From an optimization exercise on the open Yosys and OpenROAD flow, aimed at small area; shortcuts taken in it are not production practice.
Function was checked by simulation only, so behaviour that the tests miss may differ from the original.
The series may have gaps, and a smaller design here may also do less where the tests do not look.

[flow/design.v]
module AND_GATE( input1,
                 input2,
                 result );
   parameter [64:0] BubblesMask = 1;
   input input1;
   input input2;
   output result;
   wire s_realInput1;
   wire s_realInput2;
   assign  s_realInput1 = (BubblesMask[0] == 1'b0) ? input1 : ~input1;
   assign  s_realInput2 = (BubblesMask[1] == 1'b0) ? input2 : ~input2;
   assign result = s_realInput1&
                   s_realInput2;
endmodule
module OR_GATE_4_INPUTS( input1,
                         input2,
                         input3,
                         input4,
                         result );
   parameter [64:0] BubblesMask = 1;
   input input1;
   input input2;
   input input3;
   input input4;
   output result;
   wire s_realInput1;
   wire s_realInput2;
   wire s_realInput3;
   wire s_realInput4;
   assign  s_realInput1 = (BubblesMask[0] == 1'b0) ? input1 : ~input1;
   assign  s_realInput2 = (BubblesMask[1] == 1'b0) ? input2 : ~input2;
   assign  s_realInput3 = (BubblesMask[2] == 1'b0) ? input3 : ~input3;
   assign  s_realInput4 = (BubblesMask[3] == 1'b0) ? input4 : ~input4;
   assign result = s_realInput1|
                   s_realInput2|
                   s_realInput3|
                   s_realInput4;
endmodule
module Mux4to1( D0,
                D1,
                D2,
                D3,
                S,
                Y );
   input       D0;
   input       D1;
   input       D2;
   input       D3;
   input [1:0] S;
   output Y;
   wire [1:0] s_logisimBus17;
   wire       s_logisimNet0;
   wire       s_logisimNet1;
   wire       s_logisimNet10;
   wire       s_logisimNet11;
   wire       s_logisimNet12;
   wire       s_logisimNet13;
   wire       s_logisimNet14;
   wire       s_logisimNet15;
   wire       s_logisimNet16;
   wire       s_logisimNet2;
   wire       s_logisimNet3;
   wire       s_logisimNet4;
   wire       s_logisimNet5;
   wire       s_logisimNet6;
   wire       s_logisimNet7;
   wire       s_logisimNet8;
   wire       s_logisimNet9;
   assign s_logisimBus17[1:0] = S;
   assign s_logisimNet14      = D0;
   assign s_logisimNet4       = D2;
   assign s_logisimNet5       = D3;
   assign s_logisimNet7       = D1;
   assign Y = s_logisimNet16;
   assign s_logisimNet15 = ~s_logisimBus17[1];
   assign s_logisimNet6 = ~s_logisimBus17[0];
   AND_GATE #(.BubblesMask(2'b00))
      GATES_1 (.input1(s_logisimNet6),
               .input2(s_logisimNet15),
               .result(s_logisimNet8));
   AND_GATE #(.BubblesMask(2'b00))
      GATES_2 (.input1(s_logisimBus17[0]),
               .input2(s_logisimNet15),
               .result(s_logisimNet9));
   AND_GATE #(.BubblesMask(2'b00))
      GATES_3 (.input1(s_logisimNet6),
               .input2(s_logisimBus17[1]),
               .result(s_logisimNet10));
   AND_GATE #(.BubblesMask(2'b00))
      GATES_4 (.input1(s_logisimBus17[0]),
               .input2(s_logisimBus17[1]),
               .result(s_logisimNet11));
   AND_GATE #(.BubblesMask(2'b00))
      GATES_5 (.input1(s_logisimNet8),
               .input2(s_logisimNet14),
               .result(s_logisimNet12));
   AND_GATE #(.BubblesMask(2'b00))
      GATES_6 (.input1(s_logisimNet9),
               .input2(s_logisimNet7),
               .result(s_logisimNet0));
   AND_GATE #(.BubblesMask(2'b00))
      GATES_7 (.input1(s_logisimNet10),
               .input2(s_logisimNet4),
               .result(s_logisimNet1));
   AND_GATE #(.BubblesMask(2'b00))
      GATES_8 (.input1(s_logisimNet11),
               .input2(s_logisimNet5),
               .result(s_logisimNet13));
   OR_GATE_4_INPUTS #(.BubblesMask(4'h0))
      GATES_9 (.input1(s_logisimNet12),
               .input2(s_logisimNet0),
               .input3(s_logisimNet1),
               .input4(s_logisimNet13),
               .result(s_logisimNet16));
endmodule
`timescale 1ns / 1ps
module Mux4to1b4(
    input  [1:0] S,
    input  [3:0] D0,
    input  [3:0] D1,
    input  [3:0] D2,
    input  [3:0] D3,
    output [3:0] Y
    );
Mux4to1 m0(
    .S(S),
    .D0(D0[0]),
    .D1(D1[0]),
    .D2(D2[0]),
    .D3(D3[0]),
    .Y(Y[0])
);
Mux4to1 m1(
    .S(S),
    .D0(D0[1]),
    .D1(D1[1]),
    .D2(D2[1]),
    .D3(D3[1]),
    .Y(Y[1])
);
Mux4to1 m2(
    .S(S),
    .D0(D0[2]),
    .D1(D1[2]),
    .D2(D2[2]),
    .D3(D3[2]),
    .Y(Y[2])
);
Mux4to1 m3(
    .S(S),
    .D0(D0[3]),
    .D1(D1[3]),
    .D2(D2[3]),
    .D3(D3[3]),
    .Y(Y[3])
);
endmodule
module MyMC14495(
  input D0, D1, D2, D3,
  input LE,
  input point,
  output reg p,
  output reg a, b, c, d, e, f, g
);
always @(*) begin
    a<=(~D3&~D2&~D1&D0)|(~D3&D2&~D1&~D0)|(D3&~D2&D1&D0)|(D3&D2&~D1&D0)|LE;
    b<=(~D3&D2&~D1&D0)|(D2&D1&~D0)|(D3&D2&~D0)|(D3&D1&D0)|LE;
    c<=(~D3&~D2&D1&~D0)|(D3&D2&~D0)|(D3&D2&D1)|LE;
    d<=(~D3&~D2&~D1&D0)|(~D3&D2&~D1&~D0)|(D2&D1&D0)|(D3&~D2&D1&~D0)|LE;
    e<=(~D3&D0)|(~D3&D2&~D1)|(~D2&~D1&D0)|LE;
    f<=(~D3&~D2&D0)|(~D3&~D2&D1)|(~D3&D1&D0)|(D3&D2&~D1&D0)|LE;
    g<=(~D3&~D2&~D1)|(~D3&D2&D1&D0)|(D3&D2&~D1&~D0)|LE;
    p<=~point|LE;
end
endmodule
module clkdiv(
    input               clk,
    input               rst,  
    output reg [31:0]   div_res
);
    always @(posedge clk) begin      
        if(rst == 1'b1) begin
            div_res <= 32'b0;
        end else begin
            div_res <= div_res + 32'b1;   
        end
    end
endmodule
module DisplaySync(
    input [ 1:0] scan,
    input [15:0] hexs,
    input [ 3:0] points,
    input [ 3:0] LEs,
    output[ 3:0] HEX,
    output[ 3:0] AN,
    output       point,
    output       LE
);
Mux4to1b4 mux_hexs(
    .S(scan),
    .D0(hexs[3:0]),
    .D1(hexs[7:4]),
    .D2(hexs[11:8]),
    .D3(hexs[15:12]),
    .Y(HEX)
);
Mux4to1 mux_points(
    .S(scan),
    .D0(points[0]),
    .D1(points[1]),
    .D2(points[2]),
    .D3(points[3]),
    .Y(point)
);
Mux4to1 mux_LE(
    .S(scan),
    .D0(LEs[0]),
    .D1(LEs[1]),
    .D2(LEs[2]),
    .D3(LEs[3]),
    .Y(LE)
);
Mux4to1b4 mux_AN(
    .S(scan),
    .D0(4'b1110),
    .D1(4'b1101),
    .D2(4'b1011),
    .D3(4'b0111),
    .Y(AN)
);
endmodule
module DisplayNumber(
    input        clk,
    input        rst,
    input [15:0] hexs,
    input [ 3:0] points,
    input [ 3:0] LEs,
    output[ 3:0] AN,
    output[ 7:0] SEGMENT
);
wire [31:0] div_res;
wire [3:0] HEX;
wire point, LE;
clkdiv c(
    .clk(clk),
    .rst(rst),
    .div_res(div_res)
);
DisplaySync d(
    .scan(div_res[4:3]),
    .hexs(hexs),
    .points(points),
    .LEs(LEs),
    .HEX(HEX),
    .point(point),
    .LE(LE),
    .AN(AN)
);
MyMC14495 m(
    .D0(HEX[0]),
    .D1(HEX[1]),
    .D2(HEX[2]),
    .D3(HEX[3]),
    .point(point),
    .LE(LE),
    .a(SEGMENT[0]),
    .b(SEGMENT[1]),
    .c(SEGMENT[2]),
    .d(SEGMENT[3]),
    .e(SEGMENT[4]),
    .f(SEGMENT[5]),
    .g(SEGMENT[6]),
    .p(SEGMENT[7])
);
endmodule
module b_to_d(input [9:0] digit_b, output [15:0] digit_d);
wire [3:0] ones, tens, hundreds, thousands;
assign ones=digit_b%10;
assign tens=(digit_b/10)%10;
assign hundreds=(digit_b/100)%10;
assign thousands=digit_b/1000;
assign digit_d={thousands, hundreds, tens, ones};
endmodule
module JudgeBound(input [199:0] block, output isLeftBound, output isRightBound);
assign isLeftBound=block[0]|block[10]|block[20]|block[30]|block[40]|block[50]|block[60]|block[70]|block[80]|block[90]
      |block[100]|block[110]|block[120]|block[130]|block[140]|block[150]|block[160]|block[170]|block[180]|block[190];
assign isRightBound=block[9]|block[19]|block[29]|block[39]|block[49]|block[59]|block[69]|block[79]|block[89]|block[99]
      |block[109]|block[119]|block[129]|block[139]|block[149]|block[159]|block[169]|block[179]|block[189]|block[199];
endmodule
module create_block (
    input wire [2:0] S,
    input wire EN,
    output wire [199:0] shape_up, shape_down, shape_left, shape_right
);
wire [199:0] p_up1, p_up2, p_up3, p_up4, p_up5, p_up6, p_up7, p_up8;
wire [199:0] p_left1, p_left2, p_left3, p_left4, p_left5, p_left6, p_left7, p_left8;
wire [199:0] p_right1, p_right2, p_right3, p_right4, p_right5, p_right6, p_right7, p_right8;
wire [199:0] p_down1, p_down2, p_down3, p_down4, p_down5, p_down6, p_down7, p_down8;
genvar i;
generate
    for(i=0; i<200; i=i+1) begin
        if(i==4 || i==14 || i==24 || i==34) assign p_up1[i]=1;
        else assign p_up1[i]=0;
        if(i==3 || i==4 || i==5 || i==6) assign p_left1[i]=1;
        else assign p_left1[i]=0;
        if(i==3 || i==4 || i==5 || i==6) assign p_right1[i]=1;
        else assign p_right1[i]=0;
        if(i==4 || i==14 || i==24 || i==34) assign p_down1[i]=1;
        else assign p_down1[i]=0;
        if(i==4 || i==5 || i==14 || i==15) assign p_up2[i]=1;
        else assign p_up2[i]=0;
        if(i==4 || i==5 || i==14 || i==15) assign p_left2[i]=1;
        else assign p_left2[i]=0;
        if(i==4 || i==5 || i==14 || i==15) assign p_right2[i]=1;
        else assign p_right2[i]=0;
        if(i==4 || i==5 || i==14 || i==15) assign p_down2[i]=1;
        else assign p_down2[i]=0;
        if(i==5 || i==14 || i==15 || i==25) assign p_up3[i]=1;
        else assign p_up3[i]=0;
        if(i==5 || i==14 || i==15 || i==16) assign p_right3[i]=1;
        else assign p_right3[i]=0;
        if(i==14 || i==15 || i==16 || i==25) assign p_left3[i]=1;
        else assign p_left3[i]=0;
        if(i==5 || i==16 || i==15 || i==25) assign p_down3[i]=1;
        else assign p_down3[i]=0;
        if(i==4 || i==5 || i==14 || i==24) assign p_up4[i]=1;
        else assign p_up4[i]=0;
        if(i==3 || i==13 || i==14 || i==15) assign p_left4[i]=1;
        else assign p_left4[i]=0;
        if(i==13 || i==14 || i==15 || i==25) assign p_right4[i]=1;
        else assign p_right4[i]=0;
        if(i==4 || i==14 || i==23 || i==24) assign p_down4[i]=1;
        else assign p_down4[i]=0;
        if(i==4 || i==14 || i==15 || i==25) assign p_up5[i]=1;
        else assign p_up5[i]=0;
        if(i==4 || i==5 || i==13 || i==14) assign p_left5[i]=1;
        else assign p_left5[i]=0;
        if(i==4 || i==5 || i==13 || i==14) assign p_right5[i]=1;
        else assign p_right5[i]=0;
        if(i==4 || i==14 || i==15 || i==25) assign p_down5[i]=1;
        else assign p_down5[i]=0;
        if(i==5 || i==14 || i==15 || i==24) assign p_up6[i]=1;
        else assign p_up6[i]=0;
        if(i==3 || i==4 || i==14 || i==15) assign p_left6[i]=1;
        else assign p_left6[i]=0;
        if(i==3 || i==4 || i==14 || i==15) assign p_right6[i]=1;
        else assign p_right6[i]=0;
        if(i==5 || i==14 || i==15 || i==24) assign p_down6[i]=1;
        else assign p_down6[i]=0;
        if(i==4 || i==5 || i==15 || i==25) assign p_up7[i]=1;
        else assign p_up7[i]=0;
        if(i==14 || i==15 || i==16 || i==24) assign p_left7[i]=1;
        else assign p_left7[i]=0;
        if(i==6 || i==14 || i==15 || i==16) assign p_right7[i]=1;
        else assign p_right7[i]=0;
        if(i==5 || i==15 || i==25 || i==26) assign p_down7[i]=1;
        else assign p_down7[i]=0;
        if(i==4 || i==5 || i==15) assign p_up8[i]=1;
        else assign p_up8[i]=0;
        if(i==4 || i==5 || i==14) assign p_left8[i]=1;
        else assign p_left8[i]=0;
        if(i==5 || i==14 || i==15) assign p_right8[i]=1;
        else assign p_right8[i]=0;
        if(i==4 || i==14 || i==15) assign p_down8[i]=1;
        else assign p_down8[i]=0;
    end
endgenerate
wire [7:0] sig;
assign sig[0] = S[0] & S[1] & S[2];
assign sig[1] = ~S[0] & S[1] & S[2];
assign sig[2] = S[0] & ~S[1] & S[2];
assign sig[3] = S[0] & S[1] & ~S[2];
assign sig[4] = ~S[0] & ~S[1] & S[2];
assign sig[5] = S[0] & ~S[1] & ~S[2];
assign sig[6] = ~S[0] & S[1] & ~S[2];
assign sig[7] = ~S[0] & ~S[1] & ~S[2];
assign shape_up = EN?
              (sig[0]? p_up1:
               sig[1]? p_up2:
               sig[2]? p_up3:
               sig[3]? p_up4:
               sig[4]? p_up5:
               sig[5]? p_up6:
               sig[6]? p_up7:
               sig[7]? p_up8:0):
               0;
assign shape_left = EN?
              (sig[0]? p_left1:
               sig[1]? p_left2:
               sig[2]? p_left3:
               sig[3]? p_left4:
               sig[4]? p_left5:
               sig[5]? p_left6:
               sig[6]? p_left7:
               sig[7]? p_left8:0):
               0;
assign shape_right = EN?
              (sig[0]? p_right1:
               sig[1]? p_right2:
               sig[2]? p_right3:
               sig[3]? p_right4:
               sig[4]? p_right5:
               sig[5]? p_right6:
               sig[6]? p_right7:
               sig[7]? p_right8:0):
               0;
assign shape_down = EN?
              (sig[0]? p_down1:
               sig[1]? p_down2:
               sig[2]? p_down3:
               sig[3]? p_down4:
               sig[4]? p_down5:
               sig[5]? p_down6:
               sig[6]? p_down7:
               sig[7]? p_down8:0):
               0;
endmodule
module pbdebounce(
    input wire clk,
    input wire reset,
    input wire button, 
    output reg pbreg
    );
    reg [7:0] pbshift;
    always@(posedge clk) begin
        if (reset) begin
            pbshift <= 8'b0;
            pbreg <= 1'b0;
        end else begin
            pbshift <= pbshift<<1;
            pbshift[0] <= button;
            if (pbshift==8'b0)
                pbreg <= 0;
            if (pbshift==8'hFF)
                pbreg <= 1;
        end
    end
endmodule
module cyan(input [9:0] a, output [11:0] spo);
    reg [11:0] mem [0:575];
    initial $readmemh("tile_cyan.hex", mem);
    assign spo = mem[a];
endmodule
module yellow(input [9:0] a, output [11:0] spo);
    reg [11:0] mem [0:575];
    initial $readmemh("tile_yellow.hex", mem);
    assign spo = mem[a];
endmodule
module purple(input [9:0] a, output [11:0] spo);
    reg [11:0] mem [0:575];
    initial $readmemh("tile_purple.hex", mem);
    assign spo = mem[a];
endmodule
module red(input [9:0] a, output [11:0] spo);
    reg [11:0] mem [0:575];
    initial $readmemh("tile_red.hex", mem);
    assign spo = mem[a];
endmodule
module green(input [9:0] a, output [11:0] spo);
    reg [11:0] mem [0:575];
    initial $readmemh("tile_green.hex", mem);
    assign spo = mem[a];
endmodule
module blue(input [9:0] a, output [11:0] spo);
    reg [11:0] mem [0:575];
    initial $readmemh("tile_blue.hex", mem);
    assign spo = mem[a];
endmodule
module orange(input [9:0] a, output [11:0] spo);
    reg [11:0] mem [0:575];
    initial $readmemh("tile_orange.hex", mem);
    assign spo = mem[a];
endmodule
module gray(input [9:0] a, output [11:0] spo);
    reg [11:0] mem [0:575];
    initial $readmemh("tile_gray.hex", mem);
    assign spo = mem[a];
endmodule
module show(
    input [1:0] state,
    input [2:0] shape,
    input [9:0] x,
    input [8:0] y,
    input is_position,
    input is_occupy,
    output [11:0] color
);
wire [4:0] xr, yr;
assign xr = (x-200)%24;
assign yr = y%24;
wire [9:0] pr;
assign pr = xr+yr*24;
wire in_window;
assign in_window = (x>=170 && x<470 && y>=140 && y<340);
wire is_bound;
assign is_bound = (x>=197 && x<=199) || (x>=440 && x<=442) || y<=2 || y>=477;
wire [11:0] color_position1, color_position2, color_position3, color_position4,
     color_position5, color_position6, color_position7, color_position8, color_occupy;
wire [11:0] color_cover, color_end;
cyan cy(.a(pr), .spo(color_position1));
yellow ye(.a(pr), .spo(color_position2));
purple pu(.a(pr), .spo(color_position3));
red re(.a(pr), .spo(color_position4));
green gr(.a(pr), .spo(color_position5));
blue bl(.a(pr), .spo(color_position6));
orange org(.a(pr), .spo(color_position7));
gray gr1(.a(pr), .spo(color_position8));
gray gr2(.a(pr), .spo(color_occupy));
assign color_cover = in_window ? 12'h222 : 12'h111;
assign color_end = in_window ? 12'hfff : 12'h000;
assign color = state==1?
                   is_position==1?
                       shape==0? color_position1:
                       shape==1? color_position2:
                       shape==2? color_position3:
                       shape==3? color_position4:
                       shape==4? color_position5:
                       shape==5? color_position6:
                       shape==6? color_position7:
                       shape==7? color_position8: 0: 
                   is_occupy==1? color_occupy:
                   is_bound==1? 12'h79b: 0:
               state==0? color_cover:
               state==2? color_end: 0;
endmodule
module vgac (vga_clk,vga_en,clrn,d_in,row_addr,col_addr,rdn,r,g,b,hs,vs);  
   input     [11:0] d_in;      
   input            vga_clk;   
   input            vga_en;    
   input            clrn;
   output reg [8:0] row_addr;  
   output reg [9:0] col_addr;  
   output reg [3:0] r,g,b;  
   output reg       rdn;       
   output reg       hs,vs;     
   reg [9:0] h_count;  
   always @ (posedge vga_clk) begin
       if (!clrn) begin
           h_count <= 10'h0;
       end else if (!vga_en) begin
       end else if (h_count == 10'd799) begin
           h_count <= 10'h0;
       end else begin 
           h_count <= h_count + 10'h1;
       end
   end
   reg [9:0] v_count;  
   always @ (posedge vga_clk) begin
       if (!clrn) begin
           v_count <= 10'h0;
       end else if (vga_en && h_count == 10'd799) begin
           if (v_count == 10'd524) begin
               v_count <= 10'h0;
           end else begin
               v_count <= v_count + 10'h1;
           end
       end
   end
    wire  [9:0] row    =  v_count - 10'd35;      
    wire  [9:0] col    =  h_count - 10'd143;     
    wire        h_sync = (h_count > 10'd95);     
    wire        v_sync = (v_count > 10'd1);      
    wire        read   = (h_count > 10'd142) &&  
                         (h_count < 10'd783) &&  
                         (v_count > 10'd34)  &&  
                         (v_count < 10'd515);    
    always @ (posedge vga_clk) begin
      if (!clrn) begin
        row_addr <=  9'h0;
        col_addr <=  10'h0;
        rdn      <=  1'b1;
        hs       <=  1'b0;
        vs       <=  1'b0;
        r        <=  4'h0;
        g        <=  4'h0;
        b        <=  4'h0;
      end else if (vga_en) begin
        row_addr <=  row[8:0];  
        col_addr <=  col;       
        rdn      <= ~read;      
        hs       <=  h_sync;    
        vs       <=  v_sync;    
        r        <=  rdn ? 4'h0 : d_in[3:0];  
        g        <=  rdn ? 4'h0 : d_in[7:4];  
        b        <=  rdn ? 4'h0 : d_in[11:8];  
      end
    end
endmodule
module buzzer_driver (
    input reset,             
    input clk,               
    input begin_button,      
    input getscore,          
    input lose,              
    output reg note          
);
reg pre_getscore, pre_lose;
reg [31:0] clk_div;
reg [31:0] counter[8:0];
wire [31:0] temp_div_time[8:0];
parameter frequence_do = 523;
parameter frequence_re = 587;
parameter frequence_mi = 659;
parameter frequence_fa = 698;
parameter frequence_sol = 784;
parameter frequence_la = 880;
parameter frequence_si = 988;
parameter frequence_la_low = 440;
parameter frequence_si_low = 494;
parameter clk_fre = 400000;
function [31:0] div_clk_fre(input integer frequence_note);
    div_clk_fre = (clk_fre + frequence_note) / (2 * frequence_note);
endfunction
assign temp_div_time[0] = div_clk_fre(frequence_do);
assign temp_div_time[1] = div_clk_fre(frequence_re);
assign temp_div_time[2] = div_clk_fre(frequence_mi);
assign temp_div_time[3] = div_clk_fre(frequence_fa);
assign temp_div_time[4] = div_clk_fre(frequence_sol);
assign temp_div_time[5] = div_clk_fre(frequence_la);
assign temp_div_time[6] = div_clk_fre(frequence_si);
assign temp_div_time[7] = div_clk_fre(frequence_la_low);
assign temp_div_time[8] = div_clk_fre(frequence_si_low);
always @(posedge clk) begin
    if(reset) clk_div<=0;
    else clk_div<=clk_div+1;
end
reg [3:0] note_ouput[6:0];
localparam [627:0] lyric_init = 628'h5023040320101030504302023040503010105035043020230405030101005023040320202304050301010040607605053050435020203010100500300400200300007005003004002003050070000;
reg [3:0] temp_lyric;
reg [627:0] lyric;
always @(posedge clk) begin
  if(reset) begin
    lyric<=lyric_init;
  end else if(clk_div[9:0]==10'h1ff) begin
    lyric[627:4]<=lyric[623:0];
    lyric[3:0]<=lyric[627:624];
  end
end
reg [127:0] prompt;
always @(posedge clk) begin
    if(reset) begin
        prompt<={{20'h12345},{108{1'b0}}};
        pre_getscore<=0;
        pre_lose<=0;
    end
    else if(getscore & ~pre_getscore) begin
        prompt[127:116]<=12'h135;
        pre_getscore<=1;
    end
    else if(~getscore & pre_getscore) begin
        pre_getscore<=0;
    end
    else if(lose & ~pre_lose) begin
        prompt[127:108]<=20'h54321;
        pre_lose<=1;
    end
    else if(~lose & pre_lose) begin
        pre_lose<=0;
    end
    else if(clk_div[9:0]==1) begin
        prompt<=prompt<<4;
    end
end
always @(posedge clk) begin
  if(reset) begin
    counter[0] <= 0; counter[1] <= 0; counter[2] <= 0;
    counter[3] <= 0; counter[4] <= 0; counter[5] <= 0;
    counter[6] <= 0; counter[7] <= 0; counter[8] <= 0;
  end else begin
    if(counter[0] >= temp_div_time[0]) begin
        counter[0] <= 0;
    end else counter[0] <= counter[0] + 1;
    if(counter[1] >= temp_div_time[1]) begin
        counter[1] <= 0;
    end else counter[1] <= counter[1] + 1;
    if(counter[2] >= temp_div_time[2]) begin
        counter[2] <= 0;
    end else counter[2] <= counter[2] + 1;
    if(counter[3] >= temp_div_time[3]) begin
        counter[3] <= 0;
    end else counter[3] <= counter[3] + 1;
    if(counter[4] >= temp_div_time[4]) begin
        counter[4] <= 0;
    end else counter[4] <= counter[4] + 1;
    if(counter[5] >= temp_div_time[5]) begin
        counter[5] <= 0;
    end else counter[5] <= counter[5] + 1;
    if(counter[6] >= temp_div_time[6]) begin
        counter[6] <= 0;
    end else counter[6] <= counter[6] + 1;
    if(counter[7] >= temp_div_time[7]) begin
        counter[7] <= 0;
    end else counter[7] <= counter[7] + 1;
    if(counter[8] >= temp_div_time[8]) begin
        counter[8] <= 0;
    end else counter[8] <= counter[8] + 1;
  end
end
always @(posedge clk) begin
    if(reset) begin
        note <= 0;
    end
    else if(1 == prompt[127:124] && counter[0]==0) begin
        note <= ~note;
    end
    else if(2 == prompt[127:124] && counter[1]==0) begin
        note <= ~note;
    end
    else if(3 == prompt[127:124] && counter[2]==0) begin
        note <= ~note;
    end
    else if(4 == prompt[127:124] && counter[3]==0) begin
        note <= ~note;
    end
    else if(5 == prompt[127:124] && counter[4]==0) begin
        note <= ~note;
    end
    else if(6 == prompt[127:124] && counter[5]==0) begin
        note <= ~note;
    end
    else if(7 == prompt[127:124] && counter[6]==0) begin
        note <= ~note;
    end
    else if(8 == prompt[127:124] && counter[7]==0) begin
        note <= ~note;
    end
    else if(9 == prompt[127:124] && counter[8]==0) begin
        note <= ~note;
    end
    else if(1 == lyric[627:624] && begin_button == 1 && counter[0]==0) begin
        note <= ~note;
    end
    else if(2 == lyric[627:624] && begin_button == 1 && counter[1]==0) begin
        note <= ~note;
    end
    else if(3 == lyric[627:624] && begin_button == 1 && counter[2]==0) begin
        note <= ~note;
    end
    else if(4 == lyric[627:624] && begin_button == 1 && counter[3]==0) begin
        note <= ~note;
    end
    else if(5 == lyric[627:624] && begin_button == 1 && counter[4]==0) begin
        note <= ~note;
    end
    else if(6 == lyric[627:624] && begin_button == 1 && counter[5]==0) begin
        note <= ~note;
    end
    else if(7 == lyric[627:624] && begin_button == 1 && counter[6]==0) begin
        note <= ~note;
    end
    else if(8 == lyric[627:624] && begin_button == 1 && counter[7]==0) begin
        note <= ~note;
    end
    else if(9 == lyric[627:624] && begin_button == 1 && counter[8]==0) begin
        note <= ~note;
    end
end
endmodule
module top(
    input clk,
    input reset,     
    input [7:0] SW,  
    input [3:0] btn, 
    output btn_x,    
    output vga_hs, vga_vs,   
    output [3:0] vga_red, vga_green, vga_blue,    
    output [3:0] AN,
    output [7:0] SEGMENT,   
    output buzzer      
);
reg [31:0] clk_div;
always @(posedge clk) begin
    if (reset) clk_div <= 0;
    else clk_div <= clk_div + 1'b1;
end
reg [9:0] score;
reg getscore;
reg [199:0] occupy;      
reg [199:0] position;    
wire pause, rst, lose;
assign rst = SW[0];              
assign pause = SW[1];            
assign lose = (position & occupy)!=0;  
reg pre_rst, pre_lose;
reg beginning;
reg [1:0] state;
always @(posedge clk) begin
    if(reset) begin
        pre_rst<=SW[0];
        pre_lose<=1;
        beginning<=0;
        state<=0;
    end else if(lose & ~pre_lose) begin
        pre_lose<=1;
        beginning<=0;
        state<=2; 
    end else if((rst^pre_rst) & pre_lose) begin
        pre_rst<=rst;
        pre_lose<=0;
        beginning<=1;
        state<=1;
    end else if(rst^pre_rst & ~pre_lose) pre_rst<=rst;
end
reg [2:0] shape;
wire [15:0] random_option;
wire [199:0] nextblock, nextblock_tleft, nextblock_tright, nextblock_tover;
create_block create1(.S(clk_div[14:12]), .EN(beginning), .shape_up(nextblock), .shape_left(nextblock_tleft), .shape_right(nextblock_tright), .shape_down(nextblock_tover));
reg [199:0] image, image_tleft, image_tright, image_tover;
wire [199:0] img_all;
wire img_isleft, img_isright;
assign img_all=image | image_tleft | image_tright | image_tover;
JudgeBound JudgeImg(.block(img_all), .isLeftBound(img_isleft), .isRightBound(img_isright));
wire [199:0] position_below, position_left, position_right;
assign position_below = position<<10;
assign position_left=position>>1;
assign position_right=position<<1;
wire left, right, turn_left, turn_right, speed_up;
pbdebounce debounce0(.clk(clk), .reset(reset), .button(btn[0]), .pbreg(turn_right));
pbdebounce debounce1(.clk(clk), .reset(reset), .button(btn[1]), .pbreg(right));
pbdebounce debounce2(.clk(clk), .reset(reset), .button(btn[2]), .pbreg(left));
pbdebounce debounce3(.clk(clk), .reset(reset), .button(btn[3]), .pbreg(turn_left));
assign btn_x=0;
assign speed_up=SW[2];
wire isleftb, isrightb;
JudgeBound JudgeBound1(.block(position), .isLeftBound(isleftb), .isRightBound(isrightb));
always @(posedge clk) begin
    if(reset) begin
        score<=0; getscore<=0;
        position<=0; occupy<=0; shape<=0;
        image<=0; image_tleft<=0; image_tright<=0; image_tover<=0;
    end
    else if((rst^pre_rst) & pre_lose) begin
        score<=0;
    end
    else if(~beginning) begin
        position<=0;
        occupy<=0;
    end else if(clk_div[11:0]==0 & ~pause) begin       
        if(position_below & occupy || position[199:190] || position==0) begin
            occupy<=occupy|position;
            position<=nextblock;
            shape<=clk_div[14:12];
            image<=nextblock; image_tleft<=nextblock_tleft;
            image_tright<=nextblock_tright; image_tover<=nextblock_tover;
        end else begin
            position<=position_below;
            image<=image<<10; image_tleft<=image_tleft<<10;
            image_tright<=image_tright<<10; image_tover<=image_tover<<10;
        end 
    end else if(clk_div[9:0]==1 & ~pause) begin    
        if(occupy[9:0]==10'h3ff) begin
            occupy[9:0]<=0;
            score<=score+1; getscore<=1;             
        end
        else if(occupy[19:10]==10'h3ff) begin
            occupy[19:10]<=occupy[9:0];
            occupy[9:0]<=0;
            score<=score+1; getscore<=1;
        end
        else if(occupy[29:20]==10'h3ff) begin
            occupy[29:10]<=occupy[19:0];
            occupy[9:0]<=0;
            score<=score+1; getscore<=1;
        end
        else if(occupy[39:30]==10'h3ff) begin
            occupy[39:10]<=occupy[29:0];
            occupy[9:0]<=0;
            score<=score+1; getscore<=1;
        end
        else if(occupy[49:40]==10'h3ff) begin
            occupy[49:10]<=occupy[39:0];
            occupy[9:0]<=0;
            score<=score+1; getscore<=1;
        end
        else if(occupy[59:50]==10'h3ff) begin
            occupy[59:10]<=occupy[49:0];
            occupy[9:0]<=0;
            score<=score+1; getscore<=1;
        end
        else if(occupy[69:60]==10'h3ff) begin
            occupy[69:10]<=occupy[59:0];
            occupy[9:0]<=0;
            score<=score+1; getscore<=1;
        end
        else if(occupy[79:70]==10'h3ff) begin
            occupy[79:10]<=occupy[69:0];
            occupy[9:0]<=0;
            score<=score+1; getscore<=1;
        end
        else if(occupy[89:80]==10'h3ff) begin
            occupy[89:10]<=occupy[79:0];
            occupy[9:0]<=0;
            score<=score+1; getscore<=1;
        end
        else if(occupy[99:90]==10'h3ff) begin
            occupy[99:10]<=occupy[89:0];
            occupy[9:0]<=0;
            score<=score+1; getscore<=1;
        end
        else if(occupy[109:100]==10'h3ff) begin
            occupy[109:10]<=occupy[99:0];
            occupy[9:0]<=0;
            score<=score+1; getscore<=1;
        end
        else if(occupy[119:110]==10'h3ff) begin
            occupy[119:10]<=occupy[109:0];
            occupy[9:0]<=0;
            score<=score+1; getscore<=1;
        end
        else if(occupy[129:120]==10'h3ff) begin
            occupy[129:10]<=occupy[119:0];
            occupy[9:0]<=0;
            score<=score+1; getscore<=1;
        end
        else if(occupy[139:130]==10'h3ff) begin
            occupy[139:10]<=occupy[129:0];
            occupy[9:0]<=0;
            score<=score+1; getscore<=1;
        end
        else if(occupy[149:140]==10'h3ff) begin
            occupy[149:10]<=occupy[139:0];
            occupy[9:0]<=0;
            score<=score+1; getscore<=1;
        end
        else if(occupy[159:150]==10'h3ff) begin
            occupy[159:10]<=occupy[149:0];
            occupy[9:0]<=0;
            score<=score+1; getscore<=1;
        end
        else if(occupy[169:160]==10'h3ff) begin
            occupy[169:10]<=occupy[159:0];
            occupy[9:0]<=0;
            score<=score+1; getscore<=1;
        end
        else if(occupy[179:170]==10'h3ff) begin
            occupy[179:10]<=occupy[169:0];
            occupy[9:0]<=0;
            score<=score+1; getscore<=1;
        end
        else if(occupy[189:180]==10'h3ff) begin
            occupy[189:10]<=occupy[179:0];
            occupy[9:0]<=0;
            score<=score+1; getscore<=1;
        end
        else if(occupy[199:190]==10'h3ff) begin
            occupy[199:10]<=occupy[189:0];
            occupy[9:0]<=0;
            score<=score+1; getscore<=1;
        end else getscore<=0;
    end else if(clk_div[9:0]==0 & ~pause) begin     
        if((~turn_left|~turn_right) & ~(img_isleft & img_isright) & !(img_all & occupy)) begin
            if(~turn_left) begin
                position<=image_tleft;
                image<=image_tleft; image_tleft<=image_tover;
                image_tover<=image_tright; image_tright<=image;
            end else if(~turn_right) begin
                position<=image_tright;
                image<=image_tright; image_tright<=image_tover;
                image_tover<=image_tleft; image_tleft<=image;
            end
        end
    end else if(clk_div[8:0]==0 & ~pause) begin    
        if(~left & ~isleftb & !(position_left & occupy)) begin
            position<=position_left;
            image<=image>>1; image_tleft<=image_tleft>>1;
            image_tright<=image_tright>>1; image_tover<=image_tover>>1;
        end
        if(~right & ~isrightb & !(position_right & occupy)) begin
            position<=position_right;
            image<=image<<1; image_tleft<=image_tleft<<1;
            image_tright<=image_tright<<1; image_tover<=image_tover<<1;
        end
        if(speed_up & !(position_below & occupy) & !(position[199:190])) begin
            position<=position_below;
            image<=image<<10; image_tleft<=image_tleft<<10;
            image_tright<=image_tright<<10; image_tover<=image_tover<<10;
        end
    end
end
wire [15:0] score_d;
b_to_d d(.digit_b(score), .digit_d(score_d));
DisplayNumber display(.clk(clk), .rst(reset), .hexs(score_d), .points(4'h0), .LEs(4'h0), .AN(AN), .SEGMENT(SEGMENT));
wire [11:0] color;
wire [9:0] x;    
wire [8:0] y;    
wire [3:0] px;   
wire [4:0] py;   
wire [7:0] p;    
assign px=(x-200)/24;
assign py=y/24;
assign p=py*10+px;
wire is_position, is_occupy;
assign is_position = (x>=200 && x<440 && p<200 && position[p]==1);
assign is_occupy = (x>=200 && x<440 && p<200 && occupy[p]==1);
show show_up(.state(state), .shape(shape), .x(x), .y(y), .is_position(is_position), .is_occupy(is_occupy), .color(color));
vgac v0(
    .vga_clk(clk), .vga_en(clk_div[1:0]==2'b01), .clrn(~reset), .d_in(color), 
    .r(vga_red), .g(vga_green), .b(vga_blue), .hs(vga_hs), .vs(vga_vs), .col_addr(x), .row_addr(y)
);
buzzer_driver buzzing(.clk(clk), .reset(reset), .begin_button(beginning), .getscore(getscore), .lose(lose), .note(buzzer));
endmodule
[flow/tile_blue.hex]
c23
faa
fbb
faa
faa
faa
faa
faa
faa
faa
faa
faa
faa
faa
faa
faa
faa
faa
faa
faa
faa
fba
fbb
c33
c00
d44
fdc
fdd
fcc
fcd
fcc
fcc
fcc
fcc
fcc
fcc
fcc
fcc
fcc
fcc
fcc
fcc
fcc
fcc
fcc
fcc
e66
c00
d11
d00
d54
ea9
e99
e99
e99
e99
e99
e99
e99
e98
e98
e98
e98
e98
e98
e88
e88
e88
e98
d66
c00
c11
d11
d10
d00
d00
d00
d00
d00
d00
d00
d00
e00
e00
e00
d00
d00
d00
d00
e00
e00
d00
d00
d00
d11
c10
d10
d10
e10
e11
e11
f11
f11
f11
f11
f11
f11
f11
f11
f11
f11
f11
f11
f11
f11
e11
e11
e11
d10
c10
d10
e10
e10
e10
e10
f10
f10
f10
f10
f10
f10
f10
f10
f10
f10
f10
f10
f10
f10
e10
e10
e10
d10
c10
e10
e10
e10
e10
f10
f10
f10
f10
f10
f10
f10
f10
f10
f10
f10
f10
f10
f10
f10
f10
e10
e10
d10
c10
e10
e10
e10
e10
f10
f10
f10
f10
f10
f10
f10
f10
f10
f10
f10
f10
f10
f10
f10
f10
e10
e10
d10
c10
e10
e10
e10
f10
f10
f10
f10
f10
f10
f10
f10
f10
f10
f10
f10
f10
f10
f10
f10
f10
e10
e10
d10
c10
e10
e10
e10
f10
f10
f10
f10
f10
f10
f10
f10
f10
f10
f10
f10
f10
f10
f10
f10
f10
e10
e10
d10
c10
e10
e10
e10
f10
f10
f10
f10
f10
f10
f10
f10
f10
f10
f10
f10
f10
f10
f10
f10
f10
e10
e10
d10
c10
d10
e10
e10
f10
f10
f10
f10
f10
f10
f10
f10
f10
f10
f10
f10
f10
f10
f10
f10
f10
e10
e10
d10
c10
d10
e10
e10
f10
f10
f10
f10
f10
f10
f10
f10
f10
f10
f10
f10
f10
f10
f10
f10
f10
e10
e10
d10
c10
d10
e10
e10
f10
f10
f10
f10
f10
f10
f10
f10
f10
f10
f10
f10
f10
f10
f10
f10
f10
e10
e10
d10
c10
d10
e10
e10
f10
f10
f10
f10
f10
f10
f10
f10
f10
f10
f10
f10
f10
f10
f10
f10
f10
e10
e10
d10
c10
d10
e10
e10
f10
f10
f10
f10
f10
f10
f10
f10
f10
f10
f10
f10
f10
f10
f10
f10
f10
e10
e10
d10
c10
d10
e10
e10
f10
f10
f10
f10
f10
f10
f10
f10
f10
f10
f10
f10
f10
f10
f10
f10
f10
e10
e10
d10
c10
d10
e10
e10
e10
f10
f10
f10
f10
f10
f10
f10
f10
f10
f10
f10
f10
f10
f10
f10
f10
e10
d10
d10
b10
d10
d10
e10
e10
e10
f10
f10
f10
f10
f10
f10
f10
f10
f10
f10
f10
f10
f10
f10
e10
e10
d10
d10
b10
d10
d10
e10
e10
e10
e10
e10
e10
e10
e10
e10
f10
f10
e10
e10
e10
e10
e10
e10
e10
e10
d10
d10
b10
d10
d10
d10
e10
e10
e10
e10
e10
e10
e10
e10
e10
e10
e10
e10
e10
e10
e10
e10
e10
d10
d10
c10
b10
c10
c10
c10
b10
b10
b10
b10
b10
b10
b10
b10
b10
b10
b10
b10
b10
b10
b10
b10
b10
b10
b00
b00
a00
b00
900
800
700
700
700
700
600
600
600
600
600
600
600
600
600
600
700
700
700
800
800
900
900
900
800
700
700
600
600
600
600
600
600
600
600
600
600
600
600
600
600
600
600
600
700
800
800
[flow/tile_cyan.hex]
ed3
ff9
ffb
ffa
ffb
ffb
ffb
ffb
ffb
ffb
ffb
ffa
ffa
ffa
ffa
ffa
ffa
ffa
ffa
ffa
ffa
ffa
ff9
dd3
ed1
ee3
ffa
ffb
ffb
ffb
ffb
ffb
ffb
ffb
ffb
ffb
ffb
ffb
ffb
ffb
ffb
ffb
ffb
ffb
ffb
ffa
ee3
dd0
ed1
ed0
ee3
ff7
ff7
ff7
ff7
ff7
ff7
ff7
ff7
ff7
ff7
ff7
ff7
ff7
ff7
ff7
ff7
ff7
ff7
ee4
dd0
dd1
dd1
dd1
ed0
fe0
fe0
fe0
fe0
fe0
fe0
fe0
fe0
fe0
fe0
fe0
fe0
fe0
fe0
ee0
ee0
ee0
ee0
ed0
dd0
dd0
dd0
dd0
ed0
fe0
fe0
fe0
fe0
fe0
fe0
fe0
fe0
fe0
fe0
fe0
fe0
fe0
fe0
fe0
fe0
fe0
fe0
ee0
dd0
dd0
dd0
dd0
ed0
fe0
fe0
fe0
fe0
fe0
fe0
fe0
fe0
fe0
fe0
fe0
fe0
fe0
fe0
fe0
fe0
fe0
fe0
ed0
dd0
dd0
dd0
dd0
ed0
fe0
fe0
fe0
fe0
fe0
fe0
fe0
fe0
fe0
fe0
fe0
fe0
fe0
fe0
fe0
fe0
fe0
fe0
ed0
dd0
dd0
dc0
dd0
ed0
fe0
fe0
fe0
fe0
fe0
fe0
fe0
fe0
fe0
fe0
fe0
fe0
fe0
fe0
fe0
fe0
fe0
fe0
ed0
dd0
dd0
dc0
dc0
ed0
fe0
fe0
fe0
fe0
fe0
fe0
fe0
fe0
fe0
fe0
fe0
fe0
fe0
fe0
fe0
fe0
fe0
fe0
ed0
dd0
dd0
dc0
dc0
ed0
fe0
fe0
fe0
fe0
fe0
fe0
fe0
fe0
fe0
fe0
fe0
fe0
fe0
fe0
fe0
fe0
fe0
fe0
ed0
dd0
dd0
dc0
dc0
ed0
fe0
fe0
fe0
fe0
fe0
fe0
fe0
fe0
fe0
fe0
fe0
fe0
fe0
fe0
fe0
fe0
fe0
fe0
ed0
dd0
dd0
dc0
dc0
dd0
fe0
fe0
fe0
fe0
fe0
fe0
fe0
fe0
fe0
fe0
fe0
fe0
fe0
fe0
fe0
fe0
fe0
fe0
ed0
dd0
dd0
dc0
dc0
dd0
fe0
fe0
fe0
fe0
fe0
fe0
fe0
fe0
fe0
fe0
fe0
fe0
fe0
fe0
fe0
fe0
fe0
fe0
ed0
dd0
dd0
dc0
dc0
dc0
fe0
fe0
fe0
fe0
fe0
fe0
fe0
fe0
fe0
fe0
fe0
fe0
fe0
fe0
fe0
fe0
fe0
fe0
ed0
dd0
dd0
dc0
dc0
dc0
fe0
fe0
fe0
fe0
fe0
fe0
fe0
fe0
fe0
fe0
fe0
fe0
fe0
fe0
fe0
fe0
ee0
ee0
ed0
dd0
dd0
dc0
dc0
dc0
fe0
fe0
fe0
fe0
fe0
fe0
fe0
fe0
fe0
fe0
fe0
fe0
fe0
fe0
ee0
ee0
ee0
ee0
ed0
dd0
dd0
dc0
dc0
dc0
fe0
ee0
ee0
fe0
fe0
fe0
fe0
fe0
fe0
fe0
fe0
ee0
ee0
ee0
ee0
ee0
ee0
ee0
ed0
dd0
dd0
dc0
dc0
dc0
ee0
ee0
ee0
ee0
ee0
ee0
ee0
ee0
ee0
ee0
ee0
ee0
ee0
ee0
ee0
ee0
ee0
ee0
ed0
dc0
dd0
dc0
dc0
dc0
ee0
ee0
ee0
ee0
ee0
ee0
ee0
ee0
ee0
ee0
ee0
ee0
ee0
ee0
ee0
ee0
ee0
ee0
ed0
dc0
dc0
dc0
dc0
dc0
ee0
ee0
ee0
ee0
ee0
ee0
ee0
ee0
ee0
ee0
ee0
ee0
ee0
ee0
ee0
ee0
ee0
ee0
dd0
dc0
dc0
dc0
dc0
dc0
fe0
fe0
fe0
fe0
fe0
fe0
fe0
fe0
fe0
fe0
fe0
ff0
ff0
ee0
ee0
ee0
ee0
ee0
ed0
dc0
dc0
cc0
dc0
cc0
cc0
cc0
cc0
cc0
cc0
cb0
cb0
cb0
cb0
cb0
cb0
cc0
cc0
cc0
cc0
cc0
cc0
cc0
cc0
dc0
dc0
cc0
cc0
880
660
660
660
650
650
650
650
650
650
650
650
650
650
650
650
660
660
650
760
cc0
dc0
cb1
980
660
770
770
770
760
760
760
760
760
760
760
760
760
760
760
760
660
660
660
650
980
dc0
[flow/tile_gray.hex]
fff
fff
fff
fff
fff
fff
fff
eee
fff
fff
eee
fff
fff
fff
eee
fff
fff
fff
fff
fff
fff
fff
fff
eef
fff
fff
fff
fff
fff
fff
fff
eee
eee
eee
fff
fff
fff
fff
fff
fff
fff
fff
fff
fff
fff
fff
fff
eee
fff
fff
fff
fff
fff
fff
fff
eee
eee
eee
eee
eee
eee
eee
eee
eee
eee
eee
eee
eee
eee
fff
bbb
999
fff
fff
eee
eee
eee
eee
eee
eee
eee
eee
eee
eee
eee
eee
eee
eee
eee
eee
eee
eee
eee
eee
999
999
fff
fff
eee
eee
eee
eee
eee
eee
eee
eee
eee
eee
eee
eee
eee
eee
eee
eee
eee
eee
eee
eee
aaa
999
fff
fff
eee
eee
eee
eee
eee
eee
eee
eee
eee
eee
eee
eee
ddd
ddd
ddd
ddd
eee
eee
eee
eee
aaa
999
fff
fff
eee
eee
eee
eee
eee
eee
eee
eee
eee
eee
ddd
ddd
ddd
ddd
ddd
ddd
eee
eee
eee
eee
aaa
999
fff
fff
eee
eee
eee
eee
eee
eee
eee
eee
ddd
ddd
ddd
ddd
ddd
ddd
ddd
ddd
ddd
ddd
ddd
eee
aaa
999
fff
fff
eee
eee
eee
eee
eee
ddd
eee
eee
ddd
ddd
ddd
ddd
ddd
ddd
ddd
ddd
ddd
ddd
eee
eee
aaa
999
fff
eee
eee
eee
eee
eee
eee
ddd
ddd
ddd
ddd
ddd
ddd
ddd
ddd
ddd
ddd
ddd
ddd
ddd
ddd
eee
a9a
999
fff
eee
eee
eee
eee
eee
ddd
ddd
ddd
ddd
ddd
ddd
ddd
ddd
ddd
ddd
ddd
ddd
ddd
ddd
ddd
dee
99a
999
fff
eee
eee
eee
eee
eee
ddd
ddd
ddd
ddd
ddd
ddd
ddd
ddd
ddd
ddd
ddd
ddd
ddd
ddd
ddd
ddd
999
999
fff
eee
eee
eee
eee
eee
ddd
ddd
ddd
ddd
ddd
ddd
ddd
ddd
ddd
ddd
ddd
ddd
ddd
ddd
ddd
ddd
999
999
fff
eee
eee
eee
eee
eee
ddd
ddd
ddd
ddd
ddd
ddd
ddd
ddd
ddd
ddd
ddd
ddd
ddd
ddd
ddd
ddd
999
999
eee
eee
eee
eee
eee
ddd
ddd
ddd
ddd
ddd
ddd
ddd
ddd
ddd
ddd
ddd
ddd
ddd
ddd
ddd
eed
ddd
999
999
eee
eee
eee
eee
ddd
ddd
ddd
ddd
ddd
ddd
ddd
ddd
ddd
ddd
ddd
ddd
ddd
ddd
ddd
ddd
eee
ddd
999
999
eee
eee
eee
eee
ddd
ddd
ddd
ddd
ddd
ddd
ddd
ddd
ddd
ddd
ddd
ddd
ddd
ddd
ddd
ddd
ddd
ddd
999
999
eee
eee
eee
eee
eee
ddd
ddd
ddd
ddd
ddd
ddd
ddd
ddd
ddd
ddd
ddd
ddd
ddd
ddd
ddd
ddd
ddd
999
999
eee
eee
eee
eee
eee
ddd
ddd
ddd
ddd
ddd
ddd
ddd
ddd
ddd
ddd
ddd
ddd
ddd
ddd
ddd
ddd
ddd
999
999
eee
eee
eee
eee
ddd
ddd
ddd
ddd
ddd
ddd
ddd
ddd
ddd
ddd
ddd
ddd
ddd
ddd
ddd
ddd
edd
ddd
999
999
eee
eee
eee
ddd
ddd
ddd
ddd
ddd
ddd
ddd
ddd
ddd
ddd
ddd
ddd
ddd
ddd
ddd
ddd
ddd
eee
ddd
999
999
eee
fef
eef
eee
eee
eee
eee
eee
eee
eee
eee
eee
eee
eee
eee
eee
dee
dee
eee
dee
eee
ddd
899
999
fff
ddd
aaa
aaa
aaa
aaa
aaa
aaa
aaa
aaa
aaa
aaa
aaa
aaa
aaa
aaa
aaa
aaa
aaa
aaa
aaa
aaa
899
9aa
eee
ccc
999
999
999
999
999
999
999
999
999
999
999
999
999
999
999
999
999
999
999
999
999
99a
[flow/tile_green.hex]
5e7
cfc
cfc
cfc
cfc
cfc
cfc
cfc
cfc
cfc
cfc
cfc
cfc
cfc
cfb
cfb
cfb
cfb
cfb
cfb
bfb
bfb
bfb
4d5
0c1
5d6
cfb
cfb
bfb
bfa
bfa
bfa
bfa
bfa
bfa
bfa
bfa
bfa
bfa
bfa
bfa
bfa
bfa
bfa
bfa
bfb
4d6
0b1
0c1
0c0
5d5
9f9
9f9
8f9
8f9
8f9
8f9
8f9
8f9
9f9
9f9
9f9
9f9
9f9
8f9
8f9
8f9
8f9
9f9
6e6
0c1
0b1
0c1
0c1
0c0
0c1
0d2
0d2
0d2
0d2
0d2
0d2
0d2
0d2
0d2
0d2
0d2
0d2
0d2
0d2
0d1
0d1
0c1
0c1
0c1
0b1
0c0
0c0
0d0
0d0
0d0
0d0
0d0
0d0
0d0
0d0
0d0
0d0
0d0
0d0
0d0
0d0
0d0
0d0
0d0
0d0
0d0
0d1
0c0
0b1
0c0
0c0
0d0
0d0
0d0
0d0
0d0
0d1
0d0
0d0
0d0
0d0
0d0
0d0
0d0
0d0
0d0
0d0
0d0
0d0
0d0
0d0
0c0
0b0
0c0
0c0
0d0
0d0
0d0
0d0
0d0
0d0
0d0
0d0
0d0
0d0
0d0
0d0
0d0
0d0
0d0
0d0
0d0
0d0
0d0
0d0
0c0
0b0
0c0
0c0
0d0
0d0
0d0
0d0
0d0
0d0
0d0
0d0
0d0
0d0
0d0
0d0
0d0
0d0
0d0
0d0
0d0
0d0
0d0
0d0
0c0
0b0
0c0
0c0
0c0
0d0
0d0
0d0
0d0
0d0
0d0
0d0
0d0
0d0
0d0
0d0
0d0
0d0
0d0
0d0
0d0
0d0
0d0
0d0
0c0
0b0
0c0
0c0
0c0
0d0
0d0
0d0
0d0
0d0
0d0
0d0
0d0
0d0
0d0
0d0
0d0
0d0
0d0
0d0
0d0
0d0
0d0
0d0
0c0
0b0
0c0
0c0
0c0
0d0
0d0
0d0
0d0
0d0
0d0
0d0
0d0
0d0
0d0
0d0
0d0
0d0
0d0
0d0
0d0
0d0
0d0
0d0
0c0
0b1
0c0
0c0
0c0
0d0
0d0
0d0
0d0
0d0
0d0
0d0
0d0
0d0
0d0
0d0
0d0
0d0
0d0
0d0
0d0
0d0
0d0
0d0
0c0
0b1
0c0
0c0
0c0
0d0
0d0
0d0
0d0
0d0
0d0
0d0
0d0
0d0
0d0
0d0
0d0
0d0
0d0
0d0
0d0
0d0
0d0
0d0
0c0
0b1
0c0
0c0
0c0
0d0
0d0
0d0
0d0
0d0
0d0
0d0
0d0
0d0
0d0
0d0
0d0
0d0
0d0
0d0
0d0
0d0
0d0
0d0
0c0
0b1
0c0
0c0
0c0
0d0
0d0
0d0
0d0
0d0
0d0
0d0
0d0
0d0
0d0
0d0
0d0
0d0
0d0
0d0
0d0
0d0
0d0
0d0
0c0
0b1
0c0
0c0
0c0
0d0
0d0
0d0
0d0
0d0
0d0
0d0
0d0
0d0
0d0
0d0
0d0
0d0
0d0
0d0
0d0
0d0
0d0
0c0
0c0
0b1
0c0
0c0
0c0
0d0
0d0
0d0
0d0
0d0
0d0
0d0
0d0
0d0
0d0
0d0
0d0
0d0
0d0
0d0
0d0
0d0
0d0
0c0
0c0
0b1
0c0
0c0
0c0
0d0
0d0
0d0
0d0
0d0
0d0
0d0
0d0
0d0
0d0
0d0
0d0
0d0
0d0
0d0
0d0
0d0
0d0
0c0
0c0
0b0
0c0
0c0
0c0
0d0
0d0
0d0
0d0
0d0
0d0
0d0
0d0
0d0
0d0
0d0
0d0
0d0
0d0
0d0
0d0
0d0
0d0
0c0
0c0
0b0
0c0
0c0
0c0
0c0
0d0
0d0
0d0
0d0
0d0
0d0
0d0
0d0
0d0
0d0
0d0
0d0
0d0
0d0
0d0
0c0
0c0
0c0
0c0
0b0
0c0
0c0
0c0
0d0
0d0
0d0
0d0
0d0
0d0
0d0
0d0
0d0
0d0
0d0
0d0
0d0
0d0
0d0
0d0
0d0
0d0
0c0
0c0
0b0
0c0
0c0
0b0
0a0
0a0
0a0
090
090
090
090
090
090
090
090
090
090
090
090
090
090
0a0
0a0
0b0
0b0
0b0
0a0
060
050
050
050
050
050
050
050
050
050
050
050
050
050
050
050
050
050
050
060
090
0a1
0a0
070
050
060
060
060
060
060
060
060
060
060
060
060
060
060
060
060
060
060
060
060
070
091
[flow/tile_orange.hex]
19d
8df
bef
adf
aef
adf
adf
adf
adf
adf
adf
adf
adf
adf
adf
adf
adf
adf
adf
adf
adf
aef
aef
3ae
08d
29d
9df
bef
bef
bef
aef
aef
aef
aef
aef
aef
aef
aef
aef
aef
aef
aef
aef
bef
aef
bef
4ae
08d
08d
08d
29e
5cf
5cf
5cf
5cf
5cf
5cf
5cf
5bf
5cf
5cf
5cf
5cf
5cf
5cf
5cf
5cf
5cf
6cf
4be
08d
08d
08d
08d
08e
09f
09f
09f
09f
09f
09f
09f
09f
09f
09f
09f
09f
09f
09f
09f
09f
09f
09f
08e
08d
08d
08d
08d
09e
0af
0af
0af
0af
09f
09f
09f
09f
09f
09f
09f
09f
09f
09f
09f
09f
09f
0af
09e
08d
08d
08d
08d
09e
09f
09f
0af
09f
09f
09f
09f
09f
09f
09f
09f
09f
09f
09f
09f
09f
09f
0af
09e
08d
08d
08d
08d
08e
09f
09f
09f
09f
09f
09f
09f
09f
09f
09f
09f
09f
09f
09f
09f
09f
09f
0af
09e
08d
08d
08d
08d
08e
09f
09f
09f
09f
09f
09f
09f
09f
09f
09f
09f
09f
09f
09f
09f
09f
09f
0af
09e
08d
08d
08d
08d
08e
09f
09f
09f
09f
09f
09f
09f
09f
09f
09f
09f
09f
09f
09f
09f
09f
09f
0af
09e
08d
08d
08d
08d
08e
09f
09f
09f
09f
09f
09f
09f
09f
09f
09f
09f
09f
09f
09f
09f
09f
09f
0af
09e
08d
08d
08d
08d
08e
09f
09f
09f
09f
09f
09f
09f
09f
09f
09f
09f
09f
09f
09f
09f
09f
09f
0af
09e
08d
08d
08d
08d
08d
09f
09f
09f
09f
09f
09f
09f
09f
09f
09f
09f
09f
09f
09f
09f
09f
09f
0af
09e
08d
08d
08d
08d
08d
09f
09f
09f
09f
09f
09f
09f
09f
09f
09f
09f
09f
09f
09f
09f
09f
09f
09f
09e
08d
08d
08d
08d
08d
09f
09f
09f
09f
09f
09f
09f
09f
09f
09f
09f
09f
09f
09f
09f
09f
09f
09f
09e
08d
08d
08d
08d
08d
09f
09f
09f
09f
09f
09f
09f
09f
09f
09f
09f
09f
09f
09f
09f
09f
09e
09f
09e
08d
08d
08d
08d
08d
09f
09f
09f
09f
09f
09f
09f
09f
09f
09f
09f
09f
09f
09f
09e
09f
09e
09f
09e
08d
08d
08d
08d
08d
09f
09f
09f
09f
09f
09f
09f
09f
09f
09f
09f
09f
09f
09e
09e
09e
09e
09f
09e
08d
08d
08d
08d
08e
09f
09f
09f
09f
09f
09f
09f
09f
09f
09e
09e
09e
09e
09e
09e
09e
09e
09e
09e
08d
08d
08d
08d
08d
09e
09e
09e
09e
09e
09e
09e
09e
09e
09e
09e
09e
09e
09e
09e
09e
09e
09e
09e
08d
08d
08d
08d
08d
09e
09e
09e
09e
09e
09e
09e
09e
09e
09e
09e
09e
09e
09e
09e
09e
09e
09e
09d
08d
08d
08d
08d
08e
09f
09f
09f
09f
09f
09f
09f
09f
09f
09e
09f
09f
09f
09f
09f
09f
09e
09e
09e
08d
08d
08d
08d
07a
059
059
058
058
058
058
058
058
058
058
058
058
058
058
058
058
058
059
069
08c
08d
08c
07a
047
046
046
046
046
046
046
046
047
047
047
047
047
047
047
047
047
047
047
047
059
08c
06a
057
057
057
047
047
047
047
047
047
047
047
047
047
047
047
047
047
047
047
047
047
047
06a
[flow/tile_purple.hex]
f9d
fbe
fbe
fbe
fbe
fbe
fbe
fbe
fbe
fbe
fae
fae
fae
fae
fae
fae
fae
fae
fae
fae
fae
fae
fbf
c4a
d2a
f9e
fbf
fbe
fbf
fbf
fbe
fbe
fbe
fbe
fbe
fbe
fbe
fbf
fbf
fbf
fbf
fbf
fbf
fbf
fbf
fbf
e6c
b07
d09
d2a
f9e
fae
fae
fae
f9e
f9e
f9e
fae
fae
fae
fae
fae
f9e
f9e
f9e
f9e
f9e
f9e
fae
e6c
c08
c08
d09
d09
d09
d0a
e0a
e09
e0a
e0a
e19
e1a
e09
d09
e09
e09
e09
e09
e09
d09
d0a
d09
d09
d09
d09
c08
d09
d09
e09
e09
e09
e09
e0a
e0a
f0a
f09
f09
f0a
f09
e09
e0a
e0a
e0a
e0a
e0a
e09
e09
d09
d09
c08
d09
d09
e09
e09
e09
e0a
e0a
e0a
f0a
f09
f09
f0a
e0a
e0a
e0a
e0a
e0a
e0a
e09
e09
e09
d09
d09
c08
d09
d09
e09
e09
e09
e0a
e0a
e0a
f09
f09
f09
f0a
e0a
e0a
e0a
e0a
e0a
e0a
e0a
e09
e09
d09
d09
c08
d09
e09
e09
e09
e09
e09
e0a
f0a
f09
f09
f0a
f0a
f0a
f0a
f0a
f0a
f0a
e0a
e0a
e09
e09
d09
d09
c08
d09
e09
e09
e09
e0a
e0a
e0a
f0a
f09
f09
f0a
f0a
f0a
f0a
f0a
f0a
f0a
e09
e09
e09
e09
d09
d09
c08
d09
e09
e09
e09
e0a
e0a
e0a
f0a
f0a
f09
f0a
f0a
f0a
f0a
f0a
f0a
f0a
e0a
e0a
e09
e09
d09
d08
c08
d09
e09
e09
e09
e0a
e0a
e0a
f0a
f0a
f09
f0a
f0a
f0a
f0a
f0a
f0a
f0a
e0a
e0a
e09
e09
d09
d08
c08
d09
e09
e09
e09
e0a
e0a
f0a
f0a
f0a
f09
f0a
f0a
f0a
f0a
f0a
f0a
f0a
e0a
e0a
e09
e09
d09
d08
c08
d09
e09
e09
e09
e0a
e0a
f0a
f0a
f0a
f09
f0a
f0a
f0a
f0a
f0a
f0a
f0a
e0a
e0a
e09
e09
d09
d08
c08
d09
e09
e09
e09
e0a
e0a
f0a
f0a
f0a
f09
f0a
f0a
f0a
f0a
f0a
f0a
f0a
f0a
e0a
e09
e09
d09
d08
c08
d09
d09
e09
e09
e0a
e0a
e0a
e0a
e0a
e09
f0a
f0a
f0a
f0a
f0a
f0a
f0a
e0a
e09
e09
e09
d09
d08
c08
d09
d09
e09
e0a
e0a
e0a
e0a
e0a
f0a
e09
f0a
f0a
f0a
f0a
f0a
f0a
f0a
e0a
e09
e09
e09
d09
d08
c08
d09
d09
e09
e0a
e0a
e0a
e0a
e0a
e0a
e09
f0a
f0a
f0a
f0a
f0a
f0a
f0a
e0a
e09
e09
e09
d09
d08
c08
d09
d09
e09
e0a
e0a
e0a
e0a
e0a
e0a
e09
f0a
f0a
f0a
f0a
e0a
e0a
e0a
e0a
e09
e09
e09
d09
d08
b08
d09
d09
e09
e09
e0a
e09
e0a
e0a
e0a
e09
e0a
f0a
f0a
e0a
e0a
e0a
e0a
e09
e09
e09
d09
d09
d08
b08
d09
d09
e09
e09
e09
e09
e09
e09
e09
e09
e09
e0a
e09
e09
e09
e09
e09
e09
e09
e09
d09
d09
d08
b08
d09
d09
e09
e09
e09
e09
e0a
e0a
e0a
e09
f0a
f0a
e0a
e0a
e0a
e0a
e0a
e09
e09
e09
e09
d09
c08
b08
c08
c08
c08
b08
b07
b07
b08
b07
b07
b07
b07
b08
b07
b07
b07
b07
b07
b07
b07
b07
b07
b07
b08
a07
b07
806
705
605
604
604
604
604
604
604
604
604
604
604
604
604
604
604
605
605
705
705
907
a07
705
605
605
605
604
604
604
604
605
605
605
604
604
604
604
604
604
604
604
605
605
705
806
806
[flow/tile_red.hex]
11c
99e
baf
a9f
aaf
aaf
aaf
aaf
aaf
aaf
aaf
aaf
aaf
aaf
aaf
aaf
aaf
aaf
aaf
aaf
aaf
aaf
9af
22d
00c
33d
bbf
bbf
bbf
bbf
bbf
bbf
bbf
bbf
bbf
bbf
bbf
bbf
bbf
bbf
bbf
bbf
bbf
bbf
bbf
abf
23d
00d
00d
00d
33d
78e
78f
77e
77e
67e
67e
67e
67e
67e
67e
77e
77e
77e
77e
77e
77e
77e
88e
33d
00d
00e
00d
00d
00e
00e
00e
00e
00e
00e
00e
00e
00e
00e
00e
00e
00e
00e
00e
00e
00e
00e
00e
00e
00e
00e
00c
00d
00e
00f
00f
00f
00f
00f
00f
00f
00f
00f
00f
00f
00f
00f
00f
00f
00f
00f
00f
00e
00e
00e
00d
00d
00e
00f
00f
00f
00f
00f
00f
00f
00f
00f
00f
00f
00f
00f
00f
00f
00f
00f
00f
00e
00e
00e
00d
00d
00e
00f
00f
00f
00f
00f
00f
00f
00f
00f
00f
00f
00f
00f
00f
00f
00f
00f
00f
00e
00e
00e
00d
00d
00e
00f
00f
00f
00f
00f
00f
00f
00f
00f
00f
00f
00f
00f
00f
00f
00f
00f
00f
00e
00e
00e
00d
00d
00e
00f
00f
00f
00f
00f
00f
00f
00f
00f
00f
00f
00f
00f
00f
00f
00f
00f
00f
00e
00e
00e
00d
00d
00e
00f
00f
00f
00f
00f
00f
00f
00f
00f
00f
00f
00f
00f
00f
00f
00f
00f
00f
00e
00e
00e
00d
00d
00e
00f
00f
00f
00f
00f
00f
00f
00f
00f
00f
00f
00f
00f
00f
00f
00f
00f
00f
00e
00e
00e
00d
00d
00e
00f
00f
00f
00f
00f
00f
00f
00f
00f
00f
00f
00f
00f
00f
00f
00f
00f
00f
00e
00e
00e
00d
00d
00e
00f
00f
00f
00f
00f
00f
00f
00f
00f
00f
00f
00f
00f
00f
00f
00f
00f
00f
00e
00e
00e
00d
00d
00e
00f
00f
00f
00f
00f
00f
00f
00f
00f
00f
00f
00f
00f
00f
00f
00f
00f
00f
00e
00e
00e
00d
00d
00e
00f
00f
00f
00f
00f
00f
00f
00f
00f
00f
00f
00f
00f
00f
00f
00f
00f
00f
00e
00e
00e
00d
00d
00e
00f
00f
00f
00f
00f
00f
00f
00f
00f
00f
00f
00f
00f
00f
00f
00f
00f
00f
00e
00e
00e
00d
00d
00e
00f
00f
00f
00f
00f
00f
00f
00f
00f
00f
00f
00f
00f
00f
00f
00f
00f
00f
00e
00e
00e
00d
00d
00e
00f
00f
00f
00f
00f
00f
00f
00f
00f
00f
00f
00f
00f
00f
00f
00f
00f
00f
00e
00e
00e
00c
00d
00e
00f
00f
00f
00f
00f
00f
00f
00f
00f
00f
00f
00f
00f
00f
00f
00f
00f
00f
00e
00e
00e
00c
00d
00e
00f
00f
00f
00f
00f
00f
00f
00f
00f
00f
00f
00f
00f
00f
00f
00f
00f
00f
00e
00e
00e
00c
00d
00e
00f
00f
00f
00f
00f
00f
00f
00f
00f
00f
00f
00f
00f
00f
00f
00f
00f
00f
00e
00d
00d
00c
00d
00c
00a
00a
00a
00a
00a
00a
00a
00a
00a
00a
00a
00a
00a
00a
00a
00a
00a
00a
00b
00d
00d
00b
00c
008
006
006
006
006
006
007
007
007
007
007
007
007
007
007
007
007
007
007
008
00b
00d
009
007
006
006
006
006
006
006
006
006
006
006
006
006
006
006
006
006
006
006
006
006
008
00b
[flow/tile_yellow.hex]
4ee
cff
cff
bff
bff
bff
bff
bff
bff
bff
bff
bff
bff
bff
bff
bff
bff
bff
bff
bff
bff
cff
cff
6ee
0dd
6ee
bff
bff
aff
aff
aff
aff
aff
aff
aff
aff
aff
aff
aff
aff
aff
aff
aff
aff
aff
bff
4ee
0dd
0dd
0dd
6ef
9ff
9ff
aff
aff
9ff
9ff
9ff
9ff
9ff
9ff
9ff
9ff
9ff
9ff
9ff
9ff
9ff
aff
5ee
0dd
0dd
0cd
0dd
0de
1ff
1ef
1ef
1ef
1ef
1ef
1ef
1ef
1ef
1ef
1ef
1ef
1ef
1ef
1ef
1ef
1ef
1ef
0dd
0dd
0dd
0cd
0dd
0de
0ff
0ef
0ef
0ef
0ef
0ef
0ef
0ef
0ef
0ef
0ef
0ef
0ef
0ef
0ef
0ef
0ef
0ef
0dd
0dd
0dd
0dd
0dd
0dd
0ff
0ef
0ef
0ef
0ef
0ef
0ef
0ef
0ef
0ef
0ef
0ef
0ef
0ef
0ef
0ef
0ff
0ff
0dd
0dd
0dd
0cd
0dd
0dd
0ff
0ff
0ff
0ef
0ef
0ef
0ef
0ef
0ef
0ef
0ef
0ef
0ef
0ef
0ef
0ef
0ff
0ff
0dd
0dd
0dd
0cd
0cd
0dd
0ff
0ff
0ff
0ef
0ef
0ef
0ef
0ef
0ef
0ef
0ef
0ef
0ef
0ef
0ef
0ef
0ff
0ff
0dd
0dd
0dd
0cd
0cd
0dd
0ff
0ff
0ef
0ef
0ef
0ef
0ef
0ef
0ef
0ef
0ef
0ef
0ef
0ef
0ef
0ef
0ff
0ff
0dd
0dd
0dd
0cd
0cd
0dd
0ff
0ff
0ef
0ef
0ef
0ef
0ef
0ef
0ef
0ef
0ef
0ef
0ef
0ef
0ef
0ef
0ff
0ff
0dd
0dd
0dd
0cd
0cd
0dd
0ff
0ff
0ef
0ef
0ef
0ef
0ef
0ef
0ef
0ef
0ef
0ef
0ef
0ef
0ef
0ef
0ff
0ff
0dd
0dd
0dd
0cd
0cd
0dd
0ff
0ff
0ef
0ef
0ef
0ef
0ef
0ef
0ef
0ef
0ef
0ef
0ef
0ef
0ef
0ef
0ff
0ff
0dd
0dd
0dd
0cd
0cd
0dd
0ff
0ff
0ef
0ef
0ef
0ef
0ef
0ef
0ef
0ef
0ef
0ef
0ef
0ef
0ef
0ef
0ff
0ff
0dd
0dd
0dd
0cd
0cd
0dd
0ff
0ff
0ef
0ef
0ef
0ef
0ef
0ef
0ef
0ef
0ef
0ef
0ef
0ef
0ef
0ef
0ff
0ff
0dd
0dd
0dd
0cd
0cd
0dd
0ff
0ef
0ef
0ef
0ef
0ef
0ef
0ef
0ef
0ef
0ef
0ef
0ef
0ef
0ef
0ef
0ff
0ff
0dd
0dd
0dd
0cd
0cd
0dd
0ff
0ef
0ef
0ef
0ef
0ef
0ef
0ef
0ef
0ef
0ef
0ef
0ef
0ef
0ef
0ef
0ff
0ff
0dd
0dd
0dd
0dd
0cd
0dd
0ff
0ef
0ef
0ef
0ef
0ef
0ef
0ef
0ef
0ef
0ef
0ef
0ef
0ef
0ef
0ef
0ff
0ff
0dd
0dd
0dd
0cd
0cd
0dd
0ff
0ef
0ef
0ef
0ef
0ef
0ef
0ef
0ef
0ef
0ef
0ef
0ef
0ef
0ef
0ef
0ff
0ff
0dd
0dd
0dd
0cd
0dd
0dd
0ef
0ef
0ef
0ef
0ef
0ef
0ef
0ef
0ef
0ef
0ef
0ef
0ef
0ef
0ef
0ef
0ef
0ef
0dd
0dd
0dd
0cd
0dd
0dd
0ee
0ee
0ee
0ee
0ee
0ee
0ee
0ee
0ee
0ee
0ee
0ee
0ee
0ee
0ee
0ee
0ee
0ef
0dd
0dd
0dd
0cd
0cd
0dd
0ff
0ff
0ff
0ff
0ff
0ff
0ff
0ff
0ff
0ff
0ff
0ff
0ff
0ff
0ff
0ff
0ff
0ff
0dd
0cd
0dd
0cd
0dd
0cd
0cc
0cc
0cc
0cc
0cc
0bc
0bc
0bb
0bb
0bb
0bb
0bb
0bb
0bc
0cc
0cc
0cc
0cc
0cd
0dd
0cc
0cd
0cc
077
055
055
055
055
055
055
055
055
055
055
055
055
055
055
055
055
065
055
088
0cd
0dd
0ab
077
067
077
077
077
077
077
077
077
077
077
077
077
077
077
077
077
077
077
077
066
088
0cd
[flow/run.sh]
#!/bin/bash
# synth_recipe.tcl (not shown) runs the flow's synth.tcl, then flattens the netlist and writes it again
# the make line also repeats each setting of config.mk as NAME=value (left out here)
make -C /OpenROAD-flow-scripts/flow DESIGN_CONFIG=/design/flow/config.mk WORK_HOME=/design/flow/orfs CLKGATE_MAP_FILE= SYNTH_SCRIPT=/design/flow/synth_recipe.tcl finish
[flow/config.mk]
export PLATFORM = sky130hd
export DESIGN_NAME = top
export DESIGN_NICKNAME = top
export VERILOG_FILES = /design/flow/design.v
export SDC_FILE = /design/flow/constraint.sdc
export NUM_CORES = 4
export LEC_CHECK = 0
export CAP_MARGIN = 40
export CORE_MARGIN = 2
export CORE_UTILIZATION = 25
export PLACE_DENSITY = 0.45
export SLEW_MARGIN = 30
export SYNTH_MEMORY_MAX_BITS = 8192
[flow/constraint.sdc]
create_clock -name core_clock -period 20.0 [get_ports {clk}]
set_input_delay 4.0000 -clock core_clock [delete_from_list [all_inputs] [get_ports {clk}]]
set_output_delay 4.0000 -clock core_clock [all_outputs]
set_load 0.01 [all_outputs]
Figure 1. The routed nets (run 1).
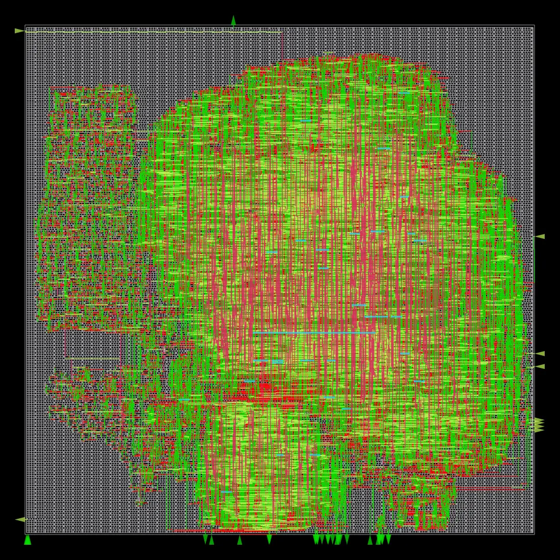
detailed-route wire length: 911,000 um
highest routed metal layer: met5
vias: 157,623
routed length on met2: 366,000 um

Figure 2. The metal 1 layer (run 1).
Drawn at 1 px/um.
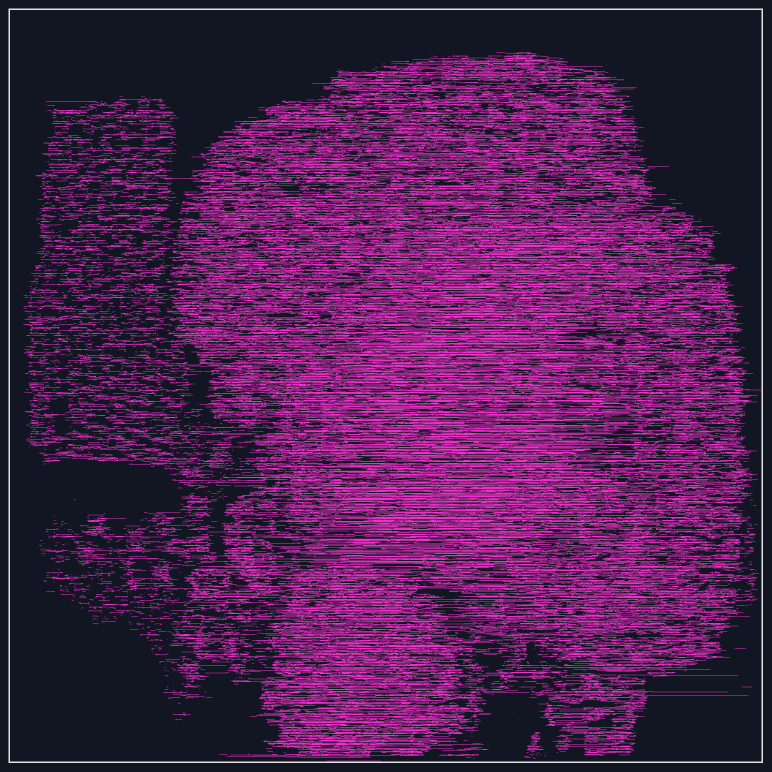
wire length on this layer: 373 mm
main direction: horizontal
share of all routed wire: 41%
longest straight run: 160 um
Global Route met1 Usage: 39.6%

==> run_results.csv, run 1 <==
group,metric,value,unit
outcome,outcome,"timing/DRC/antenna clean",
floorplan,num_rows,274,
critical_path,critPathCaptureType,"output port",
synthesis,synth_top_area_cell,"dfxtp_1",
floorplan,coreArea,0.557,sq mm
routing,first_pass_iters,7,
final_layout,layout-drive-gt1-share,10.8,%
clocking,cts.reportedPaths.clkPinSlew,60,ps
timing,period_share,73.4,%
synthesis,synth.distinct_cells,129,
timing,hold_viol_final,0,
critical_path,critPathMostFrequentCell,"ha_1",
synthesis,synth_top_area_share,32.5,%
clocking,clk_path_buf_depth,4,
clocking,cts-resized-gates,0,
synthesis,ys_warn_count,15,
synthesis,synth_most_common_cell,"nand2_1",
global_route,grt_pass1_vias,140331,
routing,vias_per_cell,6.11,
clocking,post_cts_buffers,0,
critical_path,r2r_end,"v0.g[0]",
clocking,clk_latency,1040,ps
critical_path,cp_slowest_cell,"dfxtp_1",
timing,fin_skew,108,ps
min_path,hold_start,"buzzing.lyric[78]",
min_path,min_path_type,"reg -> reg",
critical_path,rrSetupSlack,6430,ps
global_route,grt_util_met2,43.1,%
critical_path,crit_fanout,23,
synthesis,synth_cells,18544,
final_layout,multiInputGateArea,0.0877,sq mm
synthesis,synth_area_leaders,"dfxtp_1, mux2i_1, nand2_1",
routing,drc,0,
final_layout,fill_cells,59988,
floorplan,initial_core_util,25.1,%
synthesis,syn-mean-instance-area,7.53,sq um
global_route,met3_usage,10.5,%
critical_path,path_class,"reg -> out",
floorplan,io_pins,42,
placement,placed_cells,25173,
floorplan,die_area,0.565,sq mm
clocking,cts_hold_buf,0,
synthesis,synthTopCellsByCount,"nand2_1, dfxtp_1, clkbuf_1",
Figure 3. Cell classes on the final placement (run 1).
Drawn at 1 px/um.
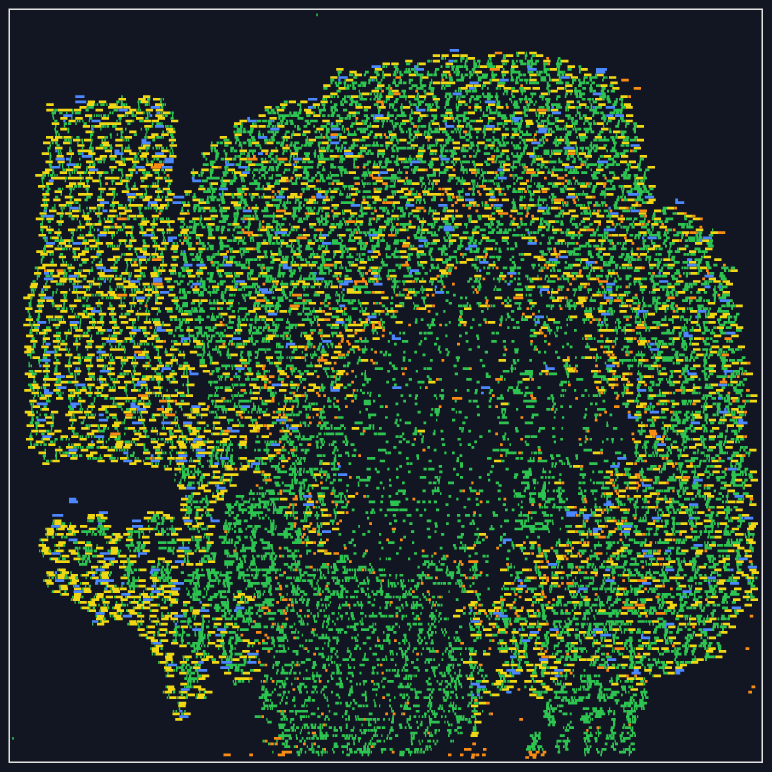
[clock drivers and dummy loads] blue | cells: 513 | share of their area: 6.3%
[remaining buffers and delay cells] orange | cells: 1,007 | share of their area: 5.9%
[registers] yellow | cells: 2,271 | share of their area: 30%
[remaining logic cells] green | cells: 14,479 | share of their area: 58%
final instance area: 0.163 sq mm
Post-Route Utilization: 29.2%

run 1: sequential cells by signal (all words and copies together) (netlist names), 14 cells and up:
name	flops
image_tright	200
image_tover	200
image	200
image_tleft	200
buzzing.lyric	628
buzzing.prompt	14
buzzing.counter	288
position	200
clk_div	15
occupy	200
run 1: final cells by class:
| cell class | count | area share, % |
|---|---|---|
| Tap cell | 7452 | 5.74 |
| Inverter | 322 | 0.754 |
| Antenna cell | 93 | 0.143 |
| Clock buffer | 414 | 5.17 |
| Clock inverter | 99 | 0.720 |
| Timing Repair Buffer | 1007 | 5.52 |
| Multi-Input combinational cell | 14157 | 54.0 |
| Sequential cell | 2271 | 28.0 |
run 1: worst max path at each step:
stage | start | end | slack [ps] | cells past startpoint
after detailed placement | score[7] | SEGMENT[1] | 6340 | 33
after global routing | score[7] | SEGMENT[6] | 4360 | 35
after floorplan | score[8] | SEGMENT[1] | 8670 | 37
after global placement | score[7] | SEGMENT[6] | 5460 | 35
final | score[7] | SEGMENT[6] | 5330 | 34
after CTS | score[7] | SEGMENT[6] | 5300 | 35
run 1: stage by stage:
step / setup slack [ps] / utilization (%)
3_3_place_gp: 5460 / 27.0
4_1_cts: 5300 / 29.0
3_5_place_dp: 6340 / 27.3
6_report: 5330 / 29.2
2_1_floorplan: 8670 / -
5_1_grt: 4360 / 29.2
run 1: metal layers:
layer  vias up  wire length (um)
met2      9485            366000
met1     77992            373000
li1      67598                 -
met3      2488            101000
met5         -               599
met4        60             70600
run 1: cell families (layout without fill, tap and decap cells):
logic type / Yosys count / count (layout) / synth area share (%)
flip-flops: 2271 / 2271 / 32.5
XOR/XNOR: 178 / 178 / 1.19
multiplexers: 1566 / 1566 / 11.9
AO/OA/AOI/OAI: 6543 / 6543 / 30.1
AND/OR/NAND/NOR: 5546 / 5546 / 16.9
other: 2 / 305 / 0.00538
buffers and inverters: 2326 / 1842 / 6.42
adder cells (fa/ha/maj): 112 / 112 / 1.02
run 1: layout by cell type (no fill, tap or decap), drive strengths merged, types with 47 or more instances in the layout:
master	n
a21oi	1672
ha	103
clkbuf	420
a211oi	694
nor2b	69
a311oi	348
o211ai	97
nand2	2858
a221oi	311
o22ai	616
buf	962
nor3	161
nand3	357
o41ai	163
nor2	1403
o21ai	1366
a22oi	260
inv	331
dfxtp	2270
nor4	240
a31oi	444
xor2	91
o31ai	47
mux2	207
o221ai	65
nand2b	47
mux4	50
diode	93
conb	212
nand4	213
clkinv	62
a32oi	48
xnor2	83
a22o	80
mux2i	1309
run 1: critical path, delay by kind of cell, from the launching register on:
family / cells / cell delay, ps
AOI/OAI and AO/OA: 16 / 4710
xor gates and xnor gates: 2 / 470
adders and majority gates: 4 / 1160
buffers and inverters: 5 / 1150
DFF: 1 / 760
and+or+nand+nor: 7 / 1440
==> run 2: too many edits to list; what changed since run 1 <==
flow/design.v: 1001 -> 3188 lines; modules unchanged: 1
  pbdebounce: edited, 21 -> 24 lines
  tile_rom: new, 2624 lines
  buzzer_driver: edited, 170 -> 67 lines
  top: edited, 243 -> 455 lines
  removed: AND_GATE, OR_GATE_4_INPUTS, Mux4to1, Mux4to1b4, clkdiv, DisplaySync, DisplayNumber, b_to_d, JudgeBound, create_block, cyan, yellow, purple, red, green, blue, orange, gray, show, vgac
==> module buzzer_driver as of run 2 <==
module buzzer_driver (
    input reset,
    input clk,
    input [9:0] cd,            
    input begin_button,
    input getscore,
    input lose,
    output reg note
);
reg [3:0] m9;
reg [4:0] m19;
reg [7:0] m203;
reg [8:0] m383;
always @(posedge clk) begin
    if (reset) begin
        m9 <= 0; m19 <= 0; m203 <= 0; m383 <= 0;
    end else begin
        m9 <= (m9 == 8) ? 4'd0 : m9 + 1'b1;
        m19 <= (m19 == 18) ? 5'd0 : m19 + 1'b1;
        m203 <= (m203 == 202) ? 8'd0 : m203 + 1'b1;
        m383 <= (m383 == 382) ? 9'd0 : m383 + 1'b1;
    end
end
wire z9 = (m9 == 0), z19 = (m19 == 0);
wire z3 = (m9 == 0) | (m9 == 3) | (m9 == 6);
wire [6:0] z = {m203 == 0, (cd[1:0] == 0) & z3 & z19, cd[7:0] == 0, (cd[4:0] == 0) & z9,
                (cd[3:0] == 0) & z19, ~cd[0] & z9 & z19, m383 == 0};
reg [7:0] li;
always @(posedge clk) begin
    if (reset) li <= 0;
    else if (cd == 10'h1ff) li <= (li == 156) ? 8'd0 : li + 1'b1;
end
localparam [627:0] lyric_init = 628'h5023040320101030504302023040503010105035043020230405030101005023040320202304050301010040607605053050435020203010100500300400200300007005003004002003050070000;
reg [2:0] lt;
integer i;
always @(*) begin
    lt = 0;
    for (i = 0; i < 157; i = i + 1)
        if (li == i) lt = lyric_init[626 - 4*i -: 3];
end
reg [2:0] p0, p1, p2, p3, p4;
reg pre_getscore, pre_lose;
always @(posedge clk) begin
    if (reset) begin
        p0 <= 1; p1 <= 2; p2 <= 3; p3 <= 4; p4 <= 5;
        pre_getscore <= 0; pre_lose <= 0;
    end else if (getscore & ~pre_getscore) begin
        p0 <= 1; p1 <= 3; p2 <= 5;
        pre_getscore <= 1;
    end else if (~getscore & pre_getscore) begin
        pre_getscore <= 0;
    end else if (lose & ~pre_lose) begin
        p0 <= 5; p1 <= 4; p2 <= 3; p3 <= 2; p4 <= 1;
        pre_lose <= 1;
    end else if (~lose & pre_lose) begin
        pre_lose <= 0;
    end else if (cd == 10'd1) begin
        p0 <= p1; p1 <= p2; p2 <= p3; p3 <= p4; p4 <= 0;
    end
end
wire tp = (p0 != 0) & z[p0 - 1'b1];
wire tl = begin_button & (lt != 0) & z[lt - 1'b1];
always @(posedge clk) begin
    if (reset) note <= 0;
    else if (tp | tl) note <= ~note;
end
endmodule
==> module pbdebounce as of run 2 <==
module pbdebounce(
    input wire clk,
    input wire reset,
    input wire button,
    output reg pbreg
    );
    reg b;
    reg [2:0] run;
    always@(posedge clk) begin
        if (reset) begin
            b <= 1'b0;
            run <= 3'd7;
            pbreg <= 1'b0;
        end else begin
            if (button != b) begin
                b <= button;
                run <= 3'd0;
            end else if (run != 3'd7)
                run <= run + 1'b1;
            if (run == 3'd7)
                pbreg <= b;
        end
    end
endmodule
--- a/flow/config.mk
+++ b/flow/config.mk
@@ -6,8 +6,9 @@
 export NUM_CORES = 4
 export LEC_CHECK = 0
+export ABC_AREA = 1
 export CAP_MARGIN = 40
 export CORE_MARGIN = 2
-export CORE_UTILIZATION = 25
-export PLACE_DENSITY = 0.45
+export CORE_UTILIZATION = 50
+export PLACE_DENSITY = 0.6
 export SLEW_MARGIN = 30
 export SYNTH_MEMORY_MAX_BITS = 8192
removed: flow/tile_blue.hex
removed: flow/tile_cyan.hex
removed: flow/tile_gray.hex
removed: flow/tile_green.hex
removed: flow/tile_orange.hex
removed: flow/tile_purple.hex
removed: flow/tile_red.hex
removed: flow/tile_yellow.hex
==> run_results.csv, run 2 <==
group,metric,value,unit
outcome,outcome,"timing/DRC/antenna clean",
routing,drc,0,
clocking,post_cts_buffers,0,
global_route,gr-usage-met1,60.8,%
synthesis,synth_top_area_cell,"dfxtp_1",
min_path,min_path_type,"reg -> reg",
timing,hold_viol_final,0,
global_route,met3_usage,21.4,%
routing,wirelength,201000,um
synthesis,synth_area,0.0389,sq mm
final_layout,largest_reg_flops,200,
global_route,grt_pass1_wl,290000,um
critical_path,critPathArrivalTime,12900,ps
critical_path,cp-endpoint,"rr[1]",
synthesis,synth_cells,6564,
clocking,cts-resized-gates,0,
floorplan,io_pins,42,
synthesis,synthXorXnorAreaFrac,1.98,%
critical_path,path_class,"reg -> reg",
synthesis,synth.distinct_cells,86,
clocking,cts_num_sinks,371,
synthesis,ys_warn_count,5,
synthesis,synth_top_family_by_area,"simple AND/OR/NAND/NOR gates",
critical_path,cp_slowest_cell,"dfxtp_1",
clocking,cts.reportedPaths.clkPinSlew,60,ps
final_layout,final_area,0.0421,sq mm
final_layout,fill_cells,7857,
critical_path,critPathMostFrequentCell,"nand2_1",
critical_path,rrSetupSlack,7630,ps
critical_path,critPathCaptureType,"flop",
synthesis,syn-mean-instance-area,5.93,sq um
final_layout,final_common_cell,"nand2_1",
critical_path,r2r_end,"rr[1]",
routing,vias_per_cell,6.64,
floorplan,initial_core_util,50.4,%
clocking,clk_latency,640,ps
critical_path,crit_fanout,24,
final_layout,layout-drive-gt1-share,4.62,%
final_layout,final_cell_mix,"nand2_1, inv_1, nor2_1",
global_route,grt_pass1_vias,45265,
synthesis,synthMuxAreaShare,0,%
synthesis,synth_most_common_cell,"nand2_1",
floorplan,coreArea,0.0772,sq mm
timing,fin_skew,42.1,ps
clocking,clk_path_buf_depth,3,
synthesis,yosys.area_share.simple,29.8,%
global_route,grt_util_met2,66.1,%
synthesis,synth_top_area_share,18.7,%
timing,period_share,61.8,%
synthesis,synth_compound_area_share,28.4,%
placement,placed_area,0.0405,sq mm
routing,first_pass_iters,14,
floorplan,die_area,0.0801,sq mm
synthesis,synthFlopType,"dfxtp_1",
final_layout,areaGrowthSynthToFinish,8.23,%
critical_path,crit_path_start,"cd[4]",
global_route,busiest_layer,"met2",
synthesis,synth_adder_area_share,7.66,%
[run 2: cell type report]
class	instances	share of cell area, %
Clock buffer	56	2.96
Sequential cell	371	17.8
Tap cell	1040	3.09
Timing Repair Buffer	140	2.79
Antenna cell	7	0.0416
Clock inverter	22	0.662
Inverter	1089	9.73
Multi-Input combinational cell	4883	62.9
[run 2: through the flow]
step           setup WS [ps]  utilization [%]  hold slack (ps)  instances
2_1_floorplan          12160                -              417       6564
5_1_grt                 7450             54.5              469       7601
4_1_cts                 8440             54.4              456       7586
6_report                7630             54.6              448       7608
3_3_place_gp            8570             52.1              433       7484
3_5_place_dp            8560             52.4              445       7508
[run 2: kinds of logic (layout without fill, tap and decap cells)]
logic type / Yosys count / after routing
other cells: 2 / 9
compound gates: 1850 / 1850
xor+xnor: 87 / 87
flops: 371 / 371
simple gates: 2714 / 2714
fa+ha+maj: 230 / 230
buf+inv: 1310 / 1307
[run 2: how the worst min path moves through the flow]
| stage | startpoint | to | depth (start not counted) |
|---|---|---|---|
| final | buzzing.m383[0] | buzzing.m383[0] | 1 |
| after global routing | buzzing.m383[0] | buzzing.m383[0] | 1 |
| after CTS | buzzing.m383[0] | buzzing.m383[0] | 1 |
| after detailed placement | buzzing.m383[0] | buzzing.m383[0] | 1 |
| after global placement | buzzing.m383[0] | buzzing.m383[0] | 1 |
| after floorplan | buzzing.m383[0] | buzzing.m383[0] | 1 |
[run 2: worst max-delay path: cells and delay by family (launching register included)]
family,cells,cell delay (ps)
compound gates,17,3390
xor+xnor,1,150
fa+ha+maj,5,1780
buf+inv,9,2480
flops,1,640
simple gates,18,3770
[run 2: metal layers]
metal  up-vias  share of wire, %
met5         -              0.17
met4        18               6.2
met3       802                17
met2      4013                39
met1     23314                38
li1      22342                 -
Figure 4. Cell placement (run 2).
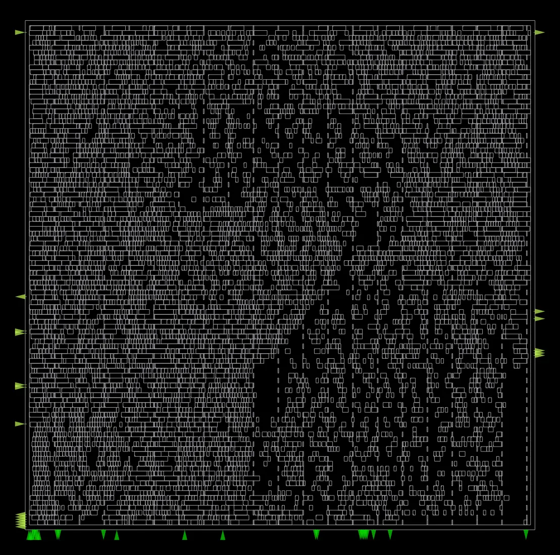
fin cells: 7,608
FF+latch count: 371
FP Rows: 102
tap cells: 1,040

Figure 5. Cell classes on the final placement (run 2).
Drawn at 1.5 px/um.
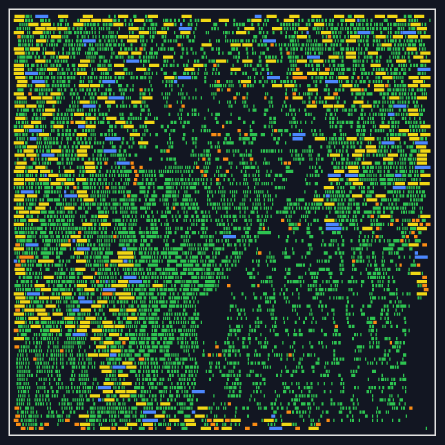
[registers] yellow | cells: 371 | share of their area: 18%
[remaining buffers and delay cells] orange | cells: 140 | share of their area: 2.9%
[clock drivers and dummy loads] blue | cells: 78 | share of their area: 3.7%
[remaining logic cells] green | cells: 5,972 | share of their area: 75%

Figure 6. The routed nets (run 2).
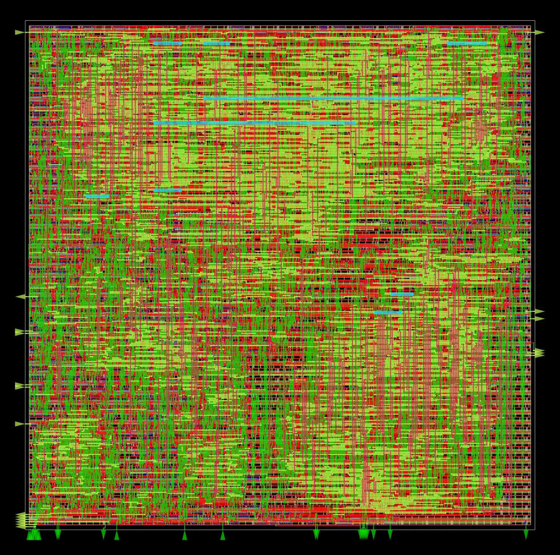
vias: 50,489
routed length on met2: 78,300 um
Routed met3 length: 33,400 um

Figure 7. The metal 1 layer (run 2).
Drawn at 1.5 px/um.
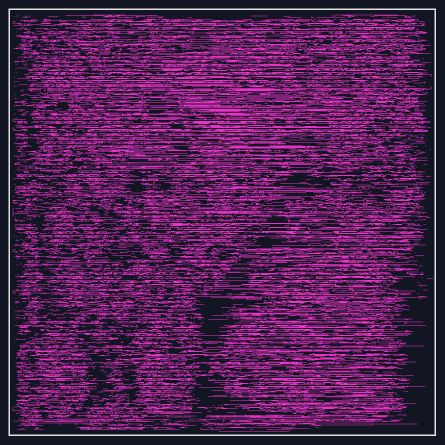
share of all routed wire: 38%
wire length on this layer: 76.4 mm
main direction: horizontal

## afterwards: timing with drivers on the ports
How much do the figures lean on ideal ports? The routed layouts below were timed once more, with nothing changed but the port constraints. Step 1 sets driving cells, clkbuf_16 on the clock port and buf_2 on the other inputs (assumed; they add their load-dependent delay and slew). Step 2 moves the port delays by t, midway between the first and last clock arrival at a register: inputs arrive t later, outputs are due t later. That takes back most of the time a late clock gives input paths. a / b / c = no drivers / after step 1 / after step 2; a / b = the first two.
| run | shift t [ns] | setup slack, ns | slew at the worst register clock pin (ns) |
|---|---|---|---|
| run 1 | 1.108 | 5.325 / 5.195 / 6.303 | 0.08 / 0.08 |
| run 2 | 0.693 | 7.635 / 7.635 / 7.635 | 0.07 / 0.07 |
After both steps every run listed still meets setup and hold.
